This is an optimization exercise on Yosys and OpenROAD, whose aim is small area, a short achievable clock period and few clock cycles, not a production implementation.
RTL that was checked went through simulation tests only; none was proved equivalent to the original.
The series may have gaps, and a smaller design here may also do less where the tests do not look.
No functional check of the RTL was part of runs 1 and 9.

==> run_1/pins.png <==
Scale bar: 50 µm. Pins as bars across the die edge, other pins in gray.
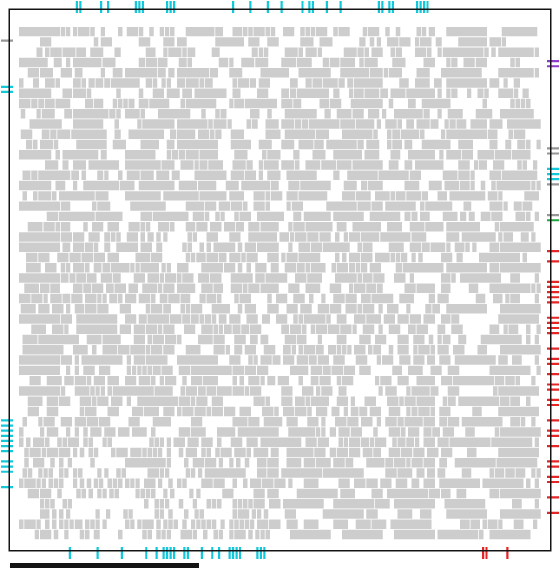
==> run_1/final_routing.png <==
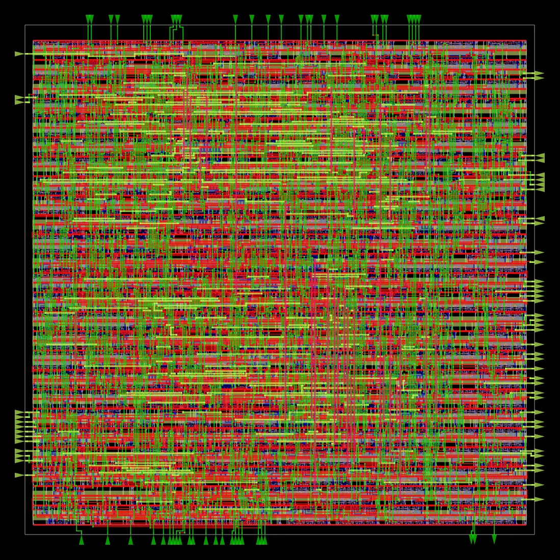
==> run_1/cell_classes.png <==
Scale bar: 50 µm.
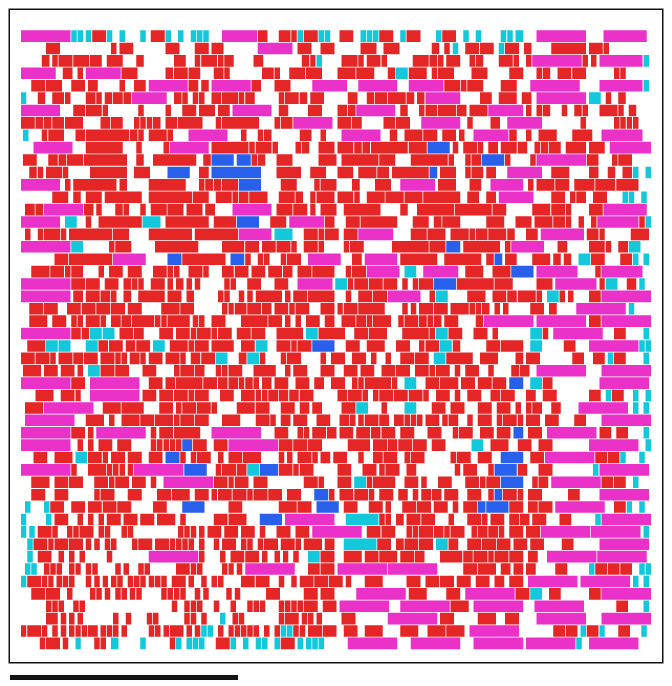
--- flow/design.v: outline only ---
// module sdiv_op: 141 lines
// module sdiv_sub: 245 lines
// module sdiv_sub5: 41 lines
// module sdiv_pg0c: 4 lines
// module sdiv_pg0: 4 lines
// module sdiv_xnor: 3 lines
// module sdiv_oai_en: 3 lines
// module sdiv_oai: 4 lines
// module sdiv_aoi: 4 lines
// module sdiv_inv2: 4 lines
// module sdiv_abs: 173 lines
// module sdiv_nor2: 3 lines
// module sdiv_nand2: 3 lines
// module sdiv_inv1: 3 lines
// module sdiv_msb: 99 lines
// module sdiv_pmt: 3 lines
// module sdiv_pmi: 3 lines
// module sdiv_dnext: 26 lines
module sdiv_op #(parameter INPUTS = 2,
		parameter OUTPUTS = 1,
		parameter DATA_IN_SIZE = 32,
		parameter DATA_OUT_SIZE = 32)
		(
		input clk,
		input rst,
		input [INPUTS * (DATA_IN_SIZE)- 1 : 0]data_in_bus,
		input [INPUTS - 1 : 0]valid_in_bus,
		output [INPUTS - 1 : 0] ready_in_bus,
		output [OUTPUTS * (DATA_OUT_SIZE) - 1 : 0]data_out_bus,
		output [OUTPUTS - 1 : 0]valid_out_bus,
		input [OUTPUTS - 1 : 0] ready_out_bus
);
  // ...
==> flow/flow/run.sh <==
#!/bin/bash
# The standard layout, with small plain buffers on the ports instead of the
# delay cells buffer_ports picks by default. Every port still gets a buffer.
set -euo pipefail
export BUFFER_PORTS_ARGS="-buffer_cell sky130_fd_sc_hd__buf_1"
bash standard.sh > standard.log 2>&1
==> flow/standard.sh <==
#!/bin/bash
# synth_recipe.tcl (not shown) runs the flow's synth.tcl, then flattens the netlist and writes it again
# the make line also repeats each setting of config.mk as NAME=value (left out here)
make -C /OpenROAD-flow-scripts/flow DESIGN_CONFIG=/design/flow/config.mk WORK_HOME=/design/flow/orfs CLKGATE_MAP_FILE= SYNTH_SCRIPT=/design/flow/synth_recipe.tcl "${@:-finish}"
==> flow/config.mk <==
export PLATFORM = sky130hd
export DESIGN_NAME = sdiv_op
export DESIGN_NICKNAME = sdiv_op
export VERILOG_FILES = /design/flow/design.v
export SDC_FILE = /design/flow/constraint.sdc
export NUM_CORES = 4
export LEC_CHECK = 0
export CAP_MARGIN = 20
export CORE_MARGIN = 2
export CORE_UTILIZATION = 65
export CTS_BUF_LIST = sky130_fd_sc_hd__clkbuf_4 sky130_fd_sc_hd__clkbuf_8
export PLACE_DENSITY = 0.75
export SETUP_SLACK_MARGIN = 2.7
export SLEW_MARGIN = 20
export SYNTH_HIERARCHICAL = 1
==> flow/constraint.sdc <==
create_clock -name core_clock -period 5.0 [get_ports {clk}]
set_input_delay 1.0000 -clock core_clock [delete_from_list [all_inputs] [get_ports {clk}]]
set_output_delay 1.0000 -clock core_clock [all_outputs]
set_load 0.01 [all_outputs]
==> results_dict.tcl, run 1 <==
set metrics [dict create \
    outcome "complete, no violations" \
    clock_path_buffers 2 \
    path_clk_slew_ps 90 \
    critPathKind "flip-flop to flip-flop" \
    clock_sinks 125 \
    track_usage_pct 33.9 \
    first_pass_iters 7 \
    crit_path_top_delay_cell "edfxtp_1" \
    met3_usage_pct 6.51 \
    nClkBuffers 17 \
    fp.dieH_um 143 \
    setup_viol 0 \
    seq_cells 125 \
    postCtsSetupBuffers 7 \
    min_period_ps 2300 \
    ctsResizeCount 58 \
    hold-worst-slack_ps 488 \
    drive_above_1_share_pct 29.8 \
    buf_share_pct 5.22 \
    slowest_delay_ps 660 \
    critical_path_buf_inv_count 0 \
    grt_max_degree 57 \
    start_util_pct 66.8 \
    multi_input_area_um2 8980 \
    fin_nets 1638 \
    stdcell_count 1839 \
    fillCellCount 1482 \
    hp-class "input pin to asynchronous set/reset pin" \
    finalWorstSetupSlack_ps 2700 \
    syn_to_final_growth_pct 12.3 \
    cp_top_family "multiplexers" \
    multi_input_area_share_pct 63.6 \
    synth_area_um2 12600 \
    remaining_drc_errors 0 \
    path_cells "mux4_1 > mux2i_1 > o21ai_0 > nor2_1 > o22ai_1" \
    seq_area_um2 3370 \
    hold_viol 0 \
    antenna_cells 0 \
    placed_area_um2 13000 \
    ctsHtreeMaxLevel 4 \
    cap_violations 0 \
    clkLatencyLatePin_ps 460 \
    critPathMaxFanout 15 \
    cts_hold_buf 0 \
    port_buffers 103 \
    rsz0062_at_grt "true" \
    cp.depth 5 \
    max_freq_mhz 436 \
    dpl_worst_slack_ps 2210 \
    tapCellCount 260 \
    skew_ps 16.3 \
    reg2reg_slack_ps 2700 \
    drt-initial-drc-count 952 \
    cp.arrival_ps 2620 \
    vias 11000 \
    avgSynthCellArea_um2 8.61 \
]
-- pins.png (at the start) --
green -> valid_out_bus  # pins 1, direction output, edge right
cyan -> data_in_bus  # pins 64, direction input, edge 27 top, 21 bottom, 13 left, 3 right
red -> data_out_bus  # pins 32, direction output, edge 29 right, 3 bottom
purple -> ready_in_bus  # pins 2, direction output, edge right

-- final_routing.png (at the start) --
M1 WL: 15600 µm
highest routed layer: met4
final wirelength: 35100 µm
met3 WL: 2990 µm
met2 wire length: 15600 µm

-- cell_classes.png (at the start) --
magenta -> flip-flops  # cells 125
blue -> clock drivers and dummy loads  # cells 32
red -> all other logic  # cells 1277
cyan -> other buffers and delay cells  # cells 145
final instance area: 14100 µm²
Final Core Density: 75.0%
core area: 18800 µm²
row count: 50
Seq/total area: 23.9%

==> run_1/density.png <==
Scale bar: 50 µm. 14 x 14 tiles, from dark purple (low) to yellow (high), 0 to 100% covered.
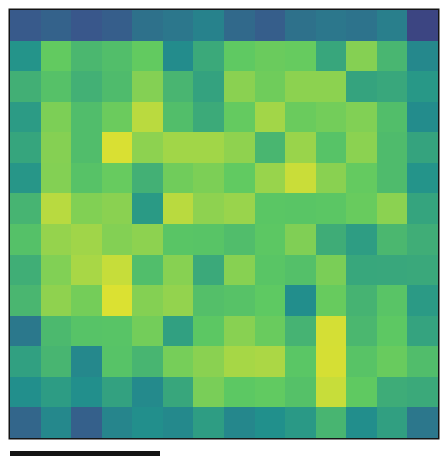

==> run 2: changes to the inputs <==
--- a/flow/design.v
+++ b/flow/design.v
@@ -23,7 +23,6 @@
 	reg [31:0] q;         
 	reg [4:0]  cnt;       
 	reg [4:0]  shr;       
-	reg [4:0]  shr2;      
 	reg        zq;        
 	reg        sa, sb;    
 	reg        cin_f;     
@@ -44,16 +43,13 @@
 	sdiv_sub u_sub (.r(r), .d(d), .cin(cin_f), .en(ren), .diff(diff), .ge(qb), .ge_en(rsel));
 	wire take = rdy & (&got_n);
 	wire [31:0] d_nx;
-	sdiv_dnext u_dn (.ld(rdy2[1]), .ldv(bin ^ {32{bin[31]}}), .shf(state[2]), .fill(sb_f), .s(shr), .s2(shr2),
+	sdiv_dnext u_dn (.ld(rdy2[1]), .ldv(bin ^ {32{bin[31]}}), .shf(state[2]), .fill(sb_f), .s(shr),
 		.div(state[3]), .d(d), .y(d_nx));
 	wire [4:0] mr, md, sh;
 	wire sh_ge;
 	sdiv_msb u_mr (.x(r), .m(mr));
 	sdiv_msb u_md (.x(d), .m(md));
 	sdiv_sub5 u_sh (.r(mr), .d(md), .cin(1'b1), .diff(sh), .ge(sh_ge));
-	wire [4:0] sh2;
-	wire sh2_ge;
-	sdiv_sub5 u_sh2 (.r(mr), .d(md), .cin(1'b1), .diff(sh2), .ge(sh2_ge));
 	assign valid_out_bus = ov;
 	assign data_out_bus = q;
 	reg [3:0] state_n;
@@ -130,7 +126,6 @@
 		if (rdy2[0]) sa <= ain[31];
 		d <= d_nx;
 		shr <= sh;
-		shr2 <= sh2;
 		if (state[2]) cnt <= shr;
 		if (rdy2[1]) begin
 			sb <= bin[31];
@@ -744,23 +739,15 @@
 	input         shf,
 	input         fill,
 	input  [4:0]  s,
-	input  [4:0]  s2,
 	input         div,
 	input  [31:0] d,
 	output [31:0] y
 );
-	wire [31:0] y0, y1, y2, y3, dsh;
-	genvar i;
-	generate
-		for (i = 0; i < 32; i = i + 1) begin : g
-			wire [4:0] c = (i < 16) ? s : s2;
-			if (i >= 1)  assign y0[i]  = c[0] ? d[i-1]   : d[i];   else assign y0[i]  = c[0] ? fill : d[i];
-			if (i >= 2)  assign y1[i]  = c[1] ? y0[i-2]  : y0[i];  else assign y1[i]  = c[1] ? fill : y0[i];
-			if (i >= 4)  assign y2[i]  = c[2] ? y1[i-4]  : y1[i];  else assign y2[i]  = c[2] ? fill : y1[i];
-			if (i >= 8)  assign y3[i]  = c[3] ? y2[i-8]  : y2[i];  else assign y3[i]  = c[3] ? fill : y2[i];
-			if (i >= 16) assign dsh[i] = c[4] ? y3[i-16] : y3[i];  else assign dsh[i] = c[4] ? fill : y3[i];
-		end
-	endgenerate
+	wire [31:0] y0 = s[0] ? {d[30:0],  {1{fill}}}  : d;
+	wire [31:0] y1 = s[1] ? {y0[29:0], {2{fill}}}  : y0;
+	wire [31:0] y2 = s[2] ? {y1[27:0], {4{fill}}}  : y1;
+	wire [31:0] y3 = s[3] ? {y2[23:0], {8{fill}}}  : y2;
+	wire [31:0] dsh = s[4] ? {y3[15:0], {16{fill}}} : y3;
 	wire [31:0] base = ld ? ldv : (div ? {1'b0, d[31:1]} : d);
 	assign y = shf ? dsh : base;
 endmodule
--- a/flow/config.mk
+++ b/flow/config.mk
@@ -10,6 +10,6 @@
 export CORE_UTILIZATION = 65
 export CTS_BUF_LIST = sky130_fd_sc_hd__clkbuf_4 sky130_fd_sc_hd__clkbuf_8
 export PLACE_DENSITY = 0.75
-export SETUP_SLACK_MARGIN = 2.7
+export SETUP_SLACK_MARGIN = 2.8
 export SLEW_MARGIN = 20
 export SYNTH_HIERARCHICAL = 1
==> run_2/density.png <==
Scale bar: 50 µm. 14 x 14 tiles, from dark purple (low) to yellow (high), 0 to 100% covered.
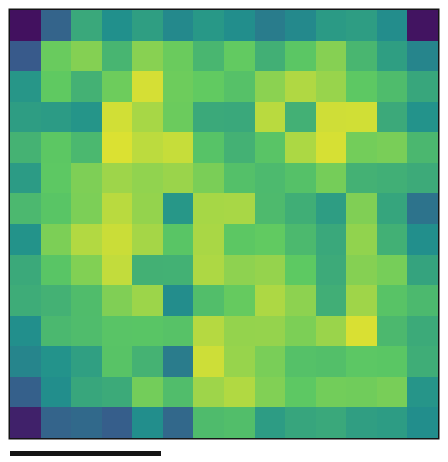
emptiest ninth of the die = lower left
fullest tile = 95%
mean over tiles = 68%
tiles over 75% full = 38%

==> run_2/pins.png <==
Scale bar: 50 µm. Pins as bars across the die edge, other pins in gray.
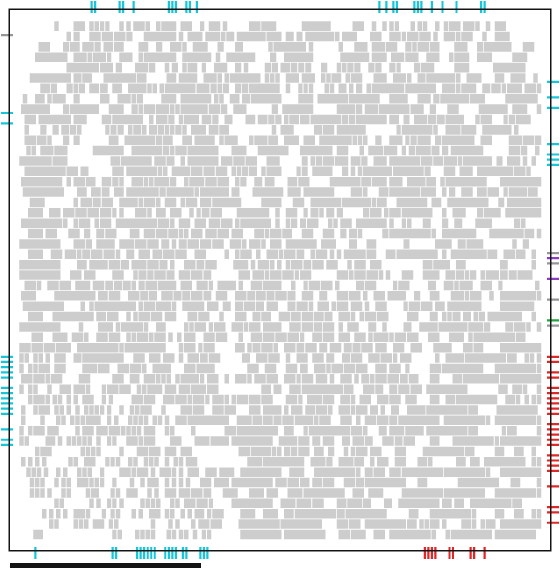
purple -> ready_in_bus  # pins 2, direction output, edge right
green -> valid_out_bus  # pins 1, direction output, edge right
red -> data_out_bus  # pins 32, direction output, edge 23 right, 9 bottom
cyan -> data_in_bus  # pins 64, direction input, edge 23 top, 18 bottom, 16 left, 7 right

==> run 2 against run 1 <==
Core utilization fell by 0.064 points. Synthesized cell count fell by 0.14%. Hold slack improved by 4.9 ps. Critical endpoint is now d[22]$_DFF_P_. Area after synthesis fell by 2.2%. Non-clock buffer count rose by 17. Critical path type unchanged. Register-to-register slack got worse by 40 ps.
==> results_dict.tcl, run 2 <==
set metrics [dict create \
    ctsResizeCount 77 \
    synthCells 1459 \
    routed.top_layer "met4" \
    postCtsSetupBuffers 10 \
    fin_nets 1648 \
    inv_count 82 \
    dr_wl_met2_um 16300 \
    slowest_delay_ps 670 \
    wl_met1_um 15700 \
    finalWorstSetupSlack_ps 2670 \
    critical_path_buf_inv_count 1 \
    dpl_worst_slack_ps 2300 \
    core_um2 18600 \
    final_max_slew_viol_count 0 \
    clock_path_buffers 2 \
    synth_area_um2 12300 \
    globalRouteOverflowTotal 0 \
    fin_setup_tns_ps 0 \
    cts_root_buffer "clkbuf_8" \
    port_buffers 103 \
    drt-initial-drc-count 1339 \
    clock_sinks 120 \
    ios 104 \
    tapCellCount 234 \
    busiest_layer "met2" \
    design.die.area_um2 20000 \
    path_clk_slew_ps 90 \
    rsz0062_at_grt "true" \
    critPathKind "flip-flop to flip-flop" \
    cts_hold_buf 0 \
    cp.depth 5 \
    grt_pass1_vias 10300 \
    multi_input_cells 1193 \
    slew_headroom_pct 34.2 \
    reg2reg_slack_ps 2670 \
    nClkBuffers 17 \
    cp.arrival_ps 2650 \
    placedCellCount 1739 \
    fin_crit_sh_pct 46.6 \
    die_x_um 142 \
    layout_common_cells "181 x nor2_1, 160 x nand2_1, 101 x buf_1" \
    grt_pass1_wl_um 55900 \
    setup_viol 0 \
    ctsHtreeMaxLevel 4 \
    grt_use_met2_pct 53.9 \
    wl_um 36900 \
    critPathMaxFanout 21 \
    fillCellCount 1457 \
    postRouteAntennaNets 0 \
    seq_share_pct 23.4 \
    dr_wl_met3_um 3730 \
    multi_input_area_um2 8820 \
    seq_area_um2 3270 \
    wl_per_cell_um 20.2 \
    seq_cells 120 \
    yosys_warnings 7 \
    crit_path_top_delay_cell "dfxtp_2" \
    placed_area_um2 12700 \
    antenna_cells 0 \
    clkLatencyLatePin_ps 470 \
    dominant-cell-class "multi-input gates" \
    fin_area_um2 14000 \
    max_freq_mhz 429 \
    crit_required_ps 5320 \
    skew_ps 12.5 \
    fp.dieH_um 142 \
    min_period_ps 2330 \
    gp_congestion 0.946 \
    r2r_cells 5 \
    via_per_inst 6.21 \
    cp_common_cell "nand2_1" \
    avgSynthCellArea_um2 8.43 \
    hold-worst-slack_ps 493 \
    num_rows 50 \
    cap_violations 0 \
    finalCoreUtilization_pct 74.9 \
    cp_top_family "compound AO/OA/AOI/OAI gates" \
    syn_to_final_growth_pct 13.5 \
    outcome "complete, no violations" \
    use_met1_pct 50.6 \
    vias 11300 \
    start_util_pct 66.0 \
    drive_above_1_share_pct 34.1 \
    hold_viol 0 \
    worst_slew_pin_slew_ps 988 \
    post-dp-hpwl_um 26000 \
    cts_tree "built" \
    grt_max_degree 55 \
    met3_usage_pct 8.77 \
    hp-class "input pin to asynchronous set/reset pin" \
    critPathLaunchType "flip-flop" \
    track_usage_pct 35.7 \
    remaining_drc_errors 0 \
    critPathCaptureType "flip-flop" \
    cts_buffers 17 \
    clk_share_pct 2.80 \
    antenna_found_initial 0 \
    buf_share_pct 6.25 \
    first_pass_iters 6 \
    signal_buffers 162 \
    path_cells "clkinvlp_4 > nand2_1 > nand2_1 > o21ai_0 > o221ai_1" \
]
Testbench counts for the RTL of run 2, summed over its fixed seeds: cycles 16,327.
==> run_2/cell_classes.png <==
Scale bar: 50 µm.
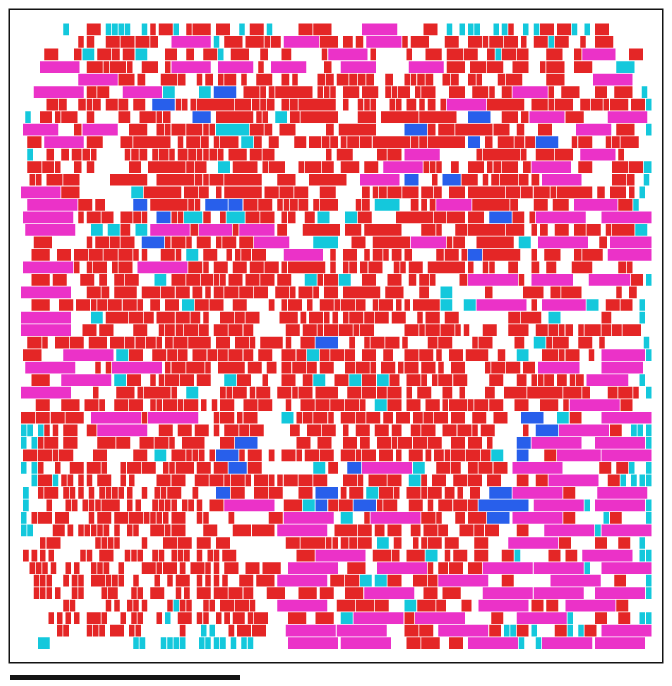
blue -> clock drivers and dummy loads  # cells 32
magenta -> flip-flops  # cells 120
red -> all other logic  # cells 1275
cyan -> other buffers and delay cells  # cells 162

==> run_2/gate_families.png <==
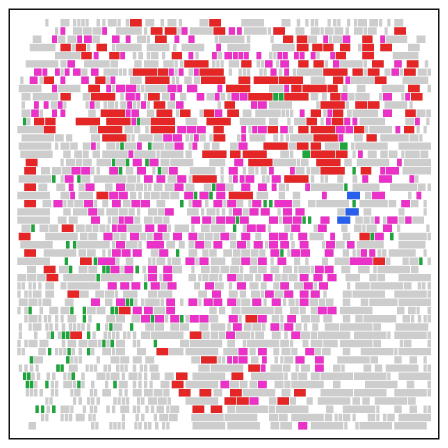
blue -> adder and majority cells  # cells 3
magenta -> inverting AOI/OAI gates  # cells 313
red -> multiplexers  # cells 142, where all over the die
green -> inverters  # cells 82
commonest non-fill, non-tap cell in the layout: nor2_1
multi-input gate share of the layout cell area: 63.2%
non-filler cells, final: 1823

==> run_2/final_routing.png <==
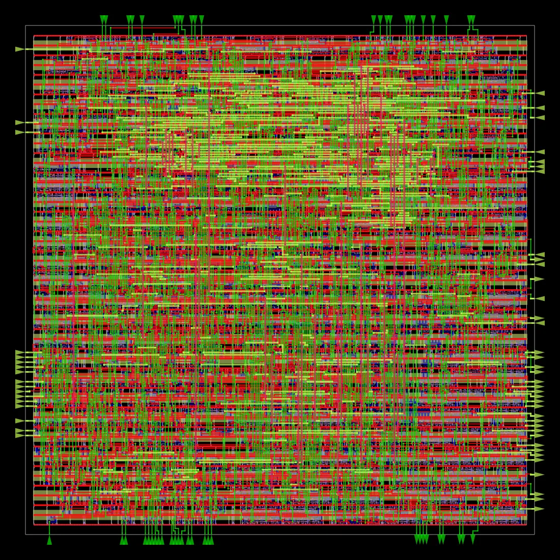

==> run 3: changes to the inputs <==
--- a/flow/config.mk
+++ b/flow/config.mk
@@ -10,6 +10,6 @@
 export CORE_UTILIZATION = 65
 export CTS_BUF_LIST = sky130_fd_sc_hd__clkbuf_4 sky130_fd_sc_hd__clkbuf_8
 export PLACE_DENSITY = 0.75
-export SETUP_SLACK_MARGIN = 2.8
+export SETUP_SLACK_MARGIN = 2.5
 export SLEW_MARGIN = 20
 export SYNTH_HIERARCHICAL = 1
==> run_3/final_routing.png <==
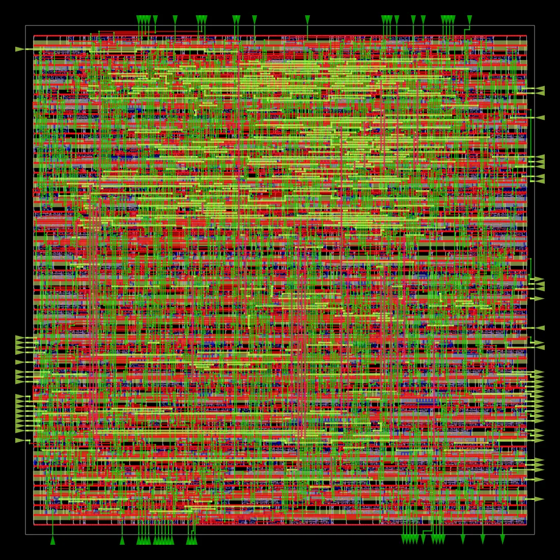
DR WL/cell: 20.1 µm
final wirelength: 35800 µm

==> run_3/pins.png <==
Scale bar: 50 µm. Pins as bars across the die edge, other pins in gray.
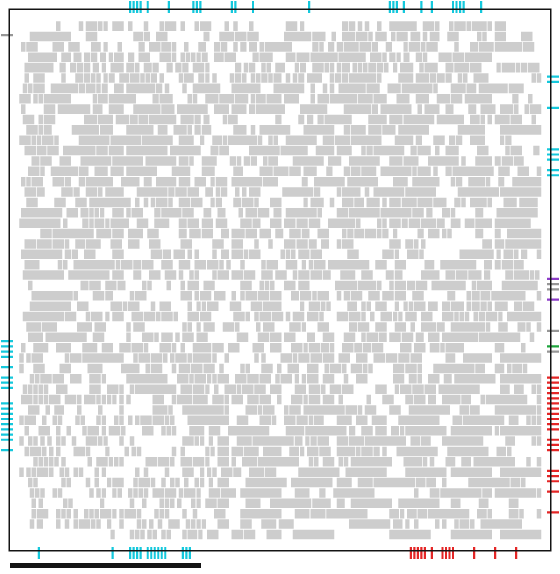
red -> data_out_bus  # pins 32, direction output, edge 19 right, 13 bottom
green -> valid_out_bus  # pins 1, direction output, edge right
cyan -> data_in_bus  # pins 64, direction input, edge 24 top, 17 left, 15 bottom, 8 right
purple -> ready_in_bus  # pins 2, direction output, edge right
PortBufs: 103
die height: 142 µm
Die W: 142 µm

==> run 3 against run 2 <==
Still clean on timing, DRC and antenna. Critical path type unchanged. Worst setup slack worse by 120 ps. Core utilization is 3.1 points lower. Global-route usage hardly changed.
==> results_dict.tcl, run 3 <==
set metrics [dict create \
    final_max_slew_viol_count 0 \
    postRouteAntennaNets 0 \
    critPathCaptureType "flip-flop" \
    num_rows 50 \
    met3_usage_pct 9.04 \
    layout_common_cells "215 x nor2_1, 168 x nand2_1, 101 x buf_1" \
    cts_buffers 17 \
    first_pass_iters 8 \
    signal_buffers 119 \
    cap_violations 0 \
    clk_share_pct 3.27 \
    critPathLaunchType "flip-flop" \
    via_per_inst 6.17 \
    cp_common_cell "a21oi_2" \
    placedCellCount 1738 \
    synth_area_um2 12300 \
    avgSynthCellArea_um2 8.43 \
    setup_viol 0 \
    seq_area_um2 3200 \
    synthCells 1459 \
    crit_path_top_delay_cell "dfxtp_1" \
    grt_use_met2_pct 55.0 \
    grt_pass1_wl_um 55400 \
    crit_required_ps 5180 \
    busiest_layer "met2" \
    routed.top_layer "met4" \
    worst_slew_pin_slew_ps 1020 \
    multi_input_cells 1193 \
    inv_count 81 \
    multi_input_area_um2 8610 \
    stdcell_count 1779 \
    track_usage_pct 35.7 \
    fin_setup_tns_ps 0 \
    reg2reg_slack_ps 2550 \
    finalCoreUtilization_pct 71.8 \
    cts_hold_buf 0 \
    skew_ps 18.4 \
    hold-worst-slack_ps 466 \
    critical_path_buf_inv_count 0 \
    cts_tree "built" \
    ctsResizeCount 18 \
    dominant-cell-class "multi-input gates" \
    min_period_ps 2450 \
    slowest_delay_ps 650 \
    globalRouteOverflowTotal 0 \
    syn_to_final_growth_pct 8.80 \
    grt_max_degree 40 \
    outcome "complete, no violations" \
    ios 104 \
    design.die.area_um2 20000 \
    tapCellCount 234 \
    clock_path_buffers 2 \
    buf_share_pct 4.01 \
    antenna_cells 0 \
    finalWorstSetupSlack_ps 2550 \
    yosys_warnings 7 \
    drt-initial-drc-count 1446 \
    cp_top_family "simple AND/OR/NAND/NOR gates" \
    antenna_found_initial 0 \
    hp-class "input pin to asynchronous set/reset pin" \
    seq_cells 120 \
    start_util_pct 66.0 \
    path_cells "nor2b_2 > nor2_2 > a21oi_2 > o21ai_2 > a21oi_2 > o21ai_1 > and2_2 > nand2b_4" \
    wl_met1_um 15000 \
    cp.arrival_ps 2630 \
    placed_area_um2 12700 \
    remaining_drc_errors 0 \
    hold_viol 0 \
    final_common_cell "nor2_1" \
    r2r_cells 8 \
    dr_wl_met3_um 3840 \
    critPathKind "flip-flop to flip-flop" \
    drive_above_1_share_pct 27.3 \
    ctsHtreeMaxLevel 4 \
    clkLatencyLatePin_ps 480 \
    max_freq_mhz 409 \
    nClkBuffers 17 \
    fin_crit_sh_pct 49.0 \
    dpl_worst_slack_ps 2130 \
    postCtsSetupBuffers 0 \
    cts_root_buffer "clkbuf_8" \
    cp.depth 8 \
]
==> run_3/cell_classes.png <==
Scale bar: 50 µm.
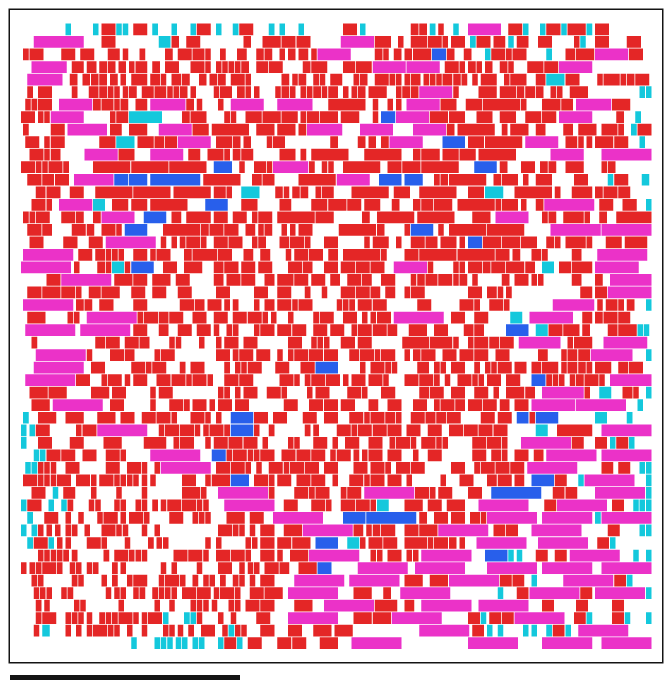
Seq/total area: 23.9%
core area: 18600 µm²
final instance area: 13400 µm²

==> run_3/gate_families.png <==
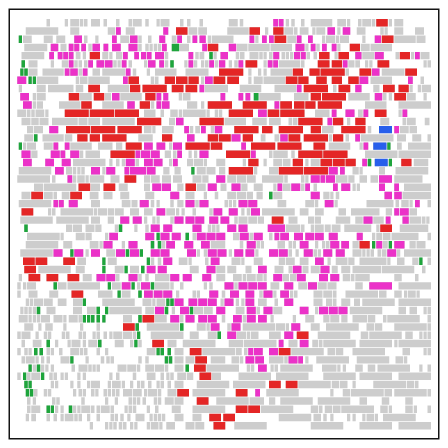
green -> inverters  # cells 81
blue -> adder and majority cells  # cells 3
magenta -> inverting AOI/OAI gates  # cells 313, where all over the die
red -> multiplexers  # cells 142, where all over the die

==> run_3/density.png <==
Scale bar: 50 µm. 14 x 14 tiles, from dark purple (low) to yellow (high), 0 to 100% covered.
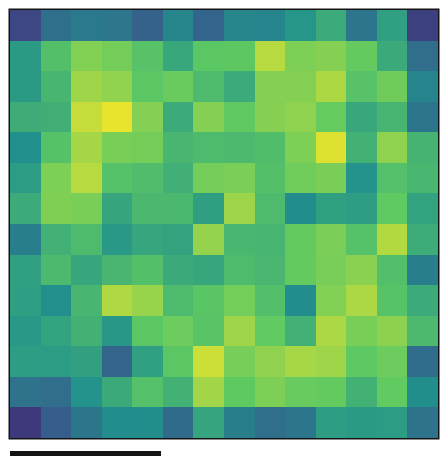

==> run 4: changes to the inputs <==
--- a/flow/config.mk
+++ b/flow/config.mk
@@ -10,6 +10,6 @@
 export CORE_UTILIZATION = 65
 export CTS_BUF_LIST = sky130_fd_sc_hd__clkbuf_4 sky130_fd_sc_hd__clkbuf_8
 export PLACE_DENSITY = 0.75
-export SETUP_SLACK_MARGIN = 2.5
+export SETUP_SLACK_MARGIN = 2.6
 export SLEW_MARGIN = 20
 export SYNTH_HIERARCHICAL = 1
==> run_4/density.png <==
Scale bar: 50 µm. 14 x 14 tiles, from dark purple (low) to yellow (high), 0 to 100% covered.
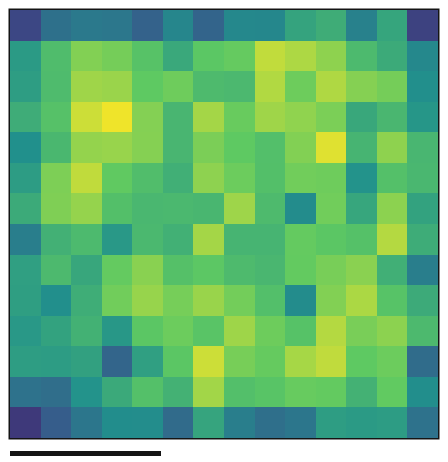
mean over tiles = 67%
emptiest ninth of the die = lower left
tiles over 75% full = 37%
fullest tile = 98%

==> run_4/cell_classes.png <==
Scale bar: 50 µm.
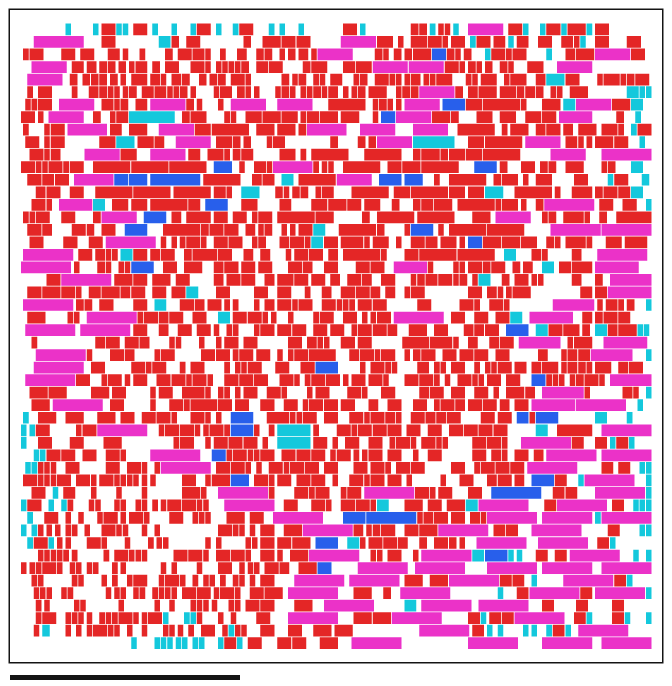
cyan -> other buffers and delay cells  # cells 138
blue -> clock drivers and dummy loads  # cells 32
red -> all other logic  # cells 1273
magenta -> flip-flops  # cells 120

==> run_4/gate_families.png <==
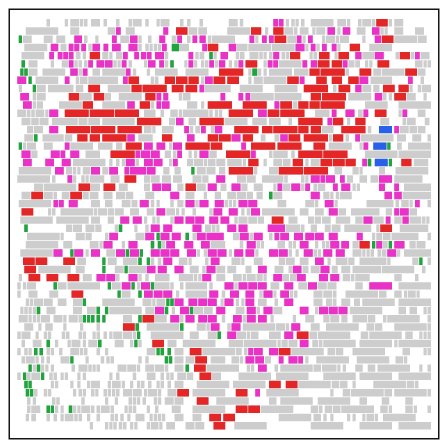
magenta -> inverting AOI/OAI gates  # cells 313, where all over the die
blue -> adder and majority cells  # cells 3
red -> multiplexers  # cells 142, where all over the die
green -> inverters  # cells 81

==> run_4/final_routing.png <==
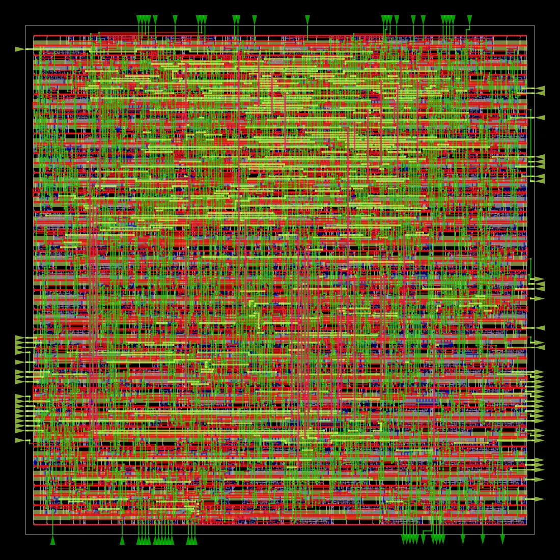
vias: 11100
M1 WL: 15400 µm

==> run 4 against run 3 <==
Non-clock buffer count grew 19. Area after synthesis is the same. Worst setup slack gained 110 ps. Critical path type unchanged. Critical endpoint is now r[25]$_DFFE_PP_. Highest routed layer unchanged.
==> results_dict.tcl, run 4 <==
set metrics [dict create \
    post-dp-hpwl_um 27300 \
    slowest_delay_ps 630 \
    dpl_worst_slack_ps 2130 \
    placed_area_um2 12700 \
    start_util_pct 66.0 \
    critical_path_buf_inv_count 0 \
    gp_congestion 1.06 \
    outcome "complete, no violations" \
    clock_sinks 120 \
    buf_share_pct 5.35 \
    cts_tree "built" \
    antenna_cells 0 \
    final_max_slew_viol_count 0 \
    cp.arrival_ps 2560 \
    postRouteAntennaNets 0 \
    clock_path_buffers 2 \
    clk_share_pct 3.21 \
    worst_slew_pin_slew_ps 1020 \
    seq_area_um2 3240 \
    nClkBuffers 17 \
    min_period_ps 2340 \
    synth_area_um2 12300 \
    ctsResizeCount 28 \
    critPathKind "flip-flop to flip-flop" \
    fp.dieH_um 142 \
    fin_setup_tns_ps 0 \
    reg2reg_slack_ps 2660 \
    cts_hold_buf 0 \
    core_um2 18600 \
    critPathCaptureType "flip-flop" \
    avgSynthCellArea_um2 8.43 \
    antenna_found_initial 0 \
    seq_share_pct 23.7 \
    tapCellCount 234 \
    routed.top_layer "met4" \
    cp.depth 8 \
    cap_violations 0 \
    port_buffers 103 \
    critPathLaunchType "flip-flop" \
    postCtsSetupBuffers 4 \
    globalRouteOverflowTotal 0 \
    wl_per_cell_um 20.4 \
    placedCellCount 1738 \
    hold_viol 0 \
    grt_use_met2_pct 55.0 \
    multi_input_area_share_pct 63.3 \
    via_per_inst 6.19 \
    fin_area_um2 13600 \
    stdcell_count 1797 \
    track_usage_pct 36.0 \
    skew_ps 16.2 \
    signal_buffers 138 \
    multi_input_area_um2 8630 \
    crit_required_ps 5220 \
    yosys_warnings 7 \
    clkLatencyLatePin_ps 480 \
    met3_usage_pct 9.25 \
    wl_um 36600 \
    ios 104 \
    syn_to_final_growth_pct 10.9 \
    seq_cells 120 \
    remaining_drc_errors 0 \
    final_common_cell "nor2_1" \
    layout_common_cells "210 x nor2_1, 167 x nand2_1, 101 x buf_1" \
    design.die.area_um2 20000 \
    max_freq_mhz 428 \
    grt_max_degree 40 \
    grt_pass1_vias 10300 \
    first_pass_iters 8 \
    path_cells "nor2b_4 > nor2_1 > nand2_1 > nor2_1 > nand2_1 > o21ai_2 > xor2_1 > mux2_2" \
    multi_input_cells 1192 \
    busiest_layer "met2" \
    rsz0062_at_grt "true" \
    dr_wl_met3_um 3820 \
    fin_crit_sh_pct 46.8 \
    num_rows 50 \
    inv_count 81 \
    fillCellCount 1501 \
    hold-worst-slack_ps 464 \
    r2r_cells 8 \
    die_x_um 142 \
    finalCoreUtilization_pct 73.2 \
    grt_pass1_wl_um 55900 \
    drt-initial-drc-count 1408 \
    critPathMaxFanout 5 \
    use_met1_pct 50.2 \
    path_clk_slew_ps 90 \
    ctsHtreeMaxLevel 4 \
    cp_top_family "simple AND/OR/NAND/NOR gates" \
    drive_above_1_share_pct 30.3 \
    dominant-cell-class "multi-input gates" \
    hp-class "input pin to asynchronous set/reset pin" \
    setup_viol 0 \
    cts_buffers 17 \
    cts_root_buffer "clkbuf_8" \
    synthCells 1459 \
    fin_nets 1622 \
    dr_wl_met2_um 16300 \
    crit_path_top_delay_cell "edfxtp_1" \
    finalWorstSetupSlack_ps 2660 \
    slew_headroom_pct 32.0 \
]
==> run_4/pins.png <==
Scale bar: 50 µm. Pins as bars across the die edge, other pins in gray.
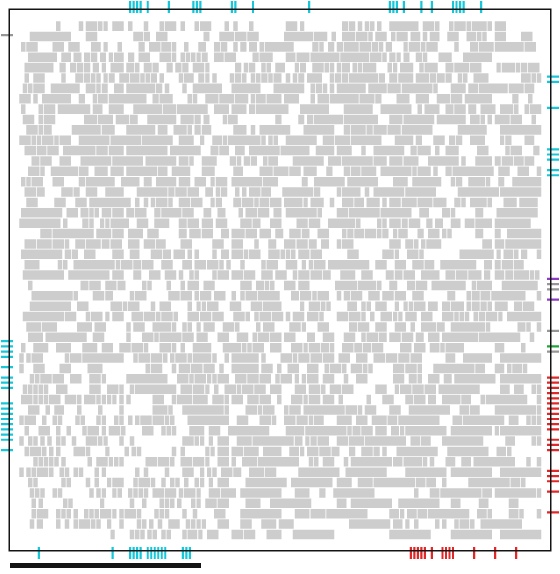

==> run 5: changes to the inputs <==
--- a/flow/config.mk
+++ b/flow/config.mk
@@ -10,6 +10,6 @@
 export CORE_UTILIZATION = 65
 export CTS_BUF_LIST = sky130_fd_sc_hd__clkbuf_4 sky130_fd_sc_hd__clkbuf_8
 export PLACE_DENSITY = 0.75
-export SETUP_SLACK_MARGIN = 2.6
+export SETUP_SLACK_MARGIN = 2.7
 export SLEW_MARGIN = 20
 export SYNTH_HIERARCHICAL = 1
==> run_5/pins.png <==
Scale bar: 50 µm. Pins as bars across the die edge, other pins in gray.
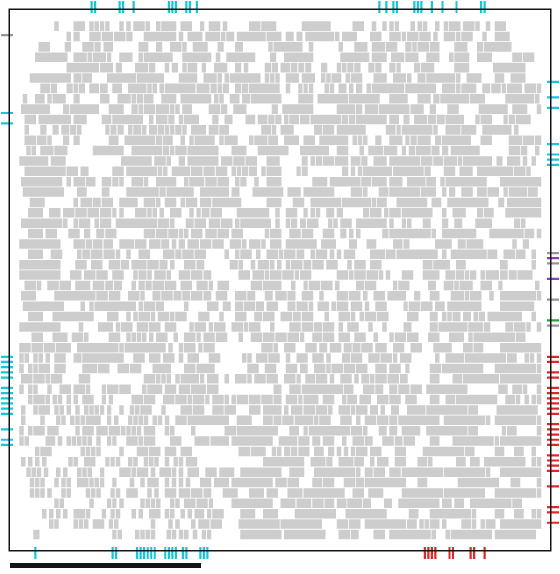

==> run_5/gate_families.png <==
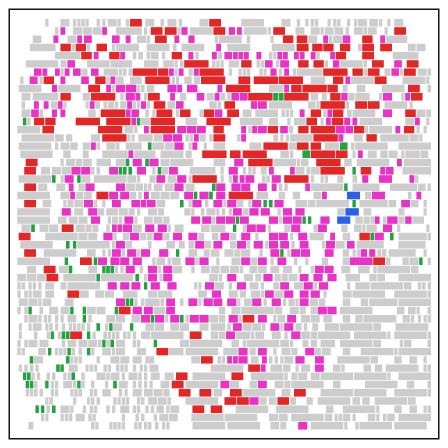
magenta -> inverting AOI/OAI gates  # cells 313
red -> multiplexers  # cells 142, where all over the die
blue -> adder and majority cells  # cells 3
green -> inverters  # cells 82

==> run 5 against run 4 <==
Die area unchanged. Hold slack better by 37 ps. Via count up 0.36%. Synthesized cell count unchanged. Area after synthesis unchanged. Critical endpoint is now r[27]$_DFFE_PP_.
==> results_dict.tcl, run 5 <==
set metrics [dict create \
    final_max_slew_viol_count 0 \
    cp.depth 9 \
    met3_usage_pct 7.69 \
    multi_input_area_um2 8680 \
    antenna_found_initial 0 \
    hold-worst-slack_ps 502 \
    postRouteAntennaNets 0 \
    first_pass_iters 7 \
    yosys_warnings 7 \
    seq_share_pct 23.9 \
    placed_area_um2 12700 \
    grt_pass1_wl_um 54900 \
    worst_slew_pin_slew_ps 989 \
    grt_max_degree 55 \
    outcome "complete, no violations" \
    wl_met1_um 15200 \
    grt_use_met2_pct 52.6 \
    die_x_um 142 \
    fin_setup_tns_ps 0 \
    cts_hold_buf 0 \
    cts_tree "built" \
    fin_nets 1624 \
    multi_input_cells 1193 \
    synthCells 1459 \
    cp_top_family "simple AND/OR/NAND/NOR gates" \
    use_met1_pct 50.2 \
    postCtsSetupBuffers 2 \
    clock_path_buffers 2 \
    critPathMaxFanout 12 \
    skew_ps 12.5 \
    cts_root_buffer "clkbuf_8" \
    path_clk_slew_ps 90 \
    layout_common_cells "194 x nor2_1, 165 x nand2_1, 101 x buf_1" \
    cap_violations 0 \
    gp_congestion 0.946 \
    remaining_drc_errors 0 \
    setup_viol 0 \
    clock_sinks 120 \
    rsz0062_at_grt "true" \
    crit_path_top_delay_cell "dfxtp_1" \
    post-dp-hpwl_um 26000 \
    critPathKind "flip-flop to flip-flop" \
    antenna_cells 1 \
    clkLatencyLatePin_ps 470 \
    critPathCaptureType "flip-flop" \
    ios 104 \
    hold_viol 0 \
    final_common_cell "nor2_1" \
    path_cells "buf_4 > nor2b_2 > nor2_1 > nand2_1 > nor2_1 > nand2_1 > o21ai_2 > xor2_1 > mux2_2" \
    design.die.area_um2 20000 \
    busiest_layer "met2" \
    placedCellCount 1739 \
    fillCellCount 1523 \
    critPathLaunchType "flip-flop" \
    cp.arrival_ps 2470 \
    cts_buffers 17 \
    inv_count 82 \
    seq_area_um2 3250 \
    drt-initial-drc-count 1319 \
    via_per_inst 6.20 \
    drive_above_1_share_pct 31.5 \
    syn_to_final_growth_pct 10.7 \
    r2r_cells 9 \
    dominant-cell-class "multi-input gates" \
    fin_area_um2 13600 \
    vias 11200 \
    max_freq_mhz 445 \
    reg2reg_slack_ps 2750 \
    ctsHtreeMaxLevel 4 \
    signal_buffers 138 \
    fin_crit_sh_pct 45.0 \
    core_um2 18600 \
    buf_share_pct 5.04 \
    critical_path_buf_inv_count 1 \
    seq_cells 120 \
    globalRouteOverflowTotal 0 \
    grt_pass1_vias 10100 \
    min_period_ps 2250 \
    stdcell_count 1800 \
    multi_input_area_share_pct 63.7 \
    finalWorstSetupSlack_ps 2750 \
    avgSynthCellArea_um2 8.43 \
    dpl_worst_slack_ps 2300 \
    fp.dieH_um 142 \
    slowest_delay_ps 310 \
    port_buffers 103 \
    hp-class "input pin to asynchronous set/reset pin" \
    tapCellCount 234 \
    routed.top_layer "met4" \
    synth_area_um2 12300 \
    ctsResizeCount 43 \
    nClkBuffers 17 \
    crit_required_ps 5220 \
    num_rows 50 \
    clk_share_pct 2.87 \
    slew_headroom_pct 34.1 \
]
==> run_5/density.png <==
Scale bar: 50 µm. 14 x 14 tiles, from dark purple (low) to yellow (high), 0 to 100% covered.
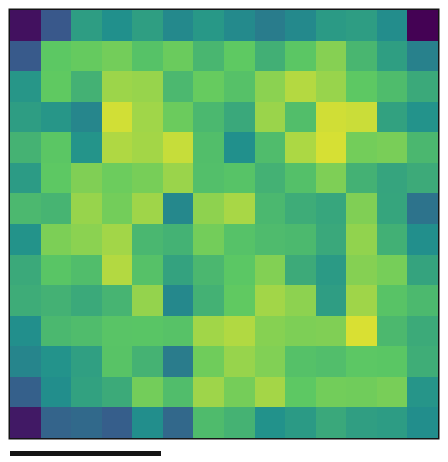
Final Core Density: 73.0%
Initial Utilization: 66.0%

==> run_5/final_routing.png <==
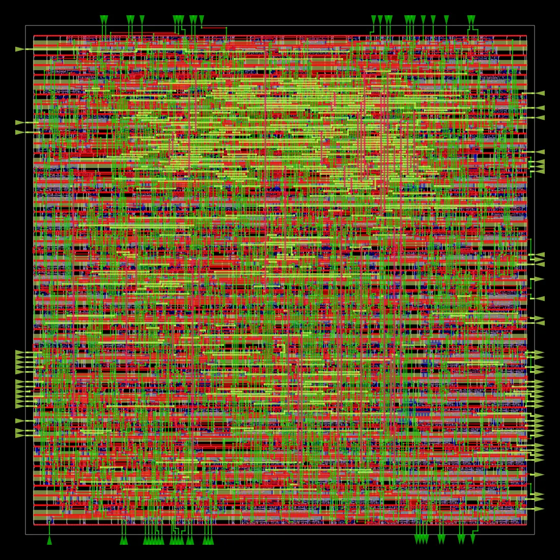
DR WL/cell: 19.9 µm
final wirelength: 35800 µm
met2 wire length: 15700 µm
met3 WL: 3780 µm
Global Route Usage Sum: 35.0%

==> run_5/cell_classes.png <==
Scale bar: 50 µm.
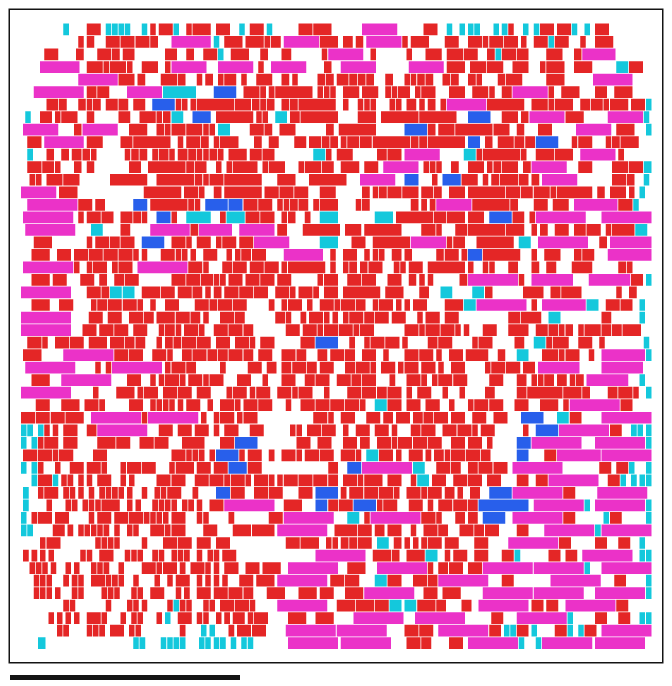

==> run 6: changes to the inputs <==
--- a/flow/config.mk
+++ b/flow/config.mk
@@ -7,9 +7,9 @@
 export LEC_CHECK = 0
 export CAP_MARGIN = 20
 export CORE_MARGIN = 2
-export CORE_UTILIZATION = 65
+export CORE_UTILIZATION = 75
 export CTS_BUF_LIST = sky130_fd_sc_hd__clkbuf_4 sky130_fd_sc_hd__clkbuf_8
-export PLACE_DENSITY = 0.75
+export PLACE_DENSITY = 0.85
 export SETUP_SLACK_MARGIN = 2.7
 export SLEW_MARGIN = 20
 export SYNTH_HIERARCHICAL = 1
==> run_6/cell_classes.png <==
Scale bar: 50 µm.
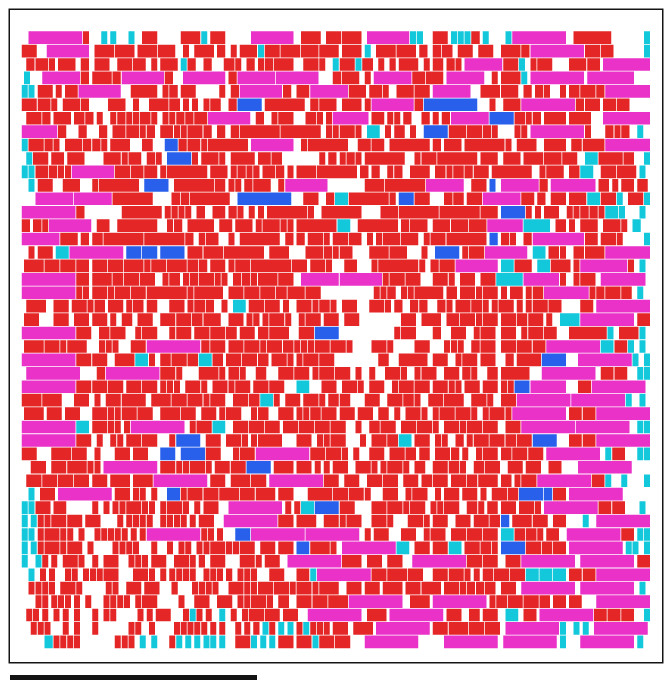
cyan -> other buffers and delay cells  # cells 134
blue -> clock drivers and dummy loads  # cells 32
magenta -> flip-flops  # cells 120
red -> all other logic  # cells 1274
final instance area: 13600 µm²
row count: 46
Final Core Density: 85.2%
Seq/total area: 24.1%

==> run_6/density.png <==
Scale bar: 50 µm. 13 x 13 tiles, from dark purple (low) to yellow (high), 0 to 100% covered.
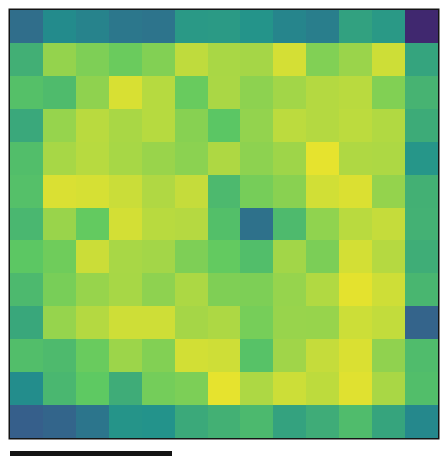
Initial Utilization: 77.2%
core area: 15900 µm²

==> run_6/gate_families.png <==
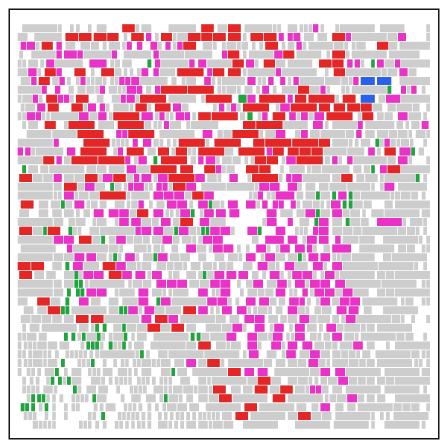
green -> inverters  # cells 81
blue -> adder and majority cells  # cells 3
magenta -> inverting AOI/OAI gates  # cells 313
red -> multiplexers  # cells 142, where all over the die
non-filler cells, final: 1776
multi-input gate share of the layout cell area: 64.1%

==> run_6/final_routing.png <==
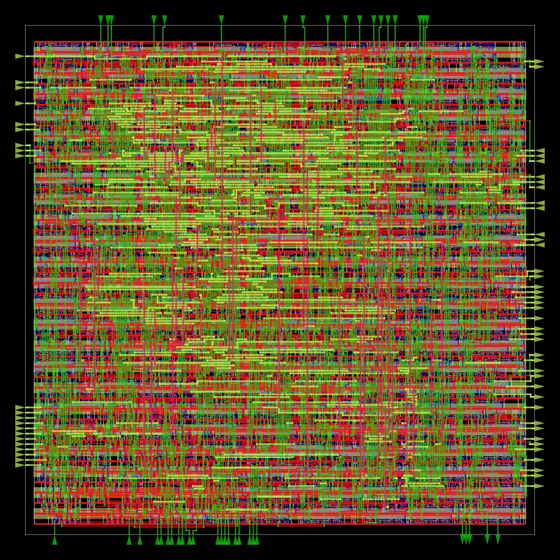
vias: 11500
met3 WL: 4150 µm
final wirelength: 35800 µm

==> run 6 against run 5 <==
Still clean. Core utilization rose by 12 points. Routed wire length rose by 0.10%. Final area fell by 0.28%. Sequential share of layout area rose by 0.22 points. Clock skew rose by 4.0 ps. Global-route usage rose by 4.8 points.
==> results_dict.tcl, run 6 <==
set metrics [dict create \
    outcome "complete, no violations" \
    fillCellCount 969 \
    reg2reg_slack_ps 2630 \
    gp_congestion 1.02 \
    critPathMaxFanout 8 \
    cp.depth 8 \
    antenna_cells 0 \
    final_max_slew_viol_count 0 \
    placedCellCount 1720 \
    clock_path_buffers 2 \
    placed_area_um2 12700 \
    dpl_worst_slack_ps 2340 \
    die_x_um 132 \
    path_cells "nor2b_2 > nor2_2 > a21oi_2 > o21ai_2 > a21oi_4 > o21ai_1 > and2_2 > nand2b_4" \
    met3_usage_pct 8.30 \
    nClkBuffers 17 \
    final_common_cell "nor2_1" \
    synth_area_um2 12300 \
    skew_ps 16.5 \
    tapCellCount 216 \
    fin_nets 1619 \
    grt_pass1_wl_um 55400 \
    slew_headroom_pct 29.2 \
    routed.top_layer "met4" \
    rsz0062_at_grt "true" \
    cp.arrival_ps 2540 \
    grt_pass1_vias 10600 \
    ios 104 \
    hold-worst-slack_ps 484 \
    fp.dieH_um 132 \
    seq_area_um2 3270 \
    hp-class "input pin to asynchronous set/reset pin" \
    drive_above_1_share_pct 30.6 \
    max_freq_mhz 422 \
    multi_input_area_um2 8700 \
    syn_to_final_growth_pct 10.4 \
    grt_use_met2_pct 61.2 \
    critPathLaunchType "flip-flop" \
    antenna_found_initial 0 \
    port_buffers 103 \
    post-dp-hpwl_um 24900 \
    synthCells 1459 \
    layout_common_cells "198 x nor2_1, 167 x nand2_1, 101 x buf_1" \
    cap_violations 0 \
    cts_tree "built" \
    multi_input_cells 1193 \
    path_clk_slew_ps 80 \
    fin_crit_sh_pct 47.4 \
    cts_root_buffer "clkbuf_8" \
    dominant-cell-class "multi-input gates" \
    buf_share_pct 4.72 \
    globalRouteOverflowTotal 0 \
    remaining_drc_errors 0 \
    ctsResizeCount 43 \
    crit_required_ps 5170 \
    clock_sinks 120 \
    finalWorstSetupSlack_ps 2630 \
    grt_max_degree 55 \
    signal_buffers 134 \
    postRouteAntennaNets 0 \
    ctsHtreeMaxLevel 4 \
    min_period_ps 2370 \
    design.die.area_um2 17400 \
    clk_share_pct 2.86 \
    wl_met1_um 14300 \
    avgSynthCellArea_um2 8.43 \
    cp_top_family "simple AND/OR/NAND/NOR gates" \
    track_usage_pct 39.8 \
    worst_slew_pin_slew_ps 1060 \
    hold_viol 0 \
    inv_count 81 \
    drt-initial-drc-count 1723 \
    via_per_inst 6.48 \
    first_pass_iters 6 \
    slowest_delay_ps 520 \
    wl_per_cell_um 20.2 \
    clkLatencyLatePin_ps 470 \
    crit_path_top_delay_cell "edfxtp_1" \
    fin_setup_tns_ps 0 \
    dr_wl_met2_um 16000 \
    postCtsSetupBuffers 5 \
    critical_path_buf_inv_count 0 \
    use_met1_pct 54.8 \
    busiest_layer "met2" \
    cts_buffers 17 \
    critPathCaptureType "flip-flop" \
    seq_cells 120 \
    yosys_warnings 7 \
    r2r_cells 8 \
]
==> run_6/pins.png <==
Scale bar: 50 µm. Pins as bars across the die edge, other pins in gray.
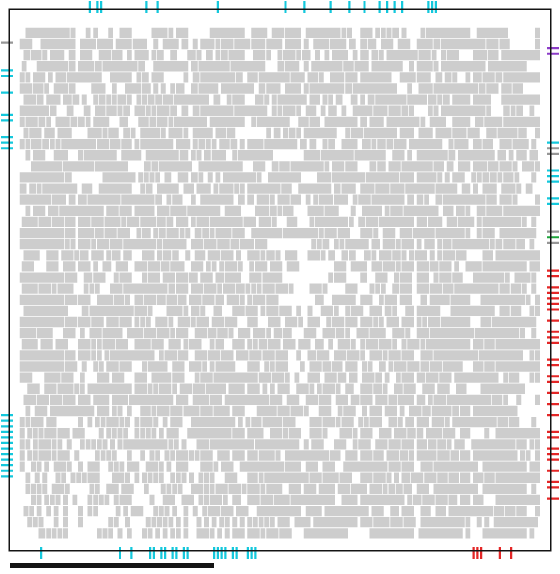

==> run 7: changes to the inputs <==
--- a/flow/config.mk
+++ b/flow/config.mk
@@ -7,9 +7,9 @@
 export LEC_CHECK = 0
 export CAP_MARGIN = 20
 export CORE_MARGIN = 2
-export CORE_UTILIZATION = 75
+export CORE_UTILIZATION = 45
 export CTS_BUF_LIST = sky130_fd_sc_hd__clkbuf_4 sky130_fd_sc_hd__clkbuf_8
-export PLACE_DENSITY = 0.85
+export PLACE_DENSITY = 0.6
 export SETUP_SLACK_MARGIN = 2.7
 export SLEW_MARGIN = 20
 export SYNTH_HIERARCHICAL = 1
==> run_7/pins.png <==
Scale bar: 50 µm. Pins as bars across the die edge, other pins in gray.
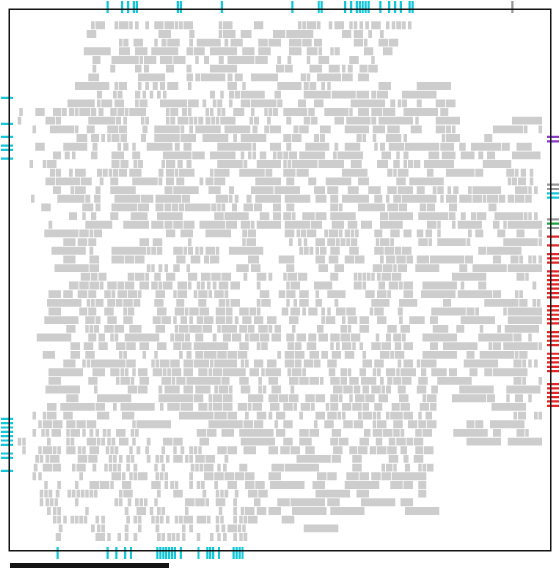
green -> valid_out_bus  # pins 1, direction output, edge right
cyan -> data_in_bus  # pins 64, direction input, edge 24 top, 22 bottom, 16 left, 2 right
red -> data_out_bus  # pins 32, direction output, edge right
purple -> ready_in_bus  # pins 2, direction output, edge right
Die W: 169 µm
die height: 169 µm

==> run_7/cell_classes.png <==
Scale bar: 50 µm.
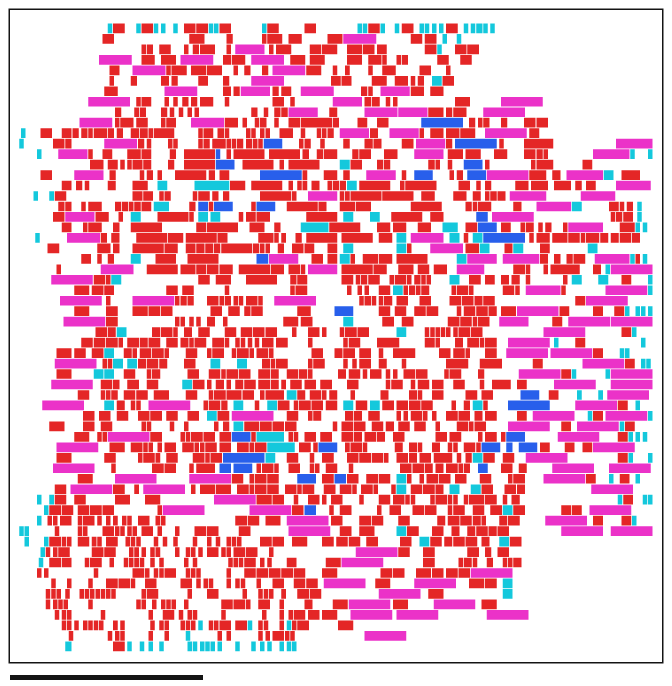
red -> all other logic  # cells 1273
magenta -> flip-flops  # cells 120
blue -> clock drivers and dummy loads  # cells 32
cyan -> other buffers and delay cells  # cells 168
Seq/total area: 23.2%
Final Core Density: 52.5%

==> run 7 against run 6 <==
Worst setup slack gained 100 ps. Critical endpoint is now r[8]$_DFFE_PP_. First-iteration DRC count down 42%. Fmax rose by 4.5%. Still clean. Die area is 64% higher. Sequential cell count unchanged. Final cell count grew 8.9%. Synthesized cell count unchanged. Sequential share of layout area shrank 0.87 points. Clock skew fell by 1.8 ps.
==> results_dict.tcl, run 7 <==
set metrics [dict create \
    min_period_ps 2270 \
    grt_max_degree 55 \
    gp_congestion 0.938 \
    antenna_found_initial 1 \
    cts_buffers 17 \
    port_buffers 103 \
    reg2reg_slack_ps 2730 \
    cp.depth 9 \
    dominant-cell-class "multi-input gates" \
    seq_cells 120 \
    via_per_inst 5.65 \
    postRouteAntennaNets 0 \
    multi_input_cells 1192 \
    clkLatencyLatePin_ps 450 \
    seq_area_um2 3270 \
    nClkBuffers 17 \
    final_max_slew_viol_count 0 \
    first_pass_iters 7 \
    cap_violations 0 \
    wl_um 36800 \
    use_met1_pct 36.6 \
    slowest_delay_ps 490 \
    hold_viol 0 \
    ios 104 \
    num_rows 60 \
    postCtsSetupBuffers 10 \
    critPathKind "flip-flop to flip-flop" \
    buf_share_pct 6.66 \
    ctsHtreeMaxLevel 4 \
    tapCellCount 341 \
    cts_root_buffer "clkbuf_8" \
    track_usage_pct 25.3 \
    multi_input_area_share_pct 61.5 \
    clock_path_buffers 2 \
    yosys_warnings 7 \
    cts_hold_buf 0 \
    remaining_drc_errors 0 \
    busiest_layer "met2" \
    grt_pass1_wl_um 56600 \
    final_common_cell "nor2_1" \
    signal_buffers 168 \
    max_freq_mhz 441 \
    fin_setup_tns_ps 0 \
    placed_area_um2 12900 \
    dr_wl_met3_um 2450 \
    met3_usage_pct 4.03 \
    clock_sinks 120 \
    crit_required_ps 5220 \
    drt-initial-drc-count 996 \
    grt_pass1_vias 10200 \
    avgSynthCellArea_um2 8.43 \
    start_util_pct 45.8 \
    slew_headroom_pct 32.9 \
    core_um2 26900 \
    crit_path_top_delay_cell "dfxtp_2" \
    syn_to_final_growth_pct 14.6 \
    drive_above_1_share_pct 32.1 \
    design.die.area_um2 28700 \
    setup_viol 0 \
    fin_crit_sh_pct 45.4 \
    inv_count 81 \
    multi_input_area_um2 8670 \
    fin_nets 1652 \
    placedCellCount 1845 \
    skew_ps 14.7 \
    path_cells "nor2b_2 > nor2_1 > a21oi_2 > o21ai_4 > a21oi_4 > o21ai_1 > and2_4 > nand2b_4 > buf_12" \
    hp-class "input pin to asynchronous set/reset pin" \
    layout_common_cells "203 x nor2_1, 166 x nand2_1, 101 x buf_1" \
    fin_area_um2 14100 \
    r2r_cells 9 \
    synthCells 1459 \
    fillCellCount 2585 \
    post-dp-hpwl_um 27100 \
    antenna_cells 0 \
    dpl_worst_slack_ps 2210 \
    ctsResizeCount 63 \
    cp.arrival_ps 2490 \
    vias 10900 \
    globalRouteOverflowTotal 0 \
    hold-worst-slack_ps 516 \
    critical_path_buf_inv_count 1 \
    path_clk_slew_ps 80 \
    grt_use_met2_pct 38.8 \
    cts_tree "built" \
    critPathCaptureType "flip-flop" \
    finalWorstSetupSlack_ps 2730 \
    worst_slew_pin_slew_ps 1010 \
    critPathMaxFanout 11 \
    critPathLaunchType "flip-flop" \
    outcome "complete, no violations" \
    synth_area_um2 12300 \
    rsz0062_at_grt "true" \
    cp_top_family "simple AND/OR/NAND/NOR gates" \
    clk_share_pct 3.42 \
]
==> run_7/density.png <==
Scale bar: 50 µm. 17 x 17 tiles, from dark purple (low) to yellow (high), 0 to 100% covered.
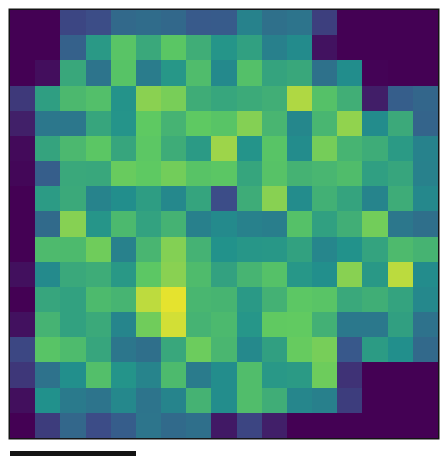
fullest tile = 96%
mean over tiles = 48%
nearly empty tiles = 12%
tiles over 75% full = 9.3%

==> run_7/final_routing.png <==
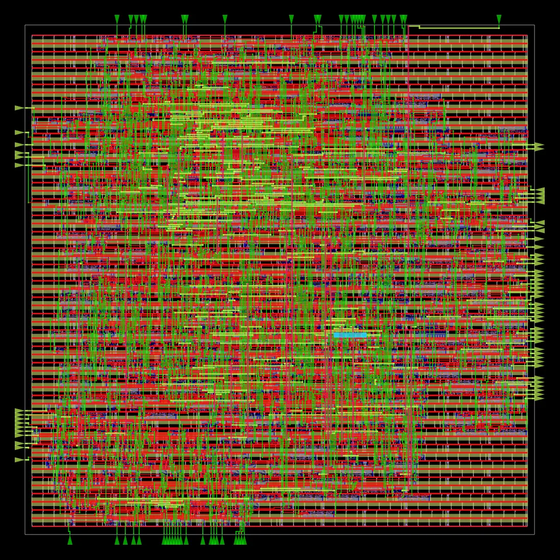
M1 WL: 17300 µm
met2 wire length: 16100 µm
highest routed layer: met5
DR WL/cell: 19.0 µm

==> run_7/gate_families.png <==
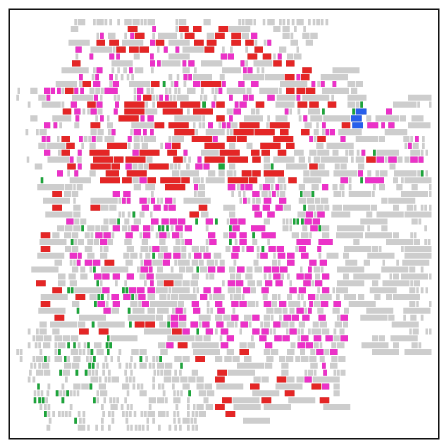

==> run 8: changes to the inputs <==
--- a/flow/config.mk
+++ b/flow/config.mk
@@ -7,9 +7,9 @@
 export LEC_CHECK = 0
 export CAP_MARGIN = 20
 export CORE_MARGIN = 2
-export CORE_UTILIZATION = 45
+export CORE_UTILIZATION = 55
 export CTS_BUF_LIST = sky130_fd_sc_hd__clkbuf_4 sky130_fd_sc_hd__clkbuf_8
-export PLACE_DENSITY = 0.6
+export PLACE_DENSITY = 0.65
 export SETUP_SLACK_MARGIN = 2.7
 export SLEW_MARGIN = 20
 export SYNTH_HIERARCHICAL = 1
==> run_8/gate_families.png <==
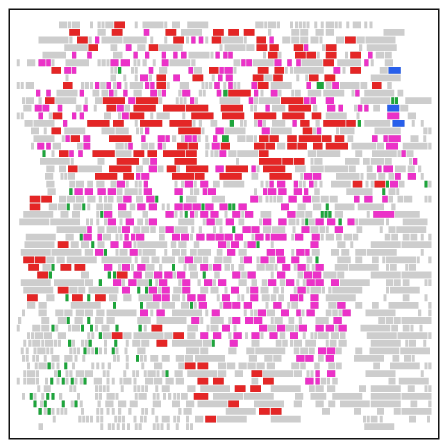
blue -> adder and majority cells  # cells 3
green -> inverters  # cells 82
magenta -> inverting AOI/OAI gates  # cells 313
red -> multiplexers  # cells 142, where all over the die

==> run_8/density.png <==
Scale bar: 50 µm. 15 x 15 tiles, from dark purple (low) to yellow (high), 0 to 100% covered.
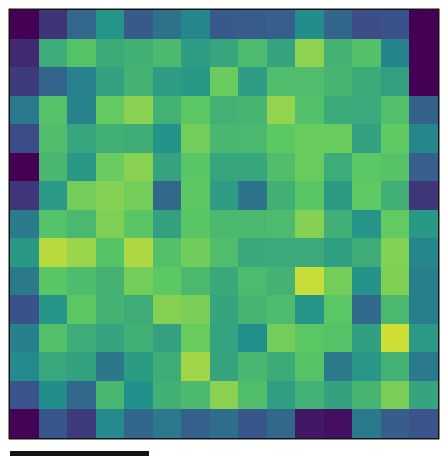
tiles over 75% full = 16%
mean over tiles = 57%
fullest tile = 93%
nearly empty tiles = 2.7%
Final Core Density: 62.8%
core area: 21900 µm²
Initial Utilization: 56.2%

==> run_8/final_routing.png <==
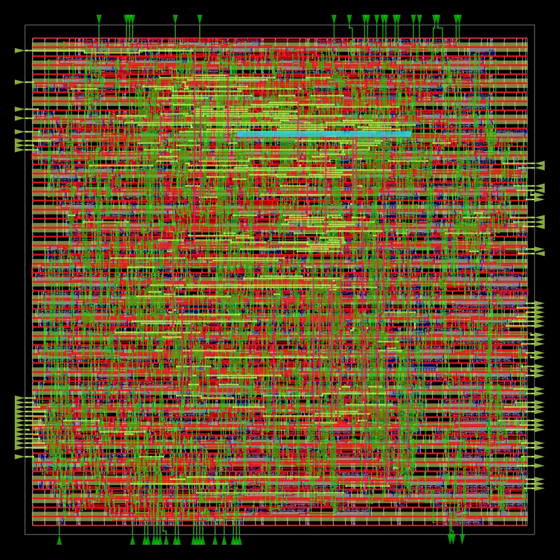
met3 WL: 2550 µm
M1 WL: 16400 µm

==> run_8/pins.png <==
Scale bar: 50 µm. Pins as bars across the die edge, other pins in gray.
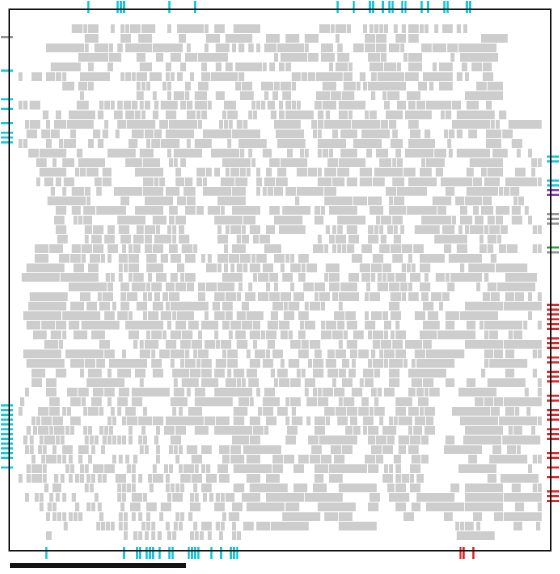
green -> valid_out_bus  # pins 1, direction output, edge right
red -> data_out_bus  # pins 32, direction output, edge 29 right, 3 bottom
cyan -> data_in_bus  # pins 64, direction input, edge 21 top, 20 left, 19 bottom, 4 right
purple -> ready_in_bus  # pins 2, direction output, edge right
die height: 154 µm
Die W: 154 µm

==> run 8 against run 7 <==
Count of clock-buffer cells in the layout unchanged. First-iteration DRC count up 8.4%. Core utilization up 10 points. Via count down 1.2%. Fmax up 0.76%. Final area down 2.6%. Largest cell class unchanged. Final cell count down 4.7%. Register-to-register slack better by 20 ps. Clock skew about the same. Critical path type unchanged. Hold slack worse by 23 ps.
==> results_dict.tcl, run 8 <==
set metrics [dict create \
    syn_to_final_growth_pct 11.7 \
    cp.depth 8 \
    stdcell_count 1843 \
    placed_area_um2 12800 \
    drive_above_1_share_pct 31.2 \
    ctsHtreeMaxLevel 4 \
    final_common_cell "nor2_1" \
    final_max_slew_viol_count 0 \
    seq_cells 120 \
    path_clk_slew_ps 90 \
    grt_max_degree 55 \
    hold_viol 0 \
    seq_share_pct 23.7 \
    hp-class "input pin to asynchronous set/reset pin" \
    grt_pass1_vias 10100 \
    cts_hold_buf 0 \
    design.die.area_um2 23600 \
    crit_required_ps 5180 \
    outcome "complete, no violations" \
    critPathLaunchType "flip-flop" \
    antenna_found_initial 0 \
    synthCells 1459 \
    placedCellCount 1785 \
    setup_viol 0 \
    post-dp-hpwl_um 26100 \
    crit_path_top_delay_cell "edfxtp_1" \
    clk_share_pct 3.21 \
    vias 10800 \
    busiest_layer "met2" \
    use_met1_pct 42.4 \
    slew_headroom_pct 32.9 \
    routed.top_layer "met5" \
    finalWorstSetupSlack_ps 2750 \
    remaining_drc_errors 0 \
    drt-initial-drc-count 1080 \
    slowest_delay_ps 510 \
    cts_tree "built" \
    dr_wl_met2_um 15900 \
    rsz0062_at_grt "false" \
    antenna_cells 0 \
    ctsResizeCount 41 \
    buf_share_pct 4.74 \
    max_freq_mhz 444 \
    ios 104 \
    critical_path_buf_inv_count 0 \
    cp_top_family "compound AO/OA/AOI/OAI gates" \
    tapCellCount 280 \
    clkLatencyLatePin_ps 470 \
    skew_ps 14.5 \
    cts_root_buffer "clkbuf_8" \
    path_cells "nor2b_2 > o21ai_2 > a21oi_2 > o21ai_2 > a21oi_2 > o21ai_1 > and2_4 > nand2b_4" \
    met3_usage_pct 5.92 \
    reg2reg_slack_ps 2750 \
    fin_setup_tns_ps 0 \
    wl_per_cell_um 19.4 \
    fin_crit_sh_pct 45.0 \
    cts_buffers 17 \
    layout_common_cells "203 x nor2_1, 164 x nand2_1, 101 x buf_1" \
    clock_path_buffers 2 \
    synth_area_um2 12300 \
    postCtsSetupBuffers 3 \
    dominant-cell-class "multi-input gates" \
    globalRouteOverflowTotal 0 \
    grt_use_met2_pct 45.7 \
    wl_um 35800 \
    multi_input_area_share_pct 63.5 \
    dpl_worst_slack_ps 2330 \
    clock_sinks 120 \
    fillCellCount 2012 \
    min_period_ps 2250 \
    port_buffers 103 \
    r2r_cells 8 \
    gp_congestion 0.939 \
    multi_input_area_um2 8730 \
    inv_count 82 \
    cap_violations 0 \
    first_pass_iters 5 \
    critPathCaptureType "flip-flop" \
    multi_input_cells 1193 \
    fin_area_um2 13700 \
    postRouteAntennaNets 0 \
    num_rows 54 \
    nClkBuffers 17 \
    fin_nets 1622 \
    avgSynthCellArea_um2 8.43 \
    worst_slew_pin_slew_ps 1010 \
    yosys_warnings 7 \
    signal_buffers 136 \
    seq_area_um2 3250 \
    via_per_inst 5.86 \
    critPathMaxFanout 8 \
    hold-worst-slack_ps 492 \
    grt_pass1_wl_um 55400 \
    track_usage_pct 29.7 \
    critPathKind "flip-flop to flip-flop" \
    cp.arrival_ps 2440 \
]
==> run_8/cell_classes.png <==
Scale bar: 50 µm.
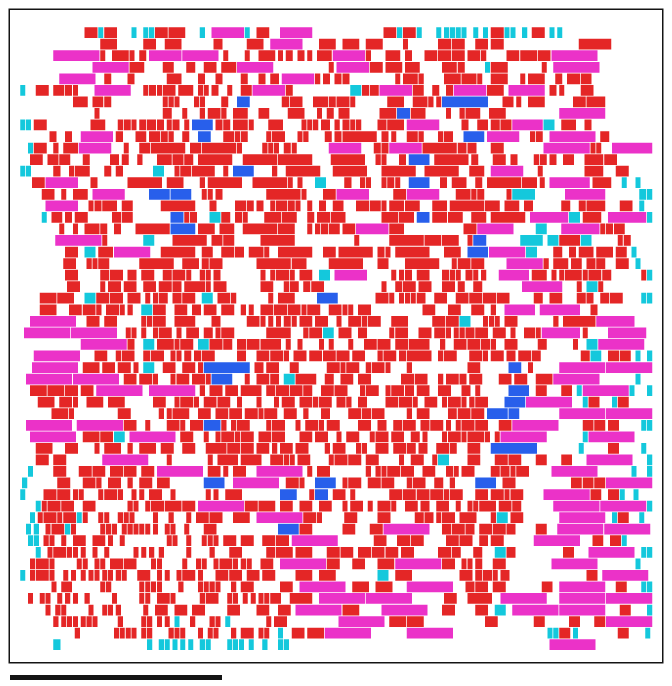

--- run 9: outline of the changes from run 8 ---
flow/design.v: 753 -> 654 lines; modules unchanged: 7
  sdiv_op: edited, 136 -> 140 lines
  sdiv_sub: edited, 245 -> 210 lines
  sdiv_sub5: edited, 41 -> 36 lines
  sdiv_pg0c: edited, 4 -> 5 lines
  sdiv_pg0: edited, 4 -> 5 lines
  sdiv_shl: new, 12 lines
  sdiv_msb: edited, 99 -> 29 lines
  sdiv_dnext: edited, 18 -> 12 lines
  sdiv_rnext: new, 11 lines
  removed: sdiv_xnor, sdiv_oai_en, sdiv_pmt, sdiv_pmi
==> module sdiv_sub5 as of run 9 <==
module sdiv_sub5 (
	input  [4:0] r,
	input  [4:0] d,
	input         cin,
	output [4:0] diff,
	output        ge
);
	wire [4:0] g0, p0;
	wire [4:0] g1, p1;
	wire [4:0] g2, p2;
	wire [4:0] g3, p3;
	wire [4:0] t;
	sdiv_pg0c u0_0 (.a(r[0]), .b(d[0]), .c(cin), .gn(g0[0]), .pn(p0[0]), .t(t[0]));
	sdiv_pg0 u0_1 (.a(r[1]), .b(d[1]), .gn(g0[1]), .pn(p0[1]), .t(t[1]));
	sdiv_pg0 u0_2 (.a(r[2]), .b(d[2]), .gn(g0[2]), .pn(p0[2]), .t(t[2]));
	sdiv_pg0 u0_3 (.a(r[3]), .b(d[3]), .gn(g0[3]), .pn(p0[3]), .t(t[3]));
	sdiv_pg0 u0_4 (.a(r[4]), .b(d[4]), .gn(g0[4]), .pn(p0[4]), .t(t[4]));
	sdiv_inv2 u1_0 (.g(g0[0]), .p(p0[0]), .go(g1[0]), .po(p1[0]));
	sdiv_oai u1_1 (.gh(g0[1]), .ph(p0[1]), .gl(g0[0]), .pl(p0[0]), .go(g1[1]), .po(p1[1]));
	sdiv_oai u1_2 (.gh(g0[2]), .ph(p0[2]), .gl(g0[1]), .pl(p0[1]), .go(g1[2]), .po(p1[2]));
	sdiv_oai u1_3 (.gh(g0[3]), .ph(p0[3]), .gl(g0[2]), .pl(p0[2]), .go(g1[3]), .po(p1[3]));
	sdiv_oai u1_4 (.gh(g0[4]), .ph(p0[4]), .gl(g0[3]), .pl(p0[3]), .go(g1[4]), .po(p1[4]));
	sdiv_inv2 u2_0 (.g(g1[0]), .p(p1[0]), .go(g2[0]), .po(p2[0]));
	sdiv_inv2 u2_1 (.g(g1[1]), .p(p1[1]), .go(g2[1]), .po(p2[1]));
	sdiv_aoi u2_2 (.gh(g1[2]), .ph(p1[2]), .gl(g1[0]), .pl(p1[0]), .go(g2[2]), .po(p2[2]));
	sdiv_aoi u2_3 (.gh(g1[3]), .ph(p1[3]), .gl(g1[1]), .pl(p1[1]), .go(g2[3]), .po(p2[3]));
	sdiv_aoi u2_4 (.gh(g1[4]), .ph(p1[4]), .gl(g1[2]), .pl(p1[2]), .go(g2[4]), .po(p2[4]));
	sdiv_inv2 u3_0 (.g(g2[0]), .p(p2[0]), .go(g3[0]), .po(p3[0]));
	sdiv_inv2 u3_1 (.g(g2[1]), .p(p2[1]), .go(g3[1]), .po(p3[1]));
	sdiv_inv2 u3_2 (.g(g2[2]), .p(p2[2]), .go(g3[2]), .po(p3[2]));
	sdiv_inv2 u3_3 (.g(g2[3]), .p(p2[3]), .go(g3[3]), .po(p3[3]));
	sdiv_oai u3_4 (.gh(g2[4]), .ph(p2[4]), .gl(g2[0]), .pl(p2[0]), .go(g3[4]), .po(p3[4]));
	wire [5:0] c = {g3, cin};
	assign diff = t ^ c[4:0];
	assign ge = c[5];
endmodule
==> module sdiv_rnext as of run 9 <==
module sdiv_rnext (
	input         ld,
	input  [31:0] ldv,
	input         en,
	input         ge,
	input  [31:0] diff,
	input  [31:0] r,
	output [31:0] y
);
	assign y = ld ? ldv : ((ge & en) ? diff : r);
endmodule
==> module sdiv_dnext as of run 9 <==
module sdiv_dnext (
	input         ld,
	input  [31:0] ldv,
	input         shf,
	input  [31:0] dsh,
	input         div,
	input  [31:0] d,
	output [31:0] y
);
	wire [31:0] base = div ? {1'b0, d[31:1]} : d;
	assign y = ld ? ldv : (shf ? dsh : base);
endmodule
==> module sdiv_op as of run 9 <==
module sdiv_op #(parameter INPUTS = 2,
		parameter OUTPUTS = 1,
		parameter DATA_IN_SIZE = 32,
		parameter DATA_OUT_SIZE = 32)
		(
		input clk,
		input rst,
		input [INPUTS * (DATA_IN_SIZE)- 1 : 0]data_in_bus,
		input [INPUTS - 1 : 0]valid_in_bus,
		output [INPUTS - 1 : 0] ready_in_bus,
		output [OUTPUTS * (DATA_OUT_SIZE) - 1 : 0]data_out_bus,
		output [OUTPUTS - 1 : 0]valid_out_bus,
		input [OUTPUTS - 1 : 0] ready_out_bus
);
	localparam S_ACC = 2'd0, S_PRE = 2'd1, S_SHF = 2'd2, S_DIV = 2'd3;
	reg [1:0]  state;
	reg        rdy;       
	reg [1:0]  rin;       
	reg [1:0]  got;       
	reg        ov;        
	reg [31:0] r;         
	reg [31:0] d;         
	reg [31:0] q;         
	reg [4:0]  cnt;       
	reg [4:0]  shr;       
	reg        zq;        
	reg        sa, sb;    
	reg        cin_f;     
	reg        sb_f;      
	wire [1:0] rdy2 = {2{rdy}} & ~got;    
	assign ready_in_bus = rin;
	wire [1:0] fire = valid_in_bus & rdy2;
	wire [1:0] got_n = got | fire;
	wire qfree = ~ov | ready_out_bus[0];
	wire sq = sa ^ sb;
	wire [31:0] ain = data_in_bus[31:0];
	wire [31:0] bin = data_in_bus[63:32];
	wire [31:0] aabs;
	sdiv_abs u_abs (.a(ain), .y(aabs));
	wire [31:0] diff;
	wire qb;
	sdiv_sub u_sub (.r(r), .d(d), .cin(cin_f), .diff(diff), .ge(qb));
	wire take = rdy & (&got_n);
	wire [31:0] r_nx;
	sdiv_rnext u_rn (.ld(rdy2[0]), .ldv(aabs), .en((state == S_DIV) | ((state == S_PRE) & sq & qfree)),
		.ge(qb), .diff(diff), .r(r), .y(r_nx));
	wire [31:0] dsh, d_nx;
	sdiv_dnext u_dn (.ld(rdy2[1]), .ldv(bin ^ {32{bin[31]}}), .shf(state == S_SHF), .dsh(dsh),
		.div(state == S_DIV), .d(d), .y(d_nx));
	sdiv_shl u_shl (.x(d), .fill(sb_f), .s(shr), .y(dsh));
	wire [4:0] mr, md, sh;
	wire sh_ge;
	sdiv_msb u_mr (.x(r), .m(mr));
	sdiv_msb u_md (.x(d), .m(md));
	sdiv_sub5 u_sh (.r(mr), .d(md), .cin(1'b1), .diff(sh), .ge(sh_ge));
	assign valid_out_bus = ov;
	assign data_out_bus = q;
	reg [1:0] state_n;
	reg       rdy_n, ov_n;
	reg [1:0] got_nx;
	always @* begin
		state_n = state;
		rdy_n = rdy;
		ov_n = ov & ~ready_out_bus[0];
		got_nx = got;
		if (rdy) got_nx = take ? 2'b00 : got_n;
		case (state)
			S_ACC: begin
				if (zq) ov_n = 1'b1;
				if (take) begin
					state_n = S_PRE;
					rdy_n = 1'b0;
				end
			end
			S_PRE: if (qfree) begin
				if (~qb) begin
					state_n = S_ACC;
					rdy_n = 1'b1;
				end else
					state_n = S_SHF;
			end
			S_SHF: begin
				state_n = S_DIV;
				rdy_n = (shr == 5'd0);
			end
			default: begin
				rdy_n = (cnt == 5'd1);
				if (cnt == 5'd0) begin
					ov_n = 1'b1;
					if (take) state_n = S_PRE;
					else begin
						state_n = S_ACC;
						rdy_n = 1'b1;
					end
				end
			end
		endcase
	end
	always @(posedge clk, posedge rst)
		if (rst) begin
			state <= S_ACC;
			zq <= 1'b0;
			rdy <= 1'b1;
			rin <= 2'b11;
			got <= 2'b00;
			ov <= 1'b0;
		end else begin
			state <= state_n;
			zq <= (state == S_PRE) & qfree & ~qb;
			rdy <= rdy_n;
			rin <= {2{rdy_n}} & ~got_nx;
			got <= got_nx;
			ov <= ov_n;
		end
	always @(posedge clk) begin
		case (state)
			S_ACC: if (zq) q <= 32'd0;
			S_PRE: if (qfree) begin
				q <= {32{sq}};
			end
			S_DIV: begin
				q <= {q[30:0], qb ^ sq};
				cnt <= cnt - 5'd1;
			end
			default: ;
		endcase
		r <= r_nx;
		if (rdy2[0]) begin
			sa <= ain[31];
		end
		d <= d_nx;
		shr <= sh;
		if (state == S_SHF) cnt <= shr;
		if (rdy2[1]) begin
			sb <= bin[31];
			sb_f <= bin[31];
			cin_f <= ~bin[31];
		end
	end
endmodule
==> module sdiv_msb as of run 9 <==
module sdiv_msb (
input  [31:0] x,
output reg [4:0] m
);
	reg [15:0] v1; reg [15:0] p1;
	reg [7:0]  v2; reg [15:0] p2;
	reg [3:0]  v3; reg [11:0] p3;
	reg [1:0]  v4; reg [7:0]  p4;
	integer i;
	always @* begin
		for (i = 0; i < 16; i = i + 1) begin
			v1[i] = x[2*i+1] | x[2*i];
			p1[i] = x[2*i+1];
		end
		for (i = 0; i < 8; i = i + 1) begin
			v2[i] = v1[2*i+1] | v1[2*i];
			p2[2*i +: 2] = v1[2*i+1] ? {1'b1, p1[2*i+1]} : {1'b0, p1[2*i]};
		end
		for (i = 0; i < 4; i = i + 1) begin
			v3[i] = v2[2*i+1] | v2[2*i];
			p3[3*i +: 3] = v2[2*i+1] ? {1'b1, p2[2*(2*i+1) +: 2]} : {1'b0, p2[2*(2*i) +: 2]};
		end
		for (i = 0; i < 2; i = i + 1) begin
			v4[i] = v3[2*i+1] | v3[2*i];
			p4[4*i +: 4] = v3[2*i+1] ? {1'b1, p3[3*(2*i+1) +: 3]} : {1'b0, p3[3*(2*i) +: 3]};
		end
		m = v4[1] ? {1'b1, p4[7:4]} : {1'b0, p4[3:0]};
	end
endmodule
==> module sdiv_shl as of run 9 <==
module sdiv_shl (
	input  [31:0] x,
	input         fill,
	input  [4:0]  s,
	output [31:0] y
);
	wire [31:0] y0 = s[0] ? {x[30:0],  {1{fill}}}  : x;
	wire [31:0] y1 = s[1] ? {y0[29:0], {2{fill}}}  : y0;
	wire [31:0] y2 = s[2] ? {y1[27:0], {4{fill}}}  : y1;
	wire [31:0] y3 = s[3] ? {y2[23:0], {8{fill}}}  : y2;
	assign y       = s[4] ? {y3[15:0], {16{fill}}} : y3;
endmodule
==> module sdiv_pg0 as of run 9 <==
module sdiv_pg0 (input a, input b, output gn, output pn, output t);
	assign gn = ~(a & ~b);
	assign pn = ~(a | ~b);
	assign t = a ^ ~b;
endmodule
==> module sdiv_pg0c as of run 9 <==
module sdiv_pg0c (input a, input b, input c, output gn, output pn, output t);
	assign gn = ~((a & ~b) | ((a | ~b) & c));
	assign pn = ~(a | ~b);
	assign t = a ^ ~b;
endmodule
==> flow/run.sh (new file) <==
#!/bin/bash
# synth_recipe.tcl (not shown) runs the flow's synth.tcl, then flattens the netlist and writes it again
# the make line also repeats each setting of config.mk as NAME=value (left out here)
make -C /OpenROAD-flow-scripts/flow DESIGN_CONFIG=/design/flow/config.mk WORK_HOME=/design/flow/orfs CLKGATE_MAP_FILE= SYNTH_SCRIPT=/design/flow/synth_recipe.tcl finish
==> flow/config.mk (replaced) <==
export PLATFORM = sky130hd
export DESIGN_NAME = sdiv_op
export DESIGN_NICKNAME = sdiv_op
export VERILOG_FILES = /design/flow/design.v
export SDC_FILE = /design/flow/constraint.sdc
export NUM_CORES = 4
export LEC_CHECK = 0
export CAP_MARGIN = 20
export CORE_MARGIN = 2
export CORE_UTILIZATION = 60
export PLACE_DENSITY = 0.7
export SETUP_SLACK_MARGIN = 2.4
export SLEW_MARGIN = 20
export SYNTH_HIERARCHICAL = 1
removed: flow/flow/run.sh
removed: flow/standard.sh
==> run_9/cell_classes.png <==
Scale bar: 50 µm.
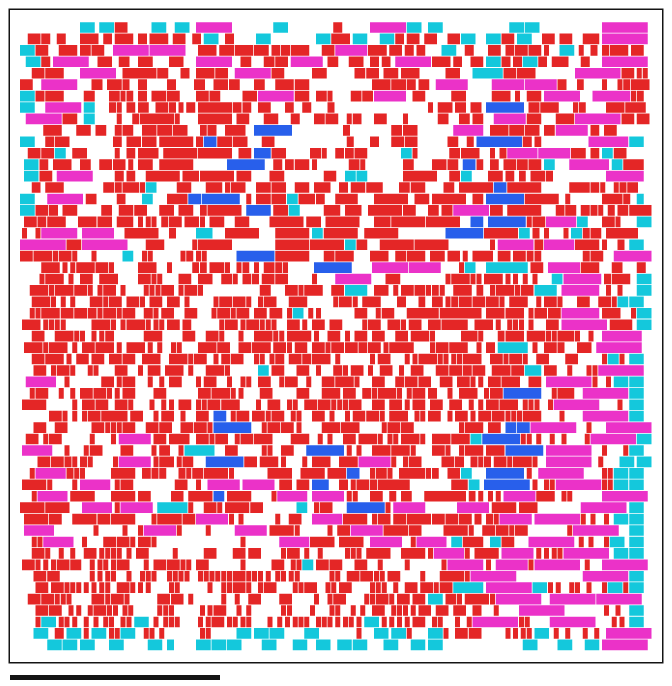
blue -> clock drivers and dummy loads  # cells 32
cyan -> other buffers and delay cells  # cells 146
magenta -> flip-flops  # cells 118
red -> all other logic  # cells 1447

==> run_9/final_routing.png <==
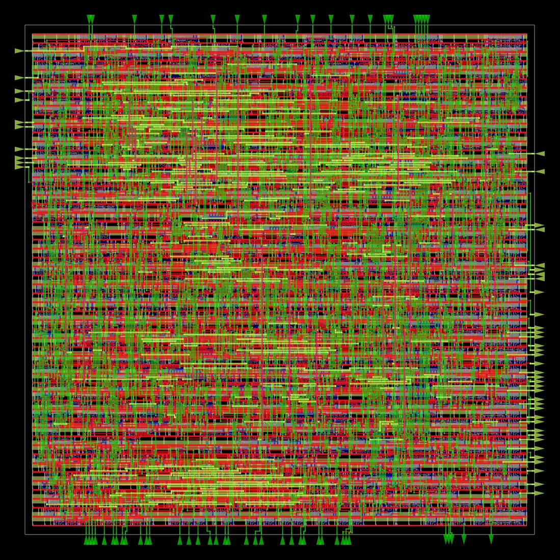
met3 WL: 3400 µm
final wirelength: 39700 µm
vias: 12200

==> run 9 against run 8 <==
Still clean on timing, DRC and antenna. Global-route usage up 2.9 points. Non-clock buffer count up 10. Count of clock-buffer cells in the layout unchanged. Register-to-register slack worse by 420 ps. Via count up 13%. Synthesized cell count up 13%. Routed wire length up 11%. Area after synthesis up 11%. Final area up 16%. Largest cell class unchanged.
==> results_dict.tcl, run 9 <==
set metrics [dict create \
    wl_per_cell_um 19.6 \
    wl_met1_um 17600 \
    dr_wl_met2_um 18000 \
    cp_top_family "simple AND/OR/NAND/NOR gates" \
    postRouteAntennaNets 0 \
    first_pass_iters 6 \
    r2r_cells 11 \
    ctsHtreeMaxLevel 4 \
    hp-class "flip-flop to flip-flop" \
    reg2reg_slack_ps 2330 \
    critPathLaunchType "flip-flop" \
    grt_use_met2_pct 52.0 \
    cts_hold_buf 0 \
    num_rows 55 \
    crit_path_top_delay_cell "or4_1" \
    ctsResizeCount 53 \
    routed.top_layer "met4" \
    layout_common_cells "234 x inv_1, 210 x nand2_1, 153 x nor2_1" \
    buf_share_pct 9.10 \
    seq_cells 118 \
    design.die.area_um2 24100 \
    clk_share_pct 3.83 \
    crit_required_ps 5310 \
    antenna_cells 2 \
    post-dp-hpwl_um 29400 \
    syn_to_final_growth_pct 16.2 \
    met3_usage_pct 5.54 \
    fin_nets 1879 \
    grt_pass1_vias 11400 \
    cap_violations 0 \
    grt_max_degree 68 \
    start_util_pct 60.9 \
    holdPathStages 2 \
    finalCoreUtilization_pct 70.8 \
    synth_area_um2 13700 \
    ios 104 \
    cts_root_buffer "clkbuf_16" \
    seq_area_um2 2930 \
    cp.arrival_ps 2980 \
    remaining_drc_errors 0 \
    fin_crit_sh_pct 53.5 \
    inv_count 234 \
    die_x_um 155 \
    skew_ps 12.5 \
    synthCells 1642 \
    use_met1_pct 45.9 \
    placed_area_um2 14700 \
    cp_common_cell "a21oi_2" \
    max_freq_mhz 374 \
    grt_pass1_wl_um 61900 \
    path_cells "or4_1 > nor2b_4 > o211a_4 > o32ai_4 > buf_4 > ha_1 > a21oi_2 > o21ai_2 > a21oi_2 > inv_1 > xor2_1" \
    clkLatencyLatePin_ps 430 \
    hold-worst-slack_ps 552 \
    gp_congestion 1.00 \
    min_period_ps 2670 \
    rsz0062_at_grt "true" \
    via_per_inst 6.00 \
    setup_viol 0 \
    slew_headroom_pct 31.3 \
    dominant-cell-class "multi-input gates" \
    cts_tree "built" \
    critical_path_buf_inv_count 2 \
    antenna_found_initial 0 \
    multi_input_cells 1213 \
    yosys_warnings 8 \
    path_clk_slew_ps 70 \
    globalRouteOverflowTotal 0 \
    fin_setup_tns_ps 0 \
    fin_area_um2 15900 \
    clock_sinks 118 \
    finalWorstSetupSlack_ps 2330 \
    drt-initial-drc-count 1135 \
    port_buffers 103 \
    core_um2 22500 \
    clock_path_buffers 2 \
    fillCellCount 1805 \
    cts_buffers 17 \
    critPathKind "flip-flop to flip-flop" \
    hold_viol 0 \
    tapCellCount 285 \
    placedCellCount 1967 \
    multi_input_area_um2 9700 \
    worst_slew_pin_slew_ps 1020 \
    final_max_slew_viol_count 0 \
    slowest_delay_ps 610 \
    postCtsSetupBuffers 6 \
    dpl_worst_slack_ps 1900 \
    critPathCaptureType "flip-flop" \
    busiest_layer "met2" \
    drive_above_1_share_pct 26.6 \
    outcome "complete, no violations" \
    track_usage_pct 32.6 \
    nClkBuffers 17 \
    seq_share_pct 18.4 \
    critPathMaxFanout 6 \
    cp.depth 11 \
    avgSynthCellArea_um2 8.34 \
    signal_buffers 146 \
    fp.dieH_um 155 \
]
==> run_9/pins.png <==
Scale bar: 50 µm. Pins as bars across the die edge, other pins in gray.
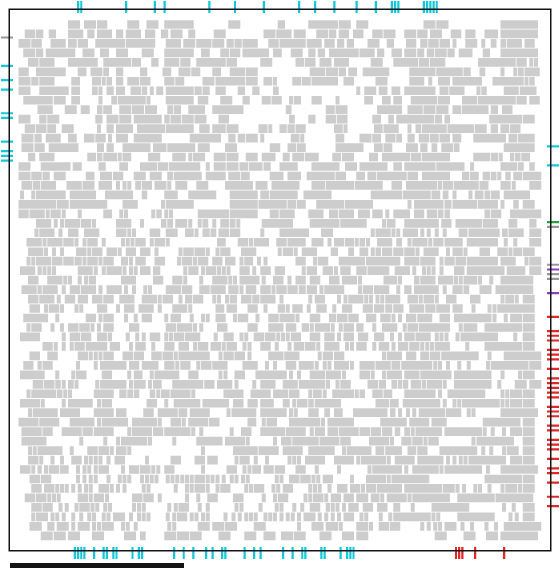
purple -> ready_in_bus  # pins 2, direction output, edge right
green -> valid_out_bus  # pins 1, direction output, edge right
cyan -> data_in_bus  # pins 64, direction input, edge 32 bottom, 21 top, 9 left, 2 right
red -> data_out_bus  # pins 32, direction output, edge 27 right, 5 bottom
all pins by edge = 37 bottom, 36 right, 21 top, 10 left

==> run_9/gate_families.png <==
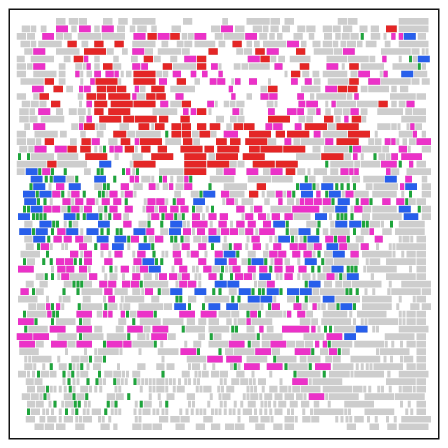
commonest non-fill, non-tap cell in the layout: inv_1
non-filler cells, final: 2030
multi-input gate share of the layout cell area: 60.9%

re-timing with driven ports:
No port has a modelled driver above. Below, the same layouts with a new extraction and two added sets of constraints. Step 1 sets driving cells, clkbuf_16 on the clock port and buf_2 on the other inputs (assumed; they add their load-dependent delay and slew). Step 2 moves the port delays by t, midway between the first and last clock arrival at a register: inputs arrive t later, outputs are due t later. That takes back most of the time a late clock gives input paths. a / b / c = ideal / step 1 / step 2; a / b = the first two.
run	t, ns	setup slack, ns	worst data-port slew with drivers (ns)
run 1	0.499	2.705 / 2.705 / 2.369	0.04
run 2	0.513	2.668 / 2.668 / 2.391	0.04
run 3	0.512	2.552 / 2.552 / 2.253	0.05
run 4	0.512	2.661 / 2.661 / 2.254	0.05
run 5	0.506	2.750 / 2.750 / 2.306	0.04
run 6	0.506	2.628 / 2.628 / 2.317	0.04
run 7	0.484	2.731 / 2.731 / 2.329	0.03
run 8	0.508	2.748 / 2.748 / 2.325	0.04
run 9	0.472	2.327 / 2.327 / 2.130	0.05
After both steps setup and hold are still met in every run listed. For run 5, which loses most, drivers alone change the setup slack by 0.000 ns; drivers and shift together by -0.444 ns.
